This design comes from an exercise in tuning for small area, a short achievable clock period and few clock cycles per item on the open sky130 flow, not from production work. Only simulation tests tie the RTL to the original design; equivalence was not proved. Not every run is shown, and edits may drop behaviour that the tests do not exercise. No activity file was given, so power comes from the tool's default toggle rates.

### design/flow/run.sh
#!/bin/bash
# synth_recipe.tcl (not shown) runs the flow's synth.tcl, then flattens the netlist and writes it again
# the make line also repeats each setting of config.mk as NAME=value (left out here)
make -C /OpenROAD-flow-scripts/flow DESIGN_CONFIG=/design/flow/config.mk WORK_HOME=/design/flow/orfs CLKGATE_MAP_FILE= SYNTH_SCRIPT=/design/flow/synth_recipe.tcl finish
### design/flow/config.mk
export PLATFORM = sky130hd
export DESIGN_NAME = matrix_mul
export DESIGN_NICKNAME = matrix_mul
export VERILOG_FILES = /design/flow/design.v
export SDC_FILE = /design/flow/constraint.sdc
export NUM_CORES = 4
export LEC_CHECK = 0
export CAP_MARGIN = 10
export CORE_MARGIN = 2
export CORE_UTILIZATION = 62
export SETUP_SLACK_MARGIN = 2.4
export SLEW_MARGIN = 10
export SYNTH_HIERARCHICAL = 1
### design/flow/constraint.sdc
create_clock -name core_clock -period 8.0 [get_ports {clk}]
set_input_delay 1.6000 -clock core_clock [delete_from_list [all_inputs] [get_ports {clk}]]
set_output_delay 1.6000 -clock core_clock [all_outputs]
set_load 0.01 [all_outputs]
### design/flow/design.v
`timescale 1ns / 1ps
module fa (
    input logic a, b, c,
    output logic s, co
);
assign s = a ^ b ^ c;
assign co = (a & b) | (a & c) | (b & c);
endmodule
module ha (
    input logic a, b,
    output logic s, co
);
assign s = a ^ b;
assign co = a & b;
endmodule
module hb (
    input logic a, b,
    output logic s, co
);
fa add (.a(a), .b(b), .c(1'b1), .s(s), .co(co));
endmodule
module booth_enc (
    input logic [7:0] b,
    output logic [3:0] one,
    output logic [3:0] two,
    output logic [3:0] neg
);
logic [8:0] bx;
assign bx = {b, 1'b0};
genvar r;
generate
    for (r = 0; r < 4; r++) begin : digit
        assign one[r] = bx[2*r+1] ^ bx[2*r];
        assign two[r] = (bx[2*r+2] & ~bx[2*r+1] & ~bx[2*r]) | (~bx[2*r+2] & bx[2*r+1] & bx[2*r]);
        assign neg[r] = bx[2*r+2];
    end
endgenerate
endmodule
module cpa16 (
    input logic [15:0] a,
    input logic [15:0] b,
    output logic [15:0] s
);
logic [15:0] p, g;
assign p = a ^ b;
assign g = a & b;
logic g0_1;
assign g0_1 = g[1] | (p[1] & g[0]);
logic g0_3;
assign g0_3 = g[3] | (p[3] & g[2]);
logic p0_3;
assign p0_3 = p[3] & p[2];
logic g0_5;
assign g0_5 = g[5] | (p[5] & g[4]);
logic p0_5;
assign p0_5 = p[5] & p[4];
logic g0_7;
assign g0_7 = g[7] | (p[7] & g[6]);
logic p0_7;
assign p0_7 = p[7] & p[6];
logic g0_9;
assign g0_9 = g[9] | (p[9] & g[8]);
logic p0_9;
assign p0_9 = p[9] & p[8];
logic g0_11;
assign g0_11 = g[11] | (p[11] & g[10]);
logic p0_11;
assign p0_11 = p[11] & p[10];
logic g0_13;
assign g0_13 = g[13] | (p[13] & g[12]);
logic p0_13;
assign p0_13 = p[13] & p[12];
logic g1_3;
assign g1_3 = g0_3 | (p0_3 & g0_1);
logic g1_7;
assign g1_7 = g0_7 | (p0_7 & g0_5);
logic p1_7;
assign p1_7 = p0_7 & p0_5;
logic g1_11;
assign g1_11 = g0_11 | (p0_11 & g0_9);
logic p1_11;
assign p1_11 = p0_11 & p0_9;
logic g2_7;
assign g2_7 = g1_7 | (p1_7 & g1_3);
logic g5_11;
assign g5_11 = g1_11 | (p1_11 & g2_7);
logic g6_5;
assign g6_5 = g0_5 | (p0_5 & g1_3);
logic g6_9;
assign g6_9 = g0_9 | (p0_9 & g2_7);
logic g6_13;
assign g6_13 = g0_13 | (p0_13 & g5_11);
logic g7_2;
assign g7_2 = g[2] | (p[2] & g0_1);
logic g7_4;
assign g7_4 = g[4] | (p[4] & g1_3);
logic g7_6;
assign g7_6 = g[6] | (p[6] & g6_5);
logic g7_8;
assign g7_8 = g[8] | (p[8] & g2_7);
logic g7_10;
assign g7_10 = g[10] | (p[10] & g6_9);
logic g7_12;
assign g7_12 = g[12] | (p[12] & g5_11);
logic g7_14;
assign g7_14 = g[14] | (p[14] & g6_13);
assign s[0] = p[0];
assign s[1] = p[1] ^ g[0];
assign s[2] = p[2] ^ g0_1;
assign s[3] = p[3] ^ g7_2;
assign s[4] = p[4] ^ g1_3;
assign s[5] = p[5] ^ g7_4;
assign s[6] = p[6] ^ g6_5;
assign s[7] = p[7] ^ g7_6;
assign s[8] = p[8] ^ g2_7;
assign s[9] = p[9] ^ g7_8;
assign s[10] = p[10] ^ g6_9;
assign s[11] = p[11] ^ g7_10;
assign s[12] = p[12] ^ g5_11;
assign s[13] = p[13] ^ g7_12;
assign s[14] = p[14] ^ g6_13;
assign s[15] = p[15] ^ g7_14;
endmodule
`timescale 1ns / 1ps
module dot4 (
    input logic [7:0] a0, a1, a2, a3,
    input logic [3:0] one0, one1, one2, one3,
    input logic [3:0] two0, two1, two2, two3,
    input logic [3:0] neg0, neg1, neg2, neg3,
    output logic [31:0] cs
);
logic p1;
logic p2;
logic p3;
logic p4;
logic p5;
logic p6;
logic p7;
logic p8;
logic p9;
logic p10;
logic p11;
logic p12;
logic p13;
logic p14;
logic p15;
logic p16;
logic p17;
logic p18;
logic p19;
logic p20;
logic p21;
logic p22;
logic p23;
logic p24;
logic p25;
logic p26;
logic p27;
logic p28;
logic p29;
logic p30;
logic p31;
logic p32;
logic p33;
logic p34;
logic p35;
logic p36;
logic p37;
logic p38;
logic p39;
logic p40;
logic p41;
logic p42;
logic p43;
logic p44;
logic p45;
logic p46;
logic p47;
logic p48;
logic p49;
logic p50;
logic p51;
logic p52;
logic p53;
logic p54;
logic p55;
logic p56;
logic p57;
logic p58;
logic p59;
logic p60;
logic p61;
logic p62;
logic p63;
logic p64;
logic p65;
logic p66;
logic p67;
logic p68;
logic p69;
logic p70;
logic p71;
logic p72;
logic p73;
logic p74;
logic p75;
logic p76;
logic p77;
logic p78;
logic p79;
logic p80;
logic p81;
logic p82;
logic p83;
logic p84;
logic p85;
logic p86;
logic p87;
logic p88;
logic p89;
logic p90;
logic p91;
logic p92;
logic p93;
logic p94;
logic p95;
logic p96;
logic p97;
logic p98;
logic p99;
logic p100;
logic p101;
logic p102;
logic p103;
logic p104;
logic p105;
logic p106;
logic p107;
logic p108;
logic p109;
logic p110;
logic p111;
logic p112;
logic p113;
logic p114;
logic p115;
logic p116;
logic p117;
logic p118;
logic p119;
logic p121;
logic p122;
logic p123;
logic p124;
logic p125;
logic p126;
logic p127;
logic p128;
logic p129;
logic p130;
logic p131;
logic p132;
logic p133;
logic p134;
logic p135;
logic p136;
logic p137;
logic p138;
logic p139;
logic p140;
logic p141;
logic p142;
logic p143;
logic p144;
logic p145;
logic p146;
logic p147;
logic p148;
logic p149;
logic p150;
logic p151;
logic p152;
logic p153;
logic p154;
logic p155;
logic p156;
logic p157;
logic p158;
logic s159;
logic c160;
logic s161;
logic c162;
logic s163;
logic c164;
logic s165;
logic c166;
logic s167;
logic c168;
logic s169;
logic c170;
logic s171;
logic c172;
logic s173;
logic c174;
logic s175;
logic c176;
logic s177;
logic c178;
logic s179;
logic c180;
logic s181;
logic c182;
logic s183;
logic c184;
logic s185;
logic c186;
logic s187;
logic c188;
logic s189;
logic c190;
logic s191;
logic c192;
logic s193;
logic c194;
logic s195;
logic c196;
logic s197;
logic c198;
logic s199;
logic c200;
logic s201;
logic c202;
logic s203;
logic c204;
logic s205;
logic c206;
logic s207;
logic c208;
logic s209;
logic c210;
logic s211;
logic c212;
logic s213;
logic c214;
logic s215;
logic c216;
logic s217;
logic c218;
logic s219;
logic c220;
logic s221;
logic c222;
logic s223;
logic c224;
logic s225;
logic c226;
logic s227;
logic c228;
logic s229;
logic c230;
logic s231;
logic c232;
logic s233;
logic c234;
logic s235;
logic c236;
logic s237;
logic c238;
logic s239;
logic c240;
logic s241;
logic c242;
logic s243;
logic c244;
logic s245;
logic c246;
logic s247;
logic c248;
logic s249;
logic c250;
logic s251;
logic c252;
logic s253;
logic c254;
logic s255;
logic c256;
logic s257;
logic c258;
logic s259;
logic c260;
logic s261;
logic c262;
logic s263;
logic c264;
logic s265;
logic c266;
logic s267;
logic c268;
logic s269;
logic c270;
logic s271;
logic c272;
logic s273;
logic c274;
logic s275;
logic c276;
logic s277;
logic c278;
logic s279;
logic c280;
logic s281;
logic c282;
logic s283;
logic c284;
logic s285;
logic c286;
logic s287;
logic c288;
logic s289;
logic c290;
logic s291;
logic c292;
logic s293;
logic c294;
logic s295;
logic c296;
logic s297;
logic c298;
logic s299;
logic c300;
logic s301;
logic c302;
logic s303;
logic c304;
logic s305;
logic c306;
logic s307;
logic c308;
logic s309;
logic c310;
logic s311;
logic c312;
logic s313;
logic c314;
logic s315;
logic c316;
logic s317;
logic c318;
logic s319;
logic c320;
logic s321;
logic c322;
logic s323;
logic c324;
logic s325;
logic c326;
logic s327;
logic c328;
logic s329;
logic c330;
logic s331;
logic c332;
logic s333;
logic c334;
logic s335;
logic c336;
logic s337;
logic c338;
logic s339;
logic c340;
logic s341;
logic c342;
logic s343;
logic c344;
logic s345;
logic c346;
logic s347;
logic c348;
logic s349;
logic c350;
logic s351;
logic c352;
logic s353;
logic c354;
logic s355;
logic c356;
logic s357;
logic c358;
logic s359;
logic c360;
logic s361;
logic c362;
logic s363;
logic c364;
logic s365;
logic c366;
logic s367;
logic c368;
logic s369;
logic c370;
logic s371;
logic c372;
logic s373;
logic c374;
logic s375;
logic c376;
logic s377;
logic c378;
logic s379;
logic c380;
logic s381;
logic c382;
logic s383;
logic c384;
logic s385;
logic c386;
logic s387;
logic c388;
logic s389;
logic c390;
logic s391;
logic c392;
logic s393;
logic c394;
logic s395;
logic c396;
logic s397;
logic c398;
logic s399;
logic c400;
logic s401;
logic c402;
logic s403;
logic c404;
logic s405;
logic c406;
logic s407;
logic c408;
logic s409;
logic c410;
logic s411;
logic c412;
logic s413;
logic c414;
logic s415;
assign p1 = one0[0] & a0[0];
assign p2 = neg0[0] & ~(one0[0] & a0[0]);
assign p3 = ((one0[0] & a0[1]) | (two0[0] & a0[0])) ^ neg0[0];
assign p4 = ((one0[0] & a0[2]) | (two0[0] & a0[1])) ^ neg0[0];
assign p5 = ((one0[0] & a0[3]) | (two0[0] & a0[2])) ^ neg0[0];
assign p6 = ((one0[0] & a0[4]) | (two0[0] & a0[3])) ^ neg0[0];
assign p7 = ((one0[0] & a0[5]) | (two0[0] & a0[4])) ^ neg0[0];
assign p8 = ((one0[0] & a0[6]) | (two0[0] & a0[5])) ^ neg0[0];
assign p9 = ((one0[0] & a0[7]) | (two0[0] & a0[6])) ^ neg0[0];
assign p10 = ~(((one0[0] & a0[7]) | (two0[0] & a0[7])) ^ neg0[0]);
assign p11 = one0[1] & a0[0];
assign p12 = neg0[1] & ~(one0[1] & a0[0]);
assign p13 = ((one0[1] & a0[1]) | (two0[1] & a0[0])) ^ neg0[1];
assign p14 = ((one0[1] & a0[2]) | (two0[1] & a0[1])) ^ neg0[1];
assign p15 = ((one0[1] & a0[3]) | (two0[1] & a0[2])) ^ neg0[1];
assign p16 = ((one0[1] & a0[4]) | (two0[1] & a0[3])) ^ neg0[1];
assign p17 = ((one0[1] & a0[5]) | (two0[1] & a0[4])) ^ neg0[1];
assign p18 = ((one0[1] & a0[6]) | (two0[1] & a0[5])) ^ neg0[1];
assign p19 = ((one0[1] & a0[7]) | (two0[1] & a0[6])) ^ neg0[1];
assign p20 = ~(((one0[1] & a0[7]) | (two0[1] & a0[7])) ^ neg0[1]);
assign p21 = one0[2] & a0[0];
assign p22 = neg0[2] & ~(one0[2] & a0[0]);
assign p23 = ((one0[2] & a0[1]) | (two0[2] & a0[0])) ^ neg0[2];
assign p24 = ((one0[2] & a0[2]) | (two0[2] & a0[1])) ^ neg0[2];
assign p25 = ((one0[2] & a0[3]) | (two0[2] & a0[2])) ^ neg0[2];
assign p26 = ((one0[2] & a0[4]) | (two0[2] & a0[3])) ^ neg0[2];
assign p27 = ((one0[2] & a0[5]) | (two0[2] & a0[4])) ^ neg0[2];
assign p28 = ((one0[2] & a0[6]) | (two0[2] & a0[5])) ^ neg0[2];
assign p29 = ((one0[2] & a0[7]) | (two0[2] & a0[6])) ^ neg0[2];
assign p30 = ~(((one0[2] & a0[7]) | (two0[2] & a0[7])) ^ neg0[2]);
assign p31 = one0[3] & a0[0];
assign p32 = neg0[3] & ~(one0[3] & a0[0]);
assign p33 = ((one0[3] & a0[1]) | (two0[3] & a0[0])) ^ neg0[3];
assign p34 = ((one0[3] & a0[2]) | (two0[3] & a0[1])) ^ neg0[3];
assign p35 = ((one0[3] & a0[3]) | (two0[3] & a0[2])) ^ neg0[3];
assign p36 = ((one0[3] & a0[4]) | (two0[3] & a0[3])) ^ neg0[3];
assign p37 = ((one0[3] & a0[5]) | (two0[3] & a0[4])) ^ neg0[3];
assign p38 = ((one0[3] & a0[6]) | (two0[3] & a0[5])) ^ neg0[3];
assign p39 = ((one0[3] & a0[7]) | (two0[3] & a0[6])) ^ neg0[3];
assign p40 = ~(((one0[3] & a0[7]) | (two0[3] & a0[7])) ^ neg0[3]);
assign p41 = one1[0] & a1[0];
assign p42 = neg1[0] & ~(one1[0] & a1[0]);
assign p43 = ((one1[0] & a1[1]) | (two1[0] & a1[0])) ^ neg1[0];
assign p44 = ((one1[0] & a1[2]) | (two1[0] & a1[1])) ^ neg1[0];
assign p45 = ((one1[0] & a1[3]) | (two1[0] & a1[2])) ^ neg1[0];
assign p46 = ((one1[0] & a1[4]) | (two1[0] & a1[3])) ^ neg1[0];
assign p47 = ((one1[0] & a1[5]) | (two1[0] & a1[4])) ^ neg1[0];
assign p48 = ((one1[0] & a1[6]) | (two1[0] & a1[5])) ^ neg1[0];
assign p49 = ((one1[0] & a1[7]) | (two1[0] & a1[6])) ^ neg1[0];
assign p50 = ~(((one1[0] & a1[7]) | (two1[0] & a1[7])) ^ neg1[0]);
assign p51 = one1[1] & a1[0];
assign p52 = neg1[1] & ~(one1[1] & a1[0]);
assign p53 = ((one1[1] & a1[1]) | (two1[1] & a1[0])) ^ neg1[1];
assign p54 = ((one1[1] & a1[2]) | (two1[1] & a1[1])) ^ neg1[1];
assign p55 = ((one1[1] & a1[3]) | (two1[1] & a1[2])) ^ neg1[1];
assign p56 = ((one1[1] & a1[4]) | (two1[1] & a1[3])) ^ neg1[1];
assign p57 = ((one1[1] & a1[5]) | (two1[1] & a1[4])) ^ neg1[1];
assign p58 = ((one1[1] & a1[6]) | (two1[1] & a1[5])) ^ neg1[1];
assign p59 = ((one1[1] & a1[7]) | (two1[1] & a1[6])) ^ neg1[1];
assign p60 = ~(((one1[1] & a1[7]) | (two1[1] & a1[7])) ^ neg1[1]);
assign p61 = one1[2] & a1[0];
assign p62 = neg1[2] & ~(one1[2] & a1[0]);
assign p63 = ((one1[2] & a1[1]) | (two1[2] & a1[0])) ^ neg1[2];
assign p64 = ((one1[2] & a1[2]) | (two1[2] & a1[1])) ^ neg1[2];
assign p65 = ((one1[2] & a1[3]) | (two1[2] & a1[2])) ^ neg1[2];
assign p66 = ((one1[2] & a1[4]) | (two1[2] & a1[3])) ^ neg1[2];
assign p67 = ((one1[2] & a1[5]) | (two1[2] & a1[4])) ^ neg1[2];
assign p68 = ((one1[2] & a1[6]) | (two1[2] & a1[5])) ^ neg1[2];
assign p69 = ((one1[2] & a1[7]) | (two1[2] & a1[6])) ^ neg1[2];
assign p70 = ~(((one1[2] & a1[7]) | (two1[2] & a1[7])) ^ neg1[2]);
assign p71 = one1[3] & a1[0];
assign p72 = neg1[3] & ~(one1[3] & a1[0]);
assign p73 = ((one1[3] & a1[1]) | (two1[3] & a1[0])) ^ neg1[3];
assign p74 = ((one1[3] & a1[2]) | (two1[3] & a1[1])) ^ neg1[3];
assign p75 = ((one1[3] & a1[3]) | (two1[3] & a1[2])) ^ neg1[3];
assign p76 = ((one1[3] & a1[4]) | (two1[3] & a1[3])) ^ neg1[3];
assign p77 = ((one1[3] & a1[5]) | (two1[3] & a1[4])) ^ neg1[3];
assign p78 = ((one1[3] & a1[6]) | (two1[3] & a1[5])) ^ neg1[3];
assign p79 = ((one1[3] & a1[7]) | (two1[3] & a1[6])) ^ neg1[3];
assign p80 = ~(((one1[3] & a1[7]) | (two1[3] & a1[7])) ^ neg1[3]);
assign p81 = one2[0] & a2[0];
assign p82 = neg2[0] & ~(one2[0] & a2[0]);
assign p83 = ((one2[0] & a2[1]) | (two2[0] & a2[0])) ^ neg2[0];
assign p84 = ((one2[0] & a2[2]) | (two2[0] & a2[1])) ^ neg2[0];
assign p85 = ((one2[0] & a2[3]) | (two2[0] & a2[2])) ^ neg2[0];
assign p86 = ((one2[0] & a2[4]) | (two2[0] & a2[3])) ^ neg2[0];
assign p87 = ((one2[0] & a2[5]) | (two2[0] & a2[4])) ^ neg2[0];
assign p88 = ((one2[0] & a2[6]) | (two2[0] & a2[5])) ^ neg2[0];
assign p89 = ((one2[0] & a2[7]) | (two2[0] & a2[6])) ^ neg2[0];
assign p90 = ~(((one2[0] & a2[7]) | (two2[0] & a2[7])) ^ neg2[0]);
assign p91 = one2[1] & a2[0];
assign p92 = neg2[1] & ~(one2[1] & a2[0]);
assign p93 = ((one2[1] & a2[1]) | (two2[1] & a2[0])) ^ neg2[1];
assign p94 = ((one2[1] & a2[2]) | (two2[1] & a2[1])) ^ neg2[1];
assign p95 = ((one2[1] & a2[3]) | (two2[1] & a2[2])) ^ neg2[1];
assign p96 = ((one2[1] & a2[4]) | (two2[1] & a2[3])) ^ neg2[1];
assign p97 = ((one2[1] & a2[5]) | (two2[1] & a2[4])) ^ neg2[1];
assign p98 = ((one2[1] & a2[6]) | (two2[1] & a2[5])) ^ neg2[1];
assign p99 = ((one2[1] & a2[7]) | (two2[1] & a2[6])) ^ neg2[1];
assign p100 = ~(((one2[1] & a2[7]) | (two2[1] & a2[7])) ^ neg2[1]);
assign p101 = one2[2] & a2[0];
assign p102 = neg2[2] & ~(one2[2] & a2[0]);
assign p103 = ((one2[2] & a2[1]) | (two2[2] & a2[0])) ^ neg2[2];
assign p104 = ((one2[2] & a2[2]) | (two2[2] & a2[1])) ^ neg2[2];
assign p105 = ((one2[2] & a2[3]) | (two2[2] & a2[2])) ^ neg2[2];
assign p106 = ((one2[2] & a2[4]) | (two2[2] & a2[3])) ^ neg2[2];
assign p107 = ((one2[2] & a2[5]) | (two2[2] & a2[4])) ^ neg2[2];
assign p108 = ((one2[2] & a2[6]) | (two2[2] & a2[5])) ^ neg2[2];
assign p109 = ((one2[2] & a2[7]) | (two2[2] & a2[6])) ^ neg2[2];
assign p110 = ~(((one2[2] & a2[7]) | (two2[2] & a2[7])) ^ neg2[2]);
assign p111 = ((one2[3] & a2[0])) ^ neg2[3];
assign p112 = ((one2[3] & a2[1]) | (two2[3] & a2[0])) ^ neg2[3];
assign p113 = ((one2[3] & a2[2]) | (two2[3] & a2[1])) ^ neg2[3];
assign p114 = ((one2[3] & a2[3]) | (two2[3] & a2[2])) ^ neg2[3];
assign p115 = ((one2[3] & a2[4]) | (two2[3] & a2[3])) ^ neg2[3];
assign p116 = ((one2[3] & a2[5]) | (two2[3] & a2[4])) ^ neg2[3];
assign p117 = ((one2[3] & a2[6]) | (two2[3] & a2[5])) ^ neg2[3];
assign p118 = ((one2[3] & a2[7]) | (two2[3] & a2[6])) ^ neg2[3];
assign p119 = ~(((one2[3] & a2[7]) | (two2[3] & a2[7])) ^ neg2[3]);
assign cs[1] = one3[0] & a3[0];
assign p121 = neg3[0] & ~(one3[0] & a3[0]);
assign p122 = ((one3[0] & a3[1]) | (two3[0] & a3[0])) ^ neg3[0];
assign p123 = ((one3[0] & a3[2]) | (two3[0] & a3[1])) ^ neg3[0];
assign p124 = ((one3[0] & a3[3]) | (two3[0] & a3[2])) ^ neg3[0];
assign p125 = ((one3[0] & a3[4]) | (two3[0] & a3[3])) ^ neg3[0];
assign p126 = ((one3[0] & a3[5]) | (two3[0] & a3[4])) ^ neg3[0];
assign p127 = ((one3[0] & a3[6]) | (two3[0] & a3[5])) ^ neg3[0];
assign p128 = ((one3[0] & a3[7]) | (two3[0] & a3[6])) ^ neg3[0];
assign p129 = ~(((one3[0] & a3[7]) | (two3[0] & a3[7])) ^ neg3[0]);
assign p130 = one3[1] & a3[0];
assign p131 = neg3[1] & ~(one3[1] & a3[0]);
assign p132 = ((one3[1] & a3[1]) | (two3[1] & a3[0])) ^ neg3[1];
assign p133 = ((one3[1] & a3[2]) | (two3[1] & a3[1])) ^ neg3[1];
assign p134 = ((one3[1] & a3[3]) | (two3[1] & a3[2])) ^ neg3[1];
assign p135 = ((one3[1] & a3[4]) | (two3[1] & a3[3])) ^ neg3[1];
assign p136 = ((one3[1] & a3[5]) | (two3[1] & a3[4])) ^ neg3[1];
assign p137 = ((one3[1] & a3[6]) | (two3[1] & a3[5])) ^ neg3[1];
assign p138 = ((one3[1] & a3[7]) | (two3[1] & a3[6])) ^ neg3[1];
assign p139 = ~(((one3[1] & a3[7]) | (two3[1] & a3[7])) ^ neg3[1]);
assign p140 = one3[2] & a3[0];
assign p141 = neg3[2] & ~(one3[2] & a3[0]);
assign p142 = ((one3[2] & a3[1]) | (two3[2] & a3[0])) ^ neg3[2];
assign p143 = ((one3[2] & a3[2]) | (two3[2] & a3[1])) ^ neg3[2];
assign p144 = ((one3[2] & a3[3]) | (two3[2] & a3[2])) ^ neg3[2];
assign p145 = ((one3[2] & a3[4]) | (two3[2] & a3[3])) ^ neg3[2];
assign p146 = ((one3[2] & a3[5]) | (two3[2] & a3[4])) ^ neg3[2];
assign p147 = ((one3[2] & a3[6]) | (two3[2] & a3[5])) ^ neg3[2];
assign p148 = ((one3[2] & a3[7]) | (two3[2] & a3[6])) ^ neg3[2];
assign p149 = ~(((one3[2] & a3[7]) | (two3[2] & a3[7])) ^ neg3[2]);
assign p150 = ((one3[3] & a3[0])) ^ neg3[3];
assign p151 = ((one3[3] & a3[1]) | (two3[3] & a3[0])) ^ neg3[3];
assign p152 = ((one3[3] & a3[2]) | (two3[3] & a3[1])) ^ neg3[3];
assign p153 = ((one3[3] & a3[3]) | (two3[3] & a3[2])) ^ neg3[3];
assign p154 = ((one3[3] & a3[4]) | (two3[3] & a3[3])) ^ neg3[3];
assign p155 = ((one3[3] & a3[5]) | (two3[3] & a3[4])) ^ neg3[3];
assign p156 = ((one3[3] & a3[6]) | (two3[3] & a3[5])) ^ neg3[3];
assign p157 = ((one3[3] & a3[7]) | (two3[3] & a3[6])) ^ neg3[3];
assign p158 = ~(((one3[3] & a3[7]) | (two3[3] & a3[7])) ^ neg3[3]);
fa u160 (.a(p7), .b(p15), .c(p22), .s(s159), .co(c160));
ha u162 (.a(p23), .b(p47), .s(s161), .co(c162));
fa u164 (.a(p8), .b(p16), .c(p24), .s(s163), .co(c164));
fa u166 (.a(p31), .b(p48), .c(p56), .s(s165), .co(c166));
fa u168 (.a(p64), .b(p71), .c(p88), .s(s167), .co(c168));
ha u170 (.a(p96), .b(p104), .s(s169), .co(c170));
fa u172 (.a(p9), .b(p17), .c(p25), .s(s171), .co(c172));
fa u174 (.a(p32), .b(p33), .c(p49), .s(s173), .co(c174));
fa u176 (.a(p57), .b(p65), .c(p72), .s(s175), .co(c176));
fa u178 (.a(p73), .b(p89), .c(p97), .s(s177), .co(c178));
ha u180 (.a(p105), .b(p112), .s(s179), .co(c180));
fa u182 (.a(p10), .b(p18), .c(p26), .s(s181), .co(c182));
fa u184 (.a(p34), .b(p50), .c(p58), .s(s183), .co(c184));
fa u186 (.a(p66), .b(p74), .c(p90), .s(s185), .co(c186));
fa u188 (.a(p98), .b(p106), .c(p113), .s(s187), .co(c188));
fa u190 (.a(p19), .b(p27), .c(p35), .s(s189), .co(c190));
ha u192 (.a(p59), .b(p67), .s(s191), .co(c192));
fa u194 (.a(p20), .b(p28), .c(p36), .s(s193), .co(c194));
fa u196 (.a(p5), .b(p12), .c(p13), .s(s195), .co(c196));
ha u198 (.a(p45), .b(p52), .s(s197), .co(c198));
fa u200 (.a(p6), .b(p14), .c(p21), .s(s199), .co(c200));
fa u202 (.a(p46), .b(p54), .c(p61), .s(s201), .co(c202));
ha u204 (.a(p86), .b(p94), .s(s203), .co(c204));
fa u206 (.a(s159), .b(s161), .c(p55), .s(s205), .co(c206));
fa u208 (.a(p62), .b(p63), .c(p87), .s(s207), .co(c208));
fa u210 (.a(p95), .b(p102), .c(p103), .s(s209), .co(c210));
ha u212 (.a(p126), .b(p134), .s(s211), .co(c212));
fa u214 (.a(c160), .b(c162), .c(s163), .s(s213), .co(c214));
fa u216 (.a(s165), .b(s167), .c(s169), .s(s215), .co(c216));
fa u218 (.a(p111), .b(neg2[3]), .c(p127), .s(s217), .co(c218));
fa u220 (.a(p135), .b(p143), .c(p150), .s(s219), .co(c220));
fa u222 (.a(c164), .b(c166), .c(c168), .s(s221), .co(c222));
fa u224 (.a(c170), .b(s171), .c(s173), .s(s223), .co(c224));
fa u226 (.a(s175), .b(s177), .c(s179), .s(s225), .co(c226));
fa u228 (.a(p128), .b(p136), .c(p144), .s(s227), .co(c228));
fa u230 (.a(c172), .b(c174), .c(c176), .s(s229), .co(c230));
fa u232 (.a(c178), .b(c180), .c(s181), .s(s231), .co(c232));
fa u234 (.a(s183), .b(s185), .c(s187), .s(s233), .co(c234));
fa u236 (.a(p129), .b(p137), .c(p145), .s(s235), .co(c236));
fa u238 (.a(c182), .b(c184), .c(c186), .s(s237), .co(c238));
fa u240 (.a(c188), .b(s189), .c(s191), .s(s239), .co(c240));
fa u242 (.a(p75), .b(p99), .c(p107), .s(s241), .co(c242));
fa u244 (.a(p114), .b(p138), .c(p146), .s(s243), .co(c244));
fa u246 (.a(c190), .b(c192), .c(s193), .s(s245), .co(c246));
fa u248 (.a(p60), .b(p68), .c(p76), .s(s247), .co(c248));
fa u250 (.a(p100), .b(p108), .c(p115), .s(s249), .co(c250));
fa u252 (.a(p139), .b(p147), .c(p154), .s(s251), .co(c252));
fa u254 (.a(c194), .b(p29), .c(p37), .s(s253), .co(c254));
fa u256 (.a(p69), .b(p77), .c(p109), .s(s255), .co(c256));
ha u258 (.a(p116), .b(p148), .s(s257), .co(c258));
fa u260 (.a(p30), .b(p38), .c(p70), .s(s259), .co(c260));
fa u262 (.a(p2), .b(p3), .c(p42), .s(s261), .co(c262));
fa u264 (.a(p4), .b(p11), .c(p44), .s(s263), .co(c264));
ha u266 (.a(p51), .b(p84), .s(s265), .co(c266));
fa u268 (.a(s195), .b(s197), .c(p53), .s(s267), .co(c268));
fa u270 (.a(p85), .b(p92), .c(p93), .s(s269), .co(c270));
ha u272 (.a(p124), .b(p131), .s(s271), .co(c272));
fa u274 (.a(c196), .b(c198), .c(s199), .s(s273), .co(c274));
fa u276 (.a(s201), .b(s203), .c(p101), .s(s275), .co(c276));
fa u278 (.a(p125), .b(p133), .c(p140), .s(s277), .co(c278));
fa u280 (.a(c200), .b(c202), .c(c204), .s(s279), .co(c280));
fa u282 (.a(s205), .b(s207), .c(s209), .s(s281), .co(c282));
fa u284 (.a(s211), .b(p141), .c(p142), .s(s283), .co(c284));
fa u286 (.a(c206), .b(c208), .c(c210), .s(s285), .co(c286));
fa u288 (.a(c212), .b(s213), .c(s215), .s(s287), .co(c288));
fa u290 (.a(s217), .b(s219), .c(neg3[3]), .s(s289), .co(c290));
fa u292 (.a(c214), .b(c216), .c(c218), .s(s291), .co(c292));
fa u294 (.a(c220), .b(s221), .c(s223), .s(s293), .co(c294));
fa u296 (.a(s225), .b(s227), .c(p151), .s(s295), .co(c296));
fa u298 (.a(c222), .b(c224), .c(c226), .s(s297), .co(c298));
fa u300 (.a(c228), .b(s229), .c(s231), .s(s299), .co(c300));
fa u302 (.a(s233), .b(s235), .c(p152), .s(s301), .co(c302));
fa u304 (.a(c230), .b(c232), .c(c234), .s(s303), .co(c304));
fa u306 (.a(c236), .b(s237), .c(s239), .s(s305), .co(c306));
fa u308 (.a(s241), .b(s243), .c(p153), .s(s307), .co(c308));
fa u310 (.a(c238), .b(c240), .c(c242), .s(s309), .co(c310));
fa u312 (.a(c244), .b(s245), .c(s247), .s(s311), .co(c312));
hb u314 (.a(s249), .b(s251), .s(s313), .co(c314));
fa u316 (.a(c246), .b(c248), .c(c250), .s(s315), .co(c316));
fa u318 (.a(c252), .b(s253), .c(s255), .s(s317), .co(c318));
hb u320 (.a(s257), .b(p155), .s(s319), .co(c320));
fa u322 (.a(c254), .b(c256), .c(c258), .s(s321), .co(c322));
fa u324 (.a(s259), .b(p78), .c(p110), .s(s323), .co(c324));
fa u326 (.a(p117), .b(p149), .c(p156), .s(s325), .co(c326));
fa u328 (.a(c260), .b(p39), .c(p79), .s(s327), .co(c328));
ha u330 (.a(p118), .b(p157), .s(s329), .co(c330));
fa u332 (.a(s261), .b(p43), .c(p82), .s(s331), .co(c332));
fa u334 (.a(c262), .b(s263), .c(s265), .s(s333), .co(c334));
ha u336 (.a(p91), .b(p123), .s(s335), .co(c336));
fa u338 (.a(c264), .b(c266), .c(s267), .s(s337), .co(c338));
fa u340 (.a(s269), .b(s271), .c(p132), .s(s339), .co(c340));
fa u342 (.a(c268), .b(c270), .c(c272), .s(s341), .co(c342));
fa u344 (.a(s273), .b(s275), .c(s277), .s(s343), .co(c344));
fa u346 (.a(c274), .b(c276), .c(c278), .s(s345), .co(c346));
fa u348 (.a(s279), .b(s281), .c(s283), .s(s347), .co(c348));
fa u350 (.a(c280), .b(c282), .c(c284), .s(s349), .co(c350));
fa u352 (.a(s285), .b(s287), .c(s289), .s(s351), .co(c352));
fa u354 (.a(c286), .b(c288), .c(c290), .s(s353), .co(c354));
fa u356 (.a(s291), .b(s293), .c(s295), .s(s355), .co(c356));
fa u358 (.a(c292), .b(c294), .c(c296), .s(s357), .co(c358));
fa u360 (.a(s297), .b(s299), .c(s301), .s(s359), .co(c360));
fa u362 (.a(c298), .b(c300), .c(c302), .s(s361), .co(c362));
fa u364 (.a(s303), .b(s305), .c(s307), .s(s363), .co(c364));
fa u366 (.a(c304), .b(c306), .c(c308), .s(s365), .co(c366));
fa u368 (.a(s309), .b(s311), .c(s313), .s(s367), .co(c368));
fa u370 (.a(c310), .b(c312), .c(c314), .s(s369), .co(c370));
fa u372 (.a(s315), .b(s317), .c(s319), .s(s371), .co(c372));
fa u374 (.a(c316), .b(c318), .c(c320), .s(s373), .co(c374));
fa u376 (.a(s321), .b(s323), .c(s325), .s(s375), .co(c376));
fa u378 (.a(c322), .b(c324), .c(c326), .s(s377), .co(c378));
hb u380 (.a(s327), .b(s329), .s(s379), .co(c380));
fa u382 (.a(c328), .b(c330), .c(p40), .s(s381), .co(c382));
fa u384 (.a(p80), .b(p119), .c(p158), .s(s383), .co(c384));
ha u386 (.a(p1), .b(p41), .s(s385), .co(c386));
fa u388 (.a(s331), .b(p83), .c(p121), .s(s387), .co(c388));
fa u390 (.a(c332), .b(s333), .c(s335), .s(s389), .co(c390));
fa u392 (.a(c334), .b(c336), .c(s337), .s(s391), .co(c392));
fa u394 (.a(c338), .b(c340), .c(s341), .s(s393), .co(c394));
fa u396 (.a(c342), .b(c344), .c(s345), .s(s395), .co(c396));
fa u398 (.a(c346), .b(c348), .c(s349), .s(s397), .co(c398));
fa u400 (.a(c350), .b(c352), .c(s353), .s(s399), .co(c400));
fa u402 (.a(c354), .b(c356), .c(s357), .s(s401), .co(c402));
fa u404 (.a(c358), .b(c360), .c(s361), .s(s403), .co(c404));
fa u406 (.a(c362), .b(c364), .c(s365), .s(s405), .co(c406));
fa u408 (.a(c366), .b(c368), .c(s369), .s(s407), .co(c408));
fa u410 (.a(c370), .b(c372), .c(s373), .s(s409), .co(c410));
fa u412 (.a(c374), .b(c376), .c(s377), .s(s411), .co(c412));
fa u414 (.a(c378), .b(c380), .c(s381), .s(s413), .co(c414));
assign s415 = c382 ^ c384;
ha u417 (.a(s385), .b(p81), .s(cs[0]), .co(cs[2]));
fa u419 (.a(c386), .b(s387), .c(p122), .s(cs[3]), .co(cs[4]));
fa u421 (.a(c388), .b(s389), .c(p130), .s(cs[5]), .co(cs[6]));
fa u423 (.a(c390), .b(s391), .c(s339), .s(cs[7]), .co(cs[8]));
fa u425 (.a(c392), .b(s393), .c(s343), .s(cs[9]), .co(cs[10]));
fa u427 (.a(c394), .b(s395), .c(s347), .s(cs[11]), .co(cs[12]));
fa u429 (.a(c396), .b(s397), .c(s351), .s(cs[13]), .co(cs[14]));
fa u431 (.a(c398), .b(s399), .c(s355), .s(cs[15]), .co(cs[16]));
fa u433 (.a(c400), .b(s401), .c(s359), .s(cs[17]), .co(cs[18]));
fa u435 (.a(c402), .b(s403), .c(s363), .s(cs[19]), .co(cs[20]));
fa u437 (.a(c404), .b(s405), .c(s367), .s(cs[21]), .co(cs[22]));
fa u439 (.a(c406), .b(s407), .c(s371), .s(cs[23]), .co(cs[24]));
fa u441 (.a(c408), .b(s409), .c(s375), .s(cs[25]), .co(cs[26]));
fa u443 (.a(c410), .b(s411), .c(s379), .s(cs[27]), .co(cs[28]));
fa u445 (.a(c412), .b(s413), .c(s383), .s(cs[29]), .co(cs[30]));
assign cs[31] = c414 ^ s415 ^ 1'b1;
endmodule
module dot4_fin (
    input logic [31:0] cs,
    output logic [15:0] res
);
logic [15:0] row0, row1;
assign row0 = {cs[30], cs[28], cs[26], cs[24], cs[22], cs[20], cs[18], cs[16], cs[14], cs[12], cs[10], cs[8], cs[6], cs[4], cs[2], cs[0]};
assign row1 = {cs[31], cs[29], cs[27], cs[25], cs[23], cs[21], cs[19], cs[17], cs[15], cs[13], cs[11], cs[9], cs[7], cs[5], cs[3], cs[1]};
cpa16 add (.a(row0), .b(row1), .s(res));
endmodule
`timescale 1ns / 1ps
module matrix_mul #(
    parameter BITS = 8,  
    parameter WIDTH = 4,  
    parameter HEIGHT_A = 4,  
    parameter WIDTH_B = 4  
)(
    input logic clk,  
    input logic reset,  
    input logic start,  
    input logic [HEIGHT_A*WIDTH*BITS-1:0] i_array_a,  
    input logic [WIDTH*WIDTH_B*BITS-1:0] i_array_b,  
    output logic [HEIGHT_A*WIDTH_B*2*BITS-1:0] o_array_res,  
    output logic done  
);
localparam int NCS = 32;  
logic [3:0] one [WIDTH*WIDTH_B];
logic [3:0] two [WIDTH*WIDTH_B];
logic [3:0] neg [WIDTH*WIDTH_B];
genvar e;
generate
    for (e = 0; e < WIDTH*WIDTH_B; e++) begin : enc
        booth_enc be (.b(i_array_b[e*BITS +: BITS]), .one(one[e]), .two(two[e]), .neg(neg[e]));
    end
endgenerate
logic [HEIGHT_A*WIDTH_B*NCS-1:0] cs, cs_q;
genvar i, j;
generate
    for (i = 0; i < HEIGHT_A; i++) begin : row
        for (j = 0; j < WIDTH_B; j++) begin : col
            localparam int R = i*WIDTH_B + j;
            dot4 dot (
                .a0(i_array_a[(i*WIDTH+0)*BITS +: BITS]),
                .a1(i_array_a[(i*WIDTH+1)*BITS +: BITS]),
                .a2(i_array_a[(i*WIDTH+2)*BITS +: BITS]),
                .a3(i_array_a[(i*WIDTH+3)*BITS +: BITS]),
                .one0(one[0*WIDTH_B+j]), .two0(two[0*WIDTH_B+j]), .neg0(neg[0*WIDTH_B+j]),
                .one1(one[1*WIDTH_B+j]), .two1(two[1*WIDTH_B+j]), .neg1(neg[1*WIDTH_B+j]),
                .one2(one[2*WIDTH_B+j]), .two2(two[2*WIDTH_B+j]), .neg2(neg[2*WIDTH_B+j]),
                .one3(one[3*WIDTH_B+j]), .two3(two[3*WIDTH_B+j]), .neg3(neg[3*WIDTH_B+j]),
                .cs(cs[R*NCS +: NCS])
            );
            dot4_fin fin (.cs(cs_q[R*NCS +: NCS]), .res(o_array_res[R*2*BITS +: 2*BITS]));
        end
    end
endgenerate
always_ff @(posedge clk) begin
    if (start) cs_q <= cs;
end
always_ff @(posedge clk or negedge reset) begin
    if (!reset) done <= 1'b0;
    else if (start) done <= 1'b1;
end
endmodule
Run 1, routed metal, one colour a layer:
Two of the layers only.
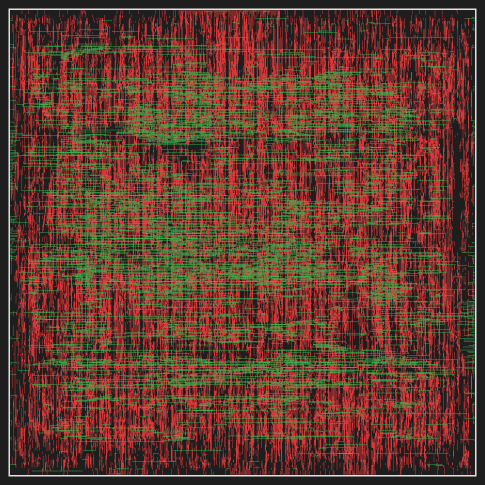
| colour | layer | wire length |
|---|---|---|
| red | metal 2 | 189 mm |
| green | metal 3 | 61.2 mm |

Run 1, supply network:
Scale bar: 100 um. Pins as bars on the die edge. Tap cells in grey.
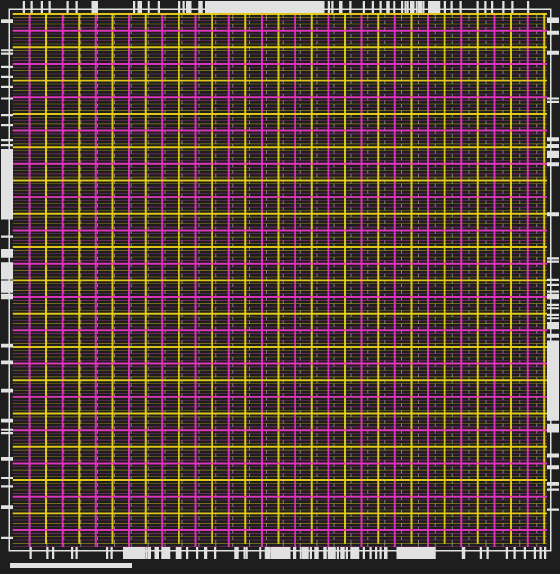
| colour | net |
|---|---|
| yellow | VDD |
| magenta | VSS |
met5 straps: 32
met1 rails: 161
rows: 160
signal pins: 516

Run 1, a small window of the routed layout:
Region (318, 318) to (343, 343) um. Cells in grey, sequential cells in the stronger grey; small squares are vias.
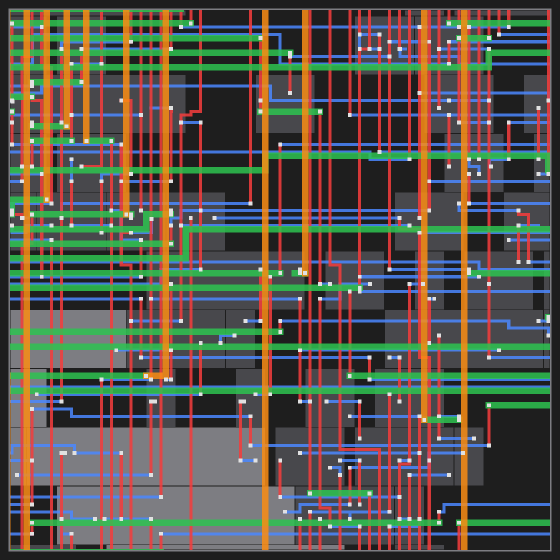
| colour | layer |
|---|---|
| green | metal 3 |
| blue | metal 1 |
| red | metal 2 |
| orange | metal 4 |
netlist names of flops here include: `cs_q` (2)
sequential cells in the window: 2
most frequent: xnor2_1 (6), a22oi_1 (5), inv_1 (5)
cells with their middle in the window: 31

Run 1, cell density map:
The die is cut into 22 by 22 equal tiles; white is low, dark blue is high, 0 to 100% covered.
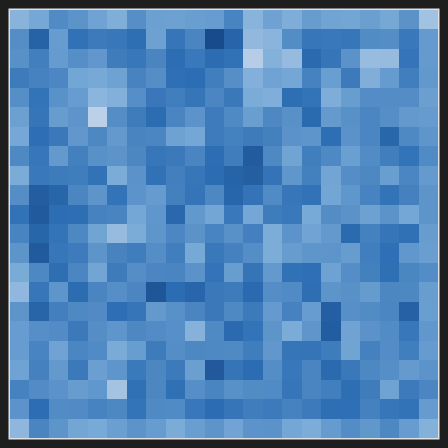
fullest tile: 89%
mean over tiles: 63%
tiles over 75% full: 8.5%

==> impl_results.md, run 1 <==
* Critical Path Sink Type: flop
* Worst Path Class, Setup: in2reg
* Synth Flop Type: edfxtp_1
* Post-synth top cells: fa_1 (2192), xnor2_1 (1920), a22oi_1 (1744)
* Drt drc at 0
* HP Class: reg2reg
* DR vias/cell at about 7
* Layout cell share with drive strength beyond 1 at roughly 11%
* 1st-iter DRT viols at ~12000
* Pwr Density at between 400 and 500 mW/mm2
* Total global routing overflow at 0
* Mapped Nets at about 13000
* Nets@finish at ~13000
* Post-synthesis cell count at 10050
* Final ANT Viol Nets at 0
* Total Routed Length at 435300 um
* First-pass GRT wire length at 617600 um
* HPWL Detailed at around 300000 um
* Hold buffer count at cts at 0
* GP Congestion at roughly 0.96
* 1st-pass router iterations at 19
* WP buf/inv at 1
* Post-Route Skew at 0 ns
* Die width at about 440 um
* Status: complete, no violations
* Area contributors post-synth: fa_1 (37%), xnor2_1 (14%), edfxtp_1 (13%)
* WL per Instance at approximately 35 um
* Slew margin rel. at about a fifth
* CTS Root Cell: clkbuf_16
* Die Area at between 0.15 and 0.2 mm2
* CP max stage cell: clkdlybuf4s15_1
* GRT Resource Usage Total at a little over two fifths
* Max Fclk at roughly 180 MHz
* Slowest Stage Delay on Critical Path at ~0.95 ns
* Mean post-synth cell area at about 12 um2
* Yosys top cell area share at a little under two fifths
* Ordered cell list for the critical path: clkdlybuf4s15_1 > o21ai_1 > xor2_1 > fa_1 > fa_1 > fa_1 > fa_1 > fa_1 > fa_1
* Starting Density at 62.39%
* RSZ-0062 raised after global routing: true
* DIE HEIGHT at approximately 440 um
* Most repeated library cell on the critical path: fa_1
* Via Count at 88650
* Startpoint Class: primary input
* Largest net degree at the start of global routing at between 100 and 150
* Num rows at 160
* Final TNS setup at 0 ns
* Arrival @ worst endpoint at roughly 6.1 ns
* # fillers at roughly 15000
* H-tree depth at 3
* Final setup viols at 0
* Placeable Area at roughly 0.19 mm2
* Clock latency on the worst-skew pair at just over 0.7 ns
* Syn. warnings at 10
* Tightest Pin Transition at roughly 1.2 ns
* CTS tree: yes
* Final Max Slew Viols at 0
* Longest Clk Path Bufs at 3
* Clock Pin Slew Worst Setup and Hold Paths at around 0.06 ns
* Port Buffers at 515
* Leakage at 46.51 nW
* Synth area leader: fa_1
* CTS buffer count at 71
* Area Growth Syn to Fin at 6.349%
* Yosys reg bits at just over 500
* Delay-heaviest family, CP: adder cells
* CP max FO at 11
* Critical Path RT at between 8 and 9 ns
* Final worst-path cycle share at between 70 and 80%
* Vias in the first global route at approximately 94000
* Post-synthesis sequential area ratio at between 10% and 20%
* Max-cap violations at 0
* EDFF count, synth at 512
* Final worst path period need at 5.670 ns
* Power Total at 61.88 mW
* CTS Sinks at roughly 500
* Ys async rst share at 0.1949%
* VDD IR max at a little under 700 uV
* Cell with the most instances after synthesis: fa_1
* Syn Std Cell Area at about 0.12 mm2
* Final hold vios at 0
* Initial antenna violation count at 29
Testbench counts for the RTL of run 1, summed over its fixed seeds: cycles 2,000, items 2,000.
[run 1: repair_timing]
action                                  in CTS  in global routing
pin swaps                                   39                 80
setup buffers                               77                 55
endpoints found under the setup margin     297                272
gates cloned                                22                 23
gates resized for setup                    192                208
[run 1: flip-flops by register name (all words and copies together) (netlist names)]
| register | count |
|---|---|
| cs_q | 512 |
| done | 1 |
[run 1: metal layers]
layer,part of all wire [%],global-route usage (%),wire length [um]
met1,35,55.92,154200
met2,43,64.69,189000
met3,14,13.57,61150
met4,7.0,26.62,30660
met5,0.068,0.5621,295
[run 1: logic make-up after synthesis]
| kind of cell | count (synthesis) | synth area share, % |
|---|---|---|
| XOR/XNOR | 2288 | 16.91 |
| AO/OA/AOI/OAI | 2352 | 14.42 |
| flip-flops | 513 | 12.99 |
| adder cells (fa/ha/maj) | 2624 | 41.58 |
| other | 48 | 0.1520 |
| AND/OR/NAND/NOR | 769 | 3.806 |
| buffers and inverters | 1456 | 10.13 |
[run 1: metrics by stage]
stage                     area (um2)  instances  worst slack, ns  hold WS [ns]  utilization [%]
after detailed placement      119900      12280           0.9249        0.4661            63.10
after global routing          126000      12600            2.366        0.4910            66.34
after floorplan               118600      10050            2.430        0.5039                -
after CTS                     124200      12500            2.350        0.4793            65.40
after global placement        119900      12280           0.8887        0.4480            63.10
final                         126100      12600            2.330        0.4703            66.35
[run 1: path summary, 6_finish.rpt]
| kind | cells after the start | from | to | slack [ns] |
|---|---|---|---|---|
| worst max register to register | 1 | done | done | 7.29 |
| max in group asynchronous | 1 | reset | done | 6.88 |
| worst max-delay path | 9 | i_array_a[23] | cs_q[19] | 2.33 |
| min in group asynchronous | 1 | reset | done | 1.02 |
| worst min-delay path | 1 | done | done | 0.47 |
| worst min register to register | 1 | done | done | 0.47 |
[run 1: where the power goes]
part	internal (mW)	switching, mW
logic	23.5	26.4
clock network	1.81	1.38
registers	8.02	0.680
[run 1: per-module statistics from Yosys, one instance, submodules excluded, a selection]
| module | cells inside | area [um2] | times used | flops+latches |
|---|---|---|---|---|
| matrix_mul | 514 | 15410 | 1 | 513 |
| cpa16 | 70 | 616.8 | 16 | 0 |
| hb | 1 | 3.754 | 48 | 0 |
| booth_enc | 18 | 123.9 | 16 | 0 |
| dot4 | 362 | 2935 | 16 | 0 |
| fa | 1 | 20.02 | 2064 | 0 |
| ha | 1 | 12.51 | 224 | 0 |
[run 1: layout make-up]
class / count / area [um2] / area share [%]
Antenna cell: 20 / 50.05 / 0.03970
Clock buffer: 83 / 1917 / 1.521
Inverter: 224 / 840.8 / 0.6670
Multi-Input combinational cell: 8088 / 92830 / 73.65
Tap cell: 2511 / 3142 / 2.492
Sequential cell: 513 / 15400 / 12.22
Clock inverter: 44 / 325.3 / 0.2581
Timing Repair Buffer: 1119 / 11540 / 9.159
[run 1: cells in the final DEF, fill, tap and decap left out, types with 43 or more instances in the layout]
cell,instances
nand2_1,96
buf_6,61
conb_1,48
buf_4,403
ha_1,432
a22oi_1,1744
nor2b_1,224
edfxtp_1,512
fa_1,2180
xor2_1,320
xnor2_1,1911
o21ai_1,272
xor2_4,51
and2_1,224
clkdlybuf4s50_1,366
inv_1,224
a22oi_2,48
buf_12,98
buf_2,80
a21oi_1,80
o21ai_2,43
clkbuf_16,98
nand2b_1,119
Run 1, critical path on the layout:
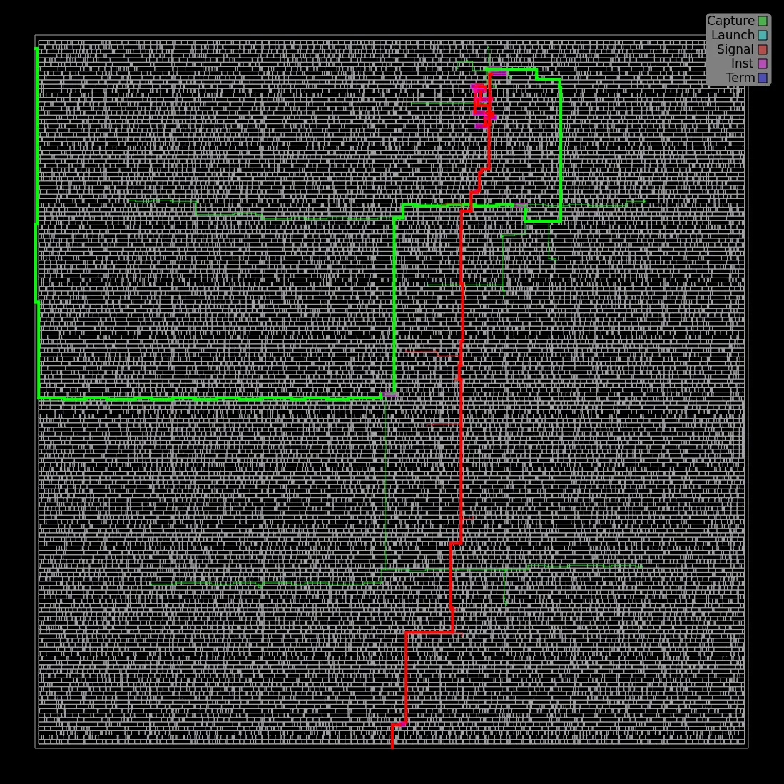

==> run 2: changes to the inputs <==
==> design/flow/config.mk (replaced) <==
export PLATFORM = sky130hd
export DESIGN_NAME = matrix_mul
export DESIGN_NICKNAME = matrix_mul
export VERILOG_FILES = /design/flow/design.v
export SDC_FILE = /design/flow/constraint.sdc
export NUM_CORES = 4
export LEC_CHECK = 0
export CAP_MARGIN = 5
export CORE_MARGIN = 2
export CORE_UTILIZATION = 55
export SETUP_SLACK_MARGIN = 2.5
export SLEW_MARGIN = 5
export SYNTH_HIERARCHICAL = 1
Run 2, critical path on the layout:
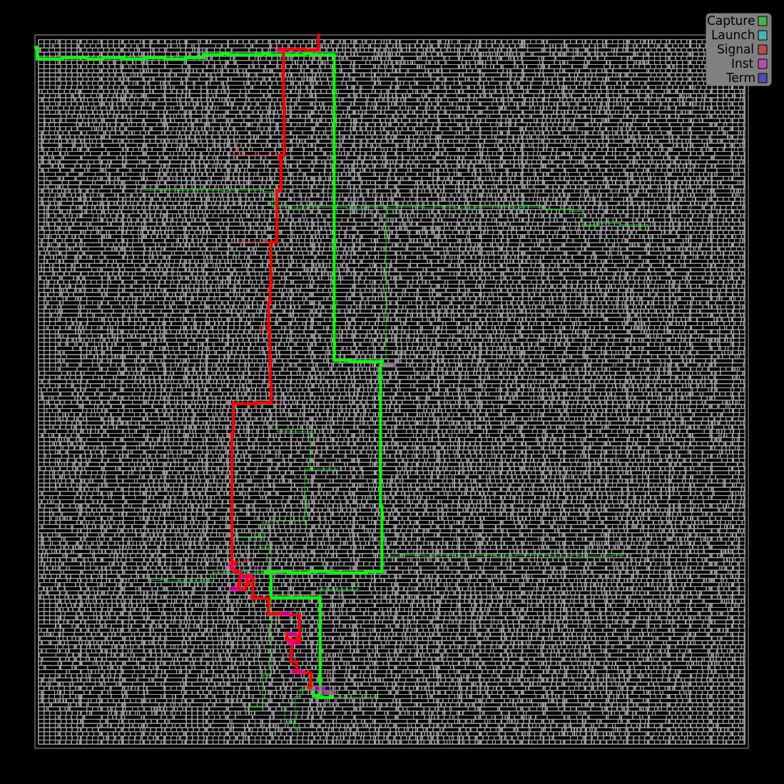
final worst path period need: 5.561 ns
post-layout instance count excluding filler cells: 13070
fin util: 60.12%
setup ws final: 2.439 ns

Run 2, a small window of the routed layout:
Region (339, 339) to (364, 364) um. Cells in grey, sequential cells in the stronger grey; small squares are vias.
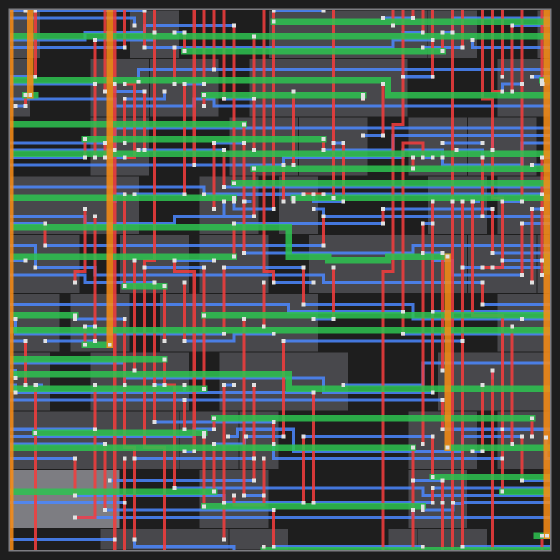
| colour | layer |
|---|---|
| orange | metal 4 |
| red | metal 2 |
| blue | metal 1 |
| green | metal 3 |
cells with their middle in the window: 37
sequential cells in the window: 0
most frequent: a22oi_1 (10), xnor2_1 (10), fa_1 (6)

==> run 2 against run 1 <==
Compared with the run above: non-clock buffer count is 118 higher; synthesized cell count unchanged; critical path depth did not move; core utilization fell by 6.2 points; sequential power is 0.8% higher; combinational power up 1%; worst setup slack better by 0.11 ns; largest cell class unchanged; die area up 13%; total power is 1.7% higher.
==> impl_results.md, run 2 <==
* Status: complete, no violations
* CP max FO at 11 (unchanged)
* HP Class: reg2reg
* First-pass GRT wire length at 683000 um (+11%)
* Slew margin rel. at 13.15% (-6.9 points)
* Final ANT Viol Nets at 0 (unchanged)
* Clock latency on the worst-skew pair at 0.75 ns (+0.03 ns)
* Total global routing overflow at 0 (unchanged)
* Design area at 0.1289 mm2 (+2.3%)
* Yosys top cell area share at 37.02% (unchanged)
* Post-synthesis cell count at 10050 (unchanged)
* CTS tree: yes
* Initial antenna violation count at 45 (+55%)
* Tightest Pin Transition at 1.303 ns (+0.1032 ns)
* Worst hold margin at 0.4586 ns (-0.01170 ns)
* Area Growth Syn to Fin at 8.748%
* Die width at 468.2 um (+6.1%)
* Reg2reg setup slack at 7.30 ns (about the same)
* WL per Instance at 37.27 um (+7.9%)
* Layout cell share with drive strength beyond 1 at 13.20% (+2.0 points)
* Compound-gate portion of the synthesized area at 14.42% (unchanged)
* Worst hold start: done
* Cell with the most instances after synthesis: fa_1
* EDFF count, synth at 512 (unchanged)
* Most frequent cells in the layout: fa_1 (2123), xnor2_1 (1903), a22oi_1 (1742)
* Critical Path Sink Type: flop
* Post-Route Skew at 0 ns (unchanged)
* Ys async rst share at 0.1949% (unchanged)
* Mux contribution to synthesized area at 0% (unchanged)
* Max Fclk at 179.8 MHz (+2.0%)
* Port Buffers at 515 (unchanged)
* 1st-iter DRT viols at 13510 (+8.7%)
* Synth Flop Type: edfxtp_1
* Critical Path RT at 8.50 ns (+0.04 ns)
* DIE HEIGHT at 468.2 um (+6.1%)
* Total Routed Length at 487200 um (+12%)
* Final setup viols at 0 (unchanged)
* Worst hold path endpoint: done
* CTS Sinks at 513 (unchanged)
* VDD IR max at 505.0 uV (-27%)
* GRT Resource Usage Total at 43.43% (-0.14 points)
* Placeable Area at 0.2144 mm2 (+13%)
* Syn. warnings at 10 (unchanged)
* Syn Std Cell Area at 0.1185 mm2 (unchanged)
* Internal Power at 33.83 mW (+1.3%)
* Largest family of logic cells by synthesized area: adder cells
* Arrival @ worst endpoint at 6.06 ns (-0.07 ns)
* H-tree depth at 3 (unchanged)
* Post-synthesis sequential area ratio at 12.99% (unchanged)
* Starting Density at 55.28% (-7.1 points)
* Top Registers: cs_q: 512 flops, done: 1 flops
* Synth Area in XOR/XNOR at 16.91% (unchanged)
* Adder-cell share of the synthesized area at 41.58% (unchanged)
* Simple-gate share of the synthesized area at 3.806% (unchanged)
* Clock power frac at 5.7% (+0.5 points)
* Reg2reg path depth at 1 (unchanged)
* Startpoint Class: primary input
* CTS Root Cell: clkbuf_16
* Clock Pin Slew Worst Setup and Hold Paths at 0.06 ns (about the same)
* Vias in the first global route at 96600 (+2.8%)
* Die Area at 0.2192 mm2 (+13%)
* Mapped Nets at 12930 (unchanged)
* Leakage at 47.62 nW (+2.4%)
* Yosys reg bits at 513 (unchanged)
* Net Sw Power at 29.13 mW (+2.2%)
* Final Max Slew Viols at 0 (unchanged)
* Mean post-synth cell area at 11.79 um2 (unchanged)
* Area after DPL at 0.1206 mm2 (+0.56%)
* Synth area leader: fa_1
* Pwr Density at 488.4 mW/mm2 (-0.50%)
* Max reg flops at 512 (unchanged)
* Max-cap violations at 0 (unchanged)
* GP Congestion at 0.9566 (+0.10%)
* DR vias/cell at 7.011 (-0.33%)
* Longest Clk Path Bufs at 3 (unchanged)
* Final TNS setup at 0 ns (unchanged)
* Final worst-path cycle share at 69.51% (-1.4 points)
* Post-synth top cells: fa_1 (2192), xnor2_1 (1920), a22oi_1 (1744)
* CTS buffer count at 77 (+8.5%)
* Worst Hold Depth at 1 (unchanged)
* Reg-to-Reg Start: done
* Largest register by flop count: cs_q
* Num rows at 170 (+6.3%)
Run 2, routed metal, one colour a layer:
Two of the layers only.
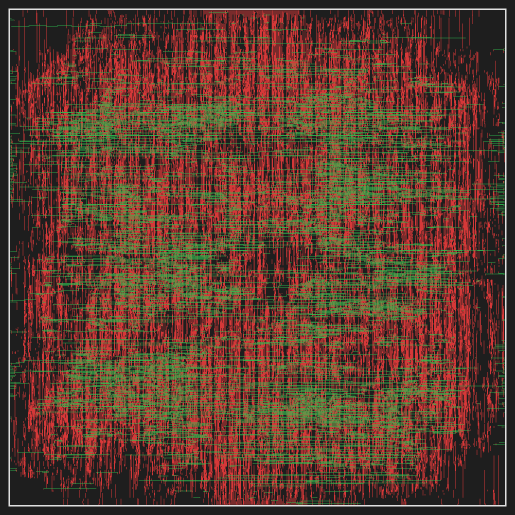
| colour | layer | wire length |
|---|---|---|
| red | metal 2 | 202 mm |
| green | metal 3 | 72.4 mm |

Run 2, supply network:
Scale bar: 100 um. Pins as bars on the die edge. Tap cells in grey.
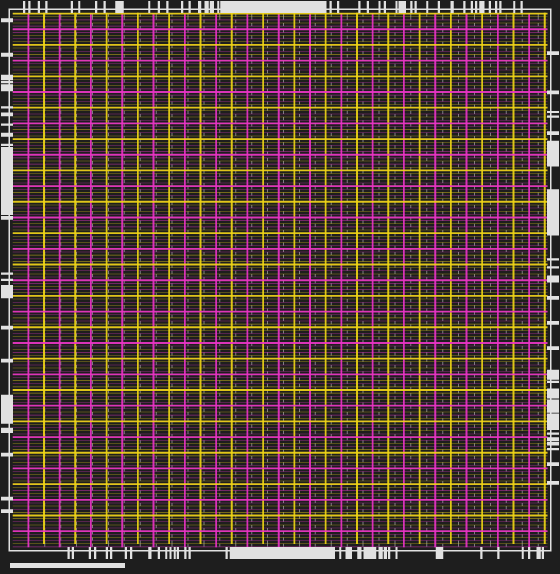
| colour | net |
|---|---|
| magenta | VSS |
| yellow | VDD |
tap cells: 2838
met4 straps: 34
rows: 170
signal pins: 516
met1 rails: 171

[run 2: changes by cell type in the layout (fill, tap and decap cells not counted), sizes merged, moves of 4 or more]
cell           change
diode             +13
clkbuf            +25
clkinvlp           +6
bufinv             +4
bufbuf            +10
clkdlybuf4s50      -8
xor2               -5
buf               +99
[run 2: modules after synthesis, one instance, submodules excluded, excerpt]
module / cell area [um2] / cells inside
booth_enc: 123.9 / 18
fa: 20.02 / 1
matrix_mul: 15410 / 514
ha: 12.51 / 1
hb: 3.754 / 1
dot4: 2935 / 362
cpa16: 616.8 / 70
[run 2: power by group through the flow]
stage               sequential (mW)  clock, mW  combinational, mW
global route                   8.92       3.69               55.9
CTS                            8.76       3.61               49.7
finish                         8.77       3.57               50.6
floorplan                      8.53          0               31.0
detailed placement             8.79          0               48.9
global placement               8.77          0               47.8
[run 2: cell families after synthesis]
family	count (synthesis)
fa+ha+maj	2624
compound gates	2352
xor+xnor	2288
buf+inv	1456
simple gates	769
flops	513
other cells	48
[run 2: worst max path at each step]
stage                               from          endpoint  slack (ns)  cells after the start
after floorplan            i_array_b[26]         cs_q[109]        2.51                     11
after global placement     i_array_b[38]         cs_q[145]        1.01                     12
after detailed placement   i_array_b[82]         cs_q[211]        0.95                     10
after CTS                      cs_q[448]  o_array_res[233]        2.48                     10
after global routing        i_array_b[5]         cs_q[277]        2.43                     15
final                     i_array_a[119]         cs_q[497]        2.44                      9
[run 2: cell type report]
| type | count | area [um2] |
|---|---|---|
| antenna | 33 | 82.58 |
| clock buffer | 90 | 1997 |
| clock inverter | 52 | 501.7 |
| fill | 17600 | 85510 |
| inverter | 224 | 840.8 |
| multi-input combinational | 8084 | 93160 |
| sequential | 513 | 15400 |
| tap | 2838 | 3551 |
| timing repair buffer | 1237 | 13360 |
[run 2: per-layer routing]
layer | global-route usage, % | routed length [um] | vias up | share of wire [%]
met3 | 18.05 | 72410 | 2116 | 15
met4 | 27.79 | 39440 | 18 | 8.1
li1 | - | - | 34210 | -
met1 | 54.28 | 173600 | 47290 | 36
met5 | 0.9003 | 258 | - | 0.053
met2 | 61.83 | 201500 | 8005 | 41
[run 2: metrics by stage]
step | cells | setup WS [ns]
floorplan | 10050 | 2.512
global placement | 12640 | 1.013
detailed placement | 12640 | 0.9497
CTS | 12930 | 2.483
global route | 13060 | 2.430
finish | 13070 | 2.439
[run 2: worst max-delay path, cell delays in order]
cell and delay (ns):
clkdlybuf4s15_1 0.89, a22oi_1 0.24, xnor2_1 0.30, fa_1 0.49, fa_1 0.53, fa_1 0.55, fa_1 0.41, fa_1 0.58
fa_1 0.44
[run 2: timing repair]
item | 4_1_cts | 5_1_grt
resized for setup | 272 | 392
setup buffers | 114 | 90
pin swaps | 66 | 190
hold endpoints to repair | 0 | 0
hold buffers | 0 | 0
gates cloned | 32 | 23
setup endpoints to repair | 343 | 281
Run 2, cell density map:
The die is cut into 23 by 23 equal tiles; white is low, dark blue is high, 0 to 100% covered.
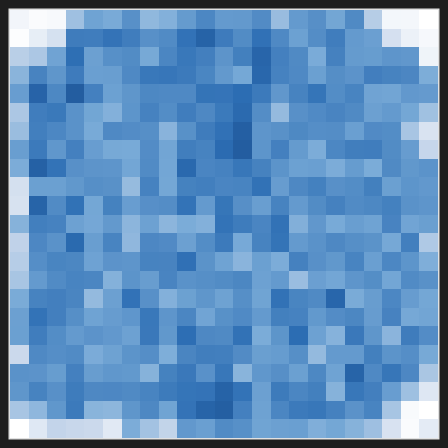

==> run 3: too many edits to list; what changed since run 2 <==
design/flow/design.v: 912 -> 1259 lines; modules unchanged: 2
  hb: edited, 6 -> 7 lines
  dot4: edited, 725 -> 1190 lines
  matrix_mul: edited, 53 -> 45 lines
  removed: booth_enc, cpa16, dot4_fin
==> module hb as of run 3 <==
module hb (
    input logic a, b,
    output logic s, co
);
assign s = ~(a ^ b);
assign co = a | b;
endmodule
==> module matrix_mul as of run 3 <==
module matrix_mul #(
    parameter BITS = 8,  
    parameter WIDTH = 4,  
    parameter HEIGHT_A = 4,  
    parameter WIDTH_B = 4  
)(
    input logic clk,  
    input logic reset,  
    input logic start,  
    input logic [HEIGHT_A*WIDTH*BITS-1:0] i_array_a,  
    input logic [WIDTH*WIDTH_B*BITS-1:0] i_array_b,  
    output logic [HEIGHT_A*WIDTH_B*2*BITS-1:0] o_array_res,  
    output logic done  
);
logic [HEIGHT_A*WIDTH_B*2*BITS-1:0] row0, row1, res;
genvar i, j;
generate
    for (i = 0; i < HEIGHT_A; i++) begin : row
        for (j = 0; j < WIDTH_B; j++) begin : col
            localparam int R = i*WIDTH_B + j;
            dot4 dot (
                .a0(i_array_a[(i*WIDTH+0)*BITS +: BITS]), .b0(i_array_b[(0*WIDTH_B+j)*BITS +: BITS]),
                .a1(i_array_a[(i*WIDTH+1)*BITS +: BITS]), .b1(i_array_b[(1*WIDTH_B+j)*BITS +: BITS]),
                .a2(i_array_a[(i*WIDTH+2)*BITS +: BITS]), .b2(i_array_b[(2*WIDTH_B+j)*BITS +: BITS]),
                .a3(i_array_a[(i*WIDTH+3)*BITS +: BITS]), .b3(i_array_b[(3*WIDTH_B+j)*BITS +: BITS]),
                .row0(row0[R*2*BITS +: 2*BITS]),
                .row1(row1[R*2*BITS +: 2*BITS])
            );
            assign res[R*2*BITS +: 2*BITS] = ~row0_q[R*2*BITS +: 2*BITS] + ~row1_q[R*2*BITS +: 2*BITS];
        end
    end
endgenerate
logic [HEIGHT_A*WIDTH_B*2*BITS-1:0] row0_q, row1_q;
always_ff @(posedge clk) begin
    if (start) begin
        row0_q <= row0;
        row1_q <= row1;
    end
end
assign o_array_res = res;
always_ff @(posedge clk or negedge reset) begin
    if (!reset) done <= 1'b0;
    else if (start) done <= 1'b1;
end
endmodule
==> design/flow/config.mk (replaced) <==
export PLATFORM = sky130hd
export DESIGN_NAME = matrix_mul
export DESIGN_NICKNAME = matrix_mul
export VERILOG_FILES = /design/flow/design.v
export SDC_FILE = /design/flow/constraint.sdc
export NUM_CORES = 4
export LEC_CHECK = 0
export CAP_MARGIN = 20
export CORE_MARGIN = 2
export CORE_UTILIZATION = 40
export SLEW_MARGIN = 20
export SYNTH_HIERARCHICAL = 1
Run 3, cell density map:
The die is cut into 28 by 28 equal tiles; white is low, dark blue is high, 0 to 100% covered.
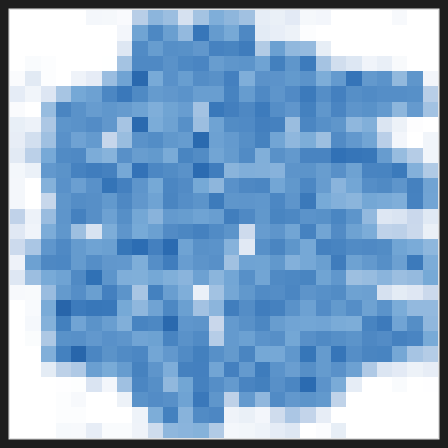
nearly empty tiles: 14%
tiles over 75% full: 1.3%
fullest tile: 79%
mean over tiles: 42%

Run 3, critical path on the layout:
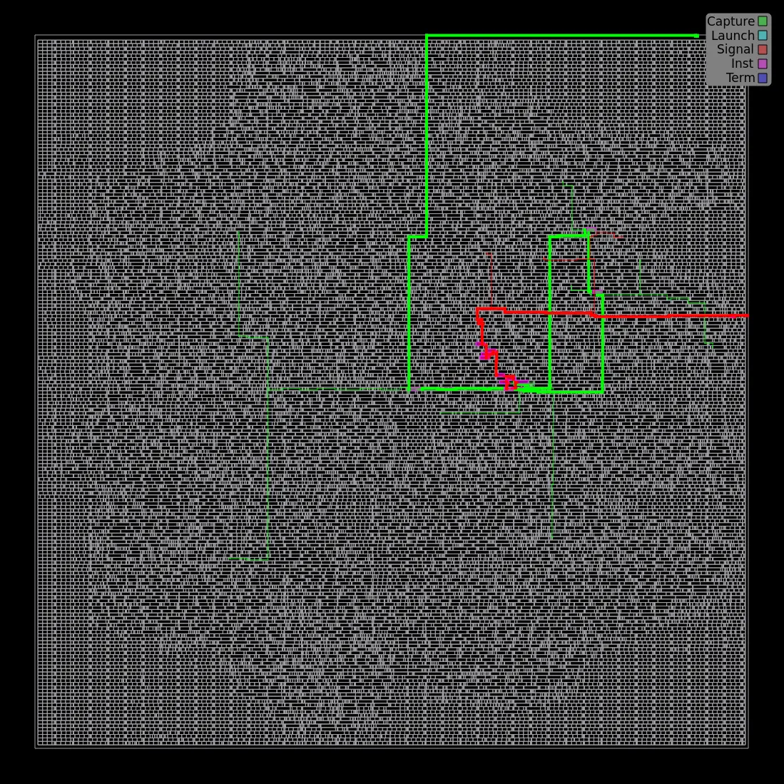
Final TNS setup: 0 ns
fin util: 44.90%
post-layout instance count excluding filler cells: 16150
final worst path period need: 6.303 ns
setup ws final: 1.697 ns

Run 3, a small window of the routed layout:
Region (407, 407) to (432, 432) um. Cells in grey, sequential cells in the stronger grey; small squares are vias.
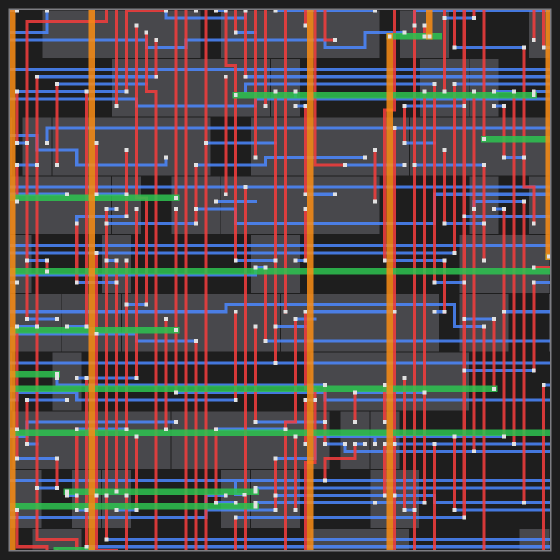
| colour | layer |
|---|---|
| red | metal 2 |
| blue | metal 1 |
| green | metal 3 |
| orange | metal 4 |
most frequent: fa_1 (14), nand2_1 (13), and2_1 (7)
sequential cells in the window: 0
cells with their middle in the window: 36

Run 3, routed metal, one colour a layer:
Two of the layers only.
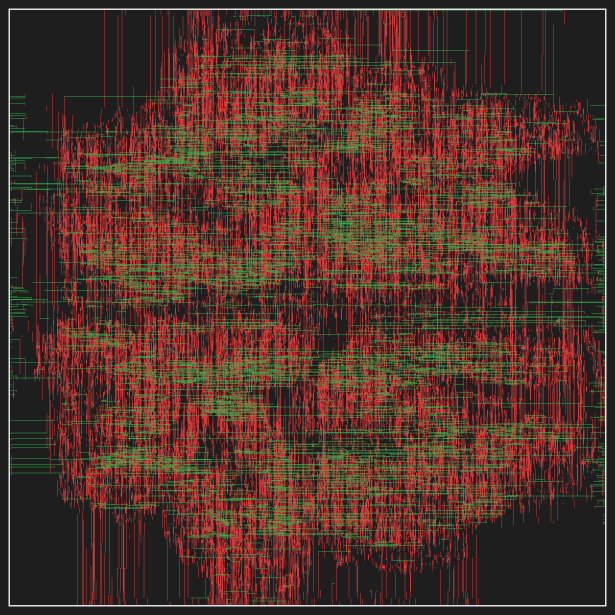
| colour | layer | wire length |
|---|---|---|
| red | metal 2 | 214 mm |
| green | metal 3 | 64.1 mm |

==> run 3 against run 2 <==
Compared with the run above: fmax is 12% lower; worst setup slack got worse by 0.74 ns; cell count is 24% higher; clock skew stayed put; non-clock buffer count is 316 lower; clock power rose by 4%; wire length increased by 1.3%; area after synthesis rose by 3.9%; die area up 42%; sequential share of layout area is 0.74 points lower; largest cell class unchanged; critical endpoint is now row1_q[168].
==> impl_results.md, run 3 <==
* Status: complete, no violations
* Clock latency on the worst-skew pair at 0.81 ns (+0.06 ns)
* # fillers at 28650 (+63%)
* CP max FO at 9 (-2)
* CTS Root Cell: clkbuf_16
* Total global routing overflow at 0 (unchanged)
* CTS Sinks at 513 (unchanged)
* Final setup viols at 0 (unchanged)
* Most frequent cells in the layout: fa_1 (3536), nand2_1 (3253), inv_1 (1289)
* Total Routed Length at 493600 um (+1.3%)
* Largest family of logic cells by synthesized area: adder cells
* Vias in the first global route at 101600 (+5.1%)
* Post-synth top cells: fa_1 (3536), nand2_1 (3253), inv_1 (1289)
* Critical Path Sink Type: flop
* DR vias/cell at 5.709 (-19%)
* EDFF count, synth at 512 (unchanged)
* Area Growth Syn to Fin at 11.58%
* Yosys reg bits at 513 (unchanged)
* Pwr Density at 429.7 mW/mm2 (-12%)
* WL per Instance at 30.56 um (-18%)
* Most repeated library cell on the critical path: fa_1
* Post-synthesis cell count at 11400 (+13%)
* Area after DPL at 0.1347 mm2 (+12%)
* Post-synthesis sequential area ratio at 12.50% (-0.49 points)
* Port Buffers at 515 (unchanged)
* Die Area at 0.3124 mm2 (+42%)
* Ys async rst share at 0.1949% (unchanged)
* Startpoint Class: primary input
* Yosys top cell area share at 57.47% (+20 points)
* Arrival @ worst endpoint at 6.85 ns (+0.79 ns)
* Clock Pin Slew Worst Setup and Hold Paths at 0.05 ns (about the same)
* H-tree depth at 3 (unchanged)
* GRT Resource Usage Total at 31.94% (-11 points)
* Cell with the most instances after synthesis: fa_1
* Starting Density at 40.24% (-15 points)
* Synth Area in XOR/XNOR at 2.106% (-15 points)
* Adder-cell share of the synthesized area at 62.02% (+20 points)
* Simple-gate share of the synthesized area at 15.37% (+12 points)
* Initial antenna violation count at 63 (+40%)
* Design area at 0.1374 mm2 (+6.6%)
* Syn. warnings at 7 (-3)
* Die width at 558.9 um (+19%)
* First-pass GRT wire length at 713800 um (+4.5%)
* Largest net degree at the start of global routing at between 100 and 150
* CTS buffer count at 81 (+5.2%)
* DIE HEIGHT at 558.9 um (+19%)
* Synth Flop Type: edfxtp_1
* Hold buffer count at cts at 0 (unchanged)
* Tightest Pin Transition at 1.262 ns (-0.04075 ns)
* GP Congestion at 0.9360 (-2.2%)
* Mux contribution to synthesized area at 0.008127% (+0.0081 points)
* Num rows at 203 (+19%)
* Post-Route Skew at 0 ns (unchanged)
* Slowest Stage Delay on Critical Path at 1.11 ns (+0.22 ns)
* Layout cell share with drive strength beyond 1 at 6.032% (-7.2 points)
* Setup Buffers After CTS at 0 (-100%)
* Syn Std Cell Area at 0.1232 mm2 (+3.9%)
* Longest Clk Path Bufs at 4 (+1)
* Top Registers: row0_q: 256 flops, row1_q: 256 flops, done: 1 flops
* Mean post-synth cell area at 10.80 um2 (-8.4%)
* VDD IR max at 422.5 uV (-16%)
* Final worst-path cycle share at 78.79% (+9.3 points)
* Compound-gate portion of the synthesized area at 2.648% (-12 points)
* Critical Path RT at 8.55 ns (+0.05 ns)
* HP Class: reg2reg
* Post-CTS resize count at 0 (-100%)
* Placeable Area at 0.3061 mm2 (+43%)
* Max Fclk at 158.7 MHz (-12%)
* Final ANT Viol Nets at 0 (unchanged)
* Mapped Nets at 15650 (+21%)
* CTS tree: yes
* Worst hold margin at 0.4619 ns (+0.003312 ns)
* Area contributors post-synth: fa_1 (57%), edfxtp_1 (12%), nand2_1 (9.9%)
* CP max stage cell: clkdlybuf4s50_1
* Leakage at 55.73 nW (+17%)
* Synth area leader: fa_1
* Slew margin rel. at 15.87% (+2.7 points)
* Ordered cell list for the critical path: clkdlybuf4s50_1 > nand2_1 > fa_1 > fa_1 > fa_1 > fa_1 > fa_1 > fa_1 > fa_1 > fa_1
* Max-cap violations at 0 (unchanged)
* 1st-iter DRT viols at 10690 (-21%)
Testbench counts for the RTL of run 3, summed over its fixed seeds: cycles 2,000, items 2,000.
## run 3: changes by cell type after synthesis, sizes merged, moves of 1065 or more
| cell | delta |
|---|---|
| nand2 | +3157 |
| buf | -1184 |
| inv | +1065 |
| fa | +1344 |
| xnor2 | -1754 |
| a22oi | -1790 |
## run 3: where the power goes
part | internal (mW) | leakage [nW] | switching (mW)
Clock | 2.14 | 1.26 | 1.59
Sequential | 7.58 | 5.04 | 0.387
Combinational | 21.9 | 49.4 | 25.5
## run 3: per-layer routing
layer | up-vias | global-route usage [%] | share of wire [%] | wire length, um
met4 | 30 | 20.08 | 7.3 | 36120
li1 | 35510 | - | - | -
met3 | 1524 | 10.99 | 13 | 64090
met2 | 6708 | 47.02 | 43 | 214400
met5 | - | 0.07622 | 0.044 | 219
met1 | 48440 | 40.29 | 36 | 178800
## run 3: worst max-delay path, delay by kind of cell
kind                       cells  cell delay, ns
adders and majority gates      8            3.91
buffers and inverters          1            1.11
and+or+nand+nor                1            0.22
## run 3: path summary, 6_finish.rpt
kind	start	to	slack [ns]	cells past startpoint
min	done	done	0.46	1
min reg2reg	done	done	0.46	1
max reg2reg	done	done	7.23	1
max in group asynchronous	reset	done	6.97	1
max	i_array_a[69]	row1_q[168]	1.70	10
min in group asynchronous	reset	done	0.93	1
## run 3: through the flow
stage / util, % / setup slack (ns) / instances
floorplan: - / 2.007 / 11400
global placement: 44.00 / 0.9650 / 15960
detailed placement: 44.01 / 0.9775 / 15960
CTS: 44.86 / 1.676 / 16100
global route: 44.88 / 1.560 / 16120
finish: 44.90 / 1.697 / 16150
## run 3: kinds of logic (layout without fill, tap and decap cells)
logic type               after synthesis  in the layout
flip-flops                           513            513
AND/OR/NAND/NOR                     4372           4372
other                                  0             51
adder cells (fa/ha/maj)             3984           3984
XOR/XNOR                             271            271
multiplexers                           1              1
AO/OA/AOI/OAI                        510            510
buffers and inverters               1753           2352
## run 3: Yosys stat by module, one instance, submodules excluded
| module | area (um2) | flip-flops and latches | copies in the design |
|---|---|---|---|
| dot4 | 1250 | 0 | 16 |
| fa | 20.02 | 0 | 3520 |
| ha | 12.51 | 0 | 16 |
| hb | 27.53 | 0 | 192 |
| matrix_mul | 27220 | 513 | 1 |
## run 3: cell type report
type	instances	area [um2]	share of cell area, %
Antenna cell	51	127.6	0.09286
Clock buffer	91	2086	1.518
Clock inverter	51	515.5	0.3751
Inverter	1289	4838	3.521
Multi-Input combinational cell	9138	101200	73.63
Sequential cell	513	15400	11.21
Tap cell	4100	5130	3.733
Timing Repair Buffer	921	8145	5.927

==> re-timing with driven ports <==
The flow's constraints put no driver on any port. The routed layouts listed below were extracted and timed again, unchanged, in two steps. Step 1 assumes that a clkbuf_16 drives the clock port and a buf_2 every other input. Step 2 times the ports against the registers' clock, not the clock port: input delays grow and output delays shrink by t, the midpoint of the rising clock arrivals with the driver on. a / b / c = ideal ports / drivers / drivers and shift; a / b = the first two.
| run | shift t [ns] | slack for setup (ns) | worst setup path after step 2 | clock arrival spread, ns |
|---|---|---|---|---|
| run 1 | 0.835 | 2.330 / 2.345 / 1.510 | input to register | 0.066 / 0.066 |
| run 2 | 0.857 | 2.439 / 2.389 / 1.583 | input to register | 0.044 / 0.045 |
| run 3 | 0.933 | 1.697 / 1.601 / 0.832 | input to register | 0.047 / 0.047 |
After both steps every run listed still meets setup and hold. For run 3, which loses most, drivers alone change the setup slack by -0.096 ns; drivers and shift together by -0.865 ns.
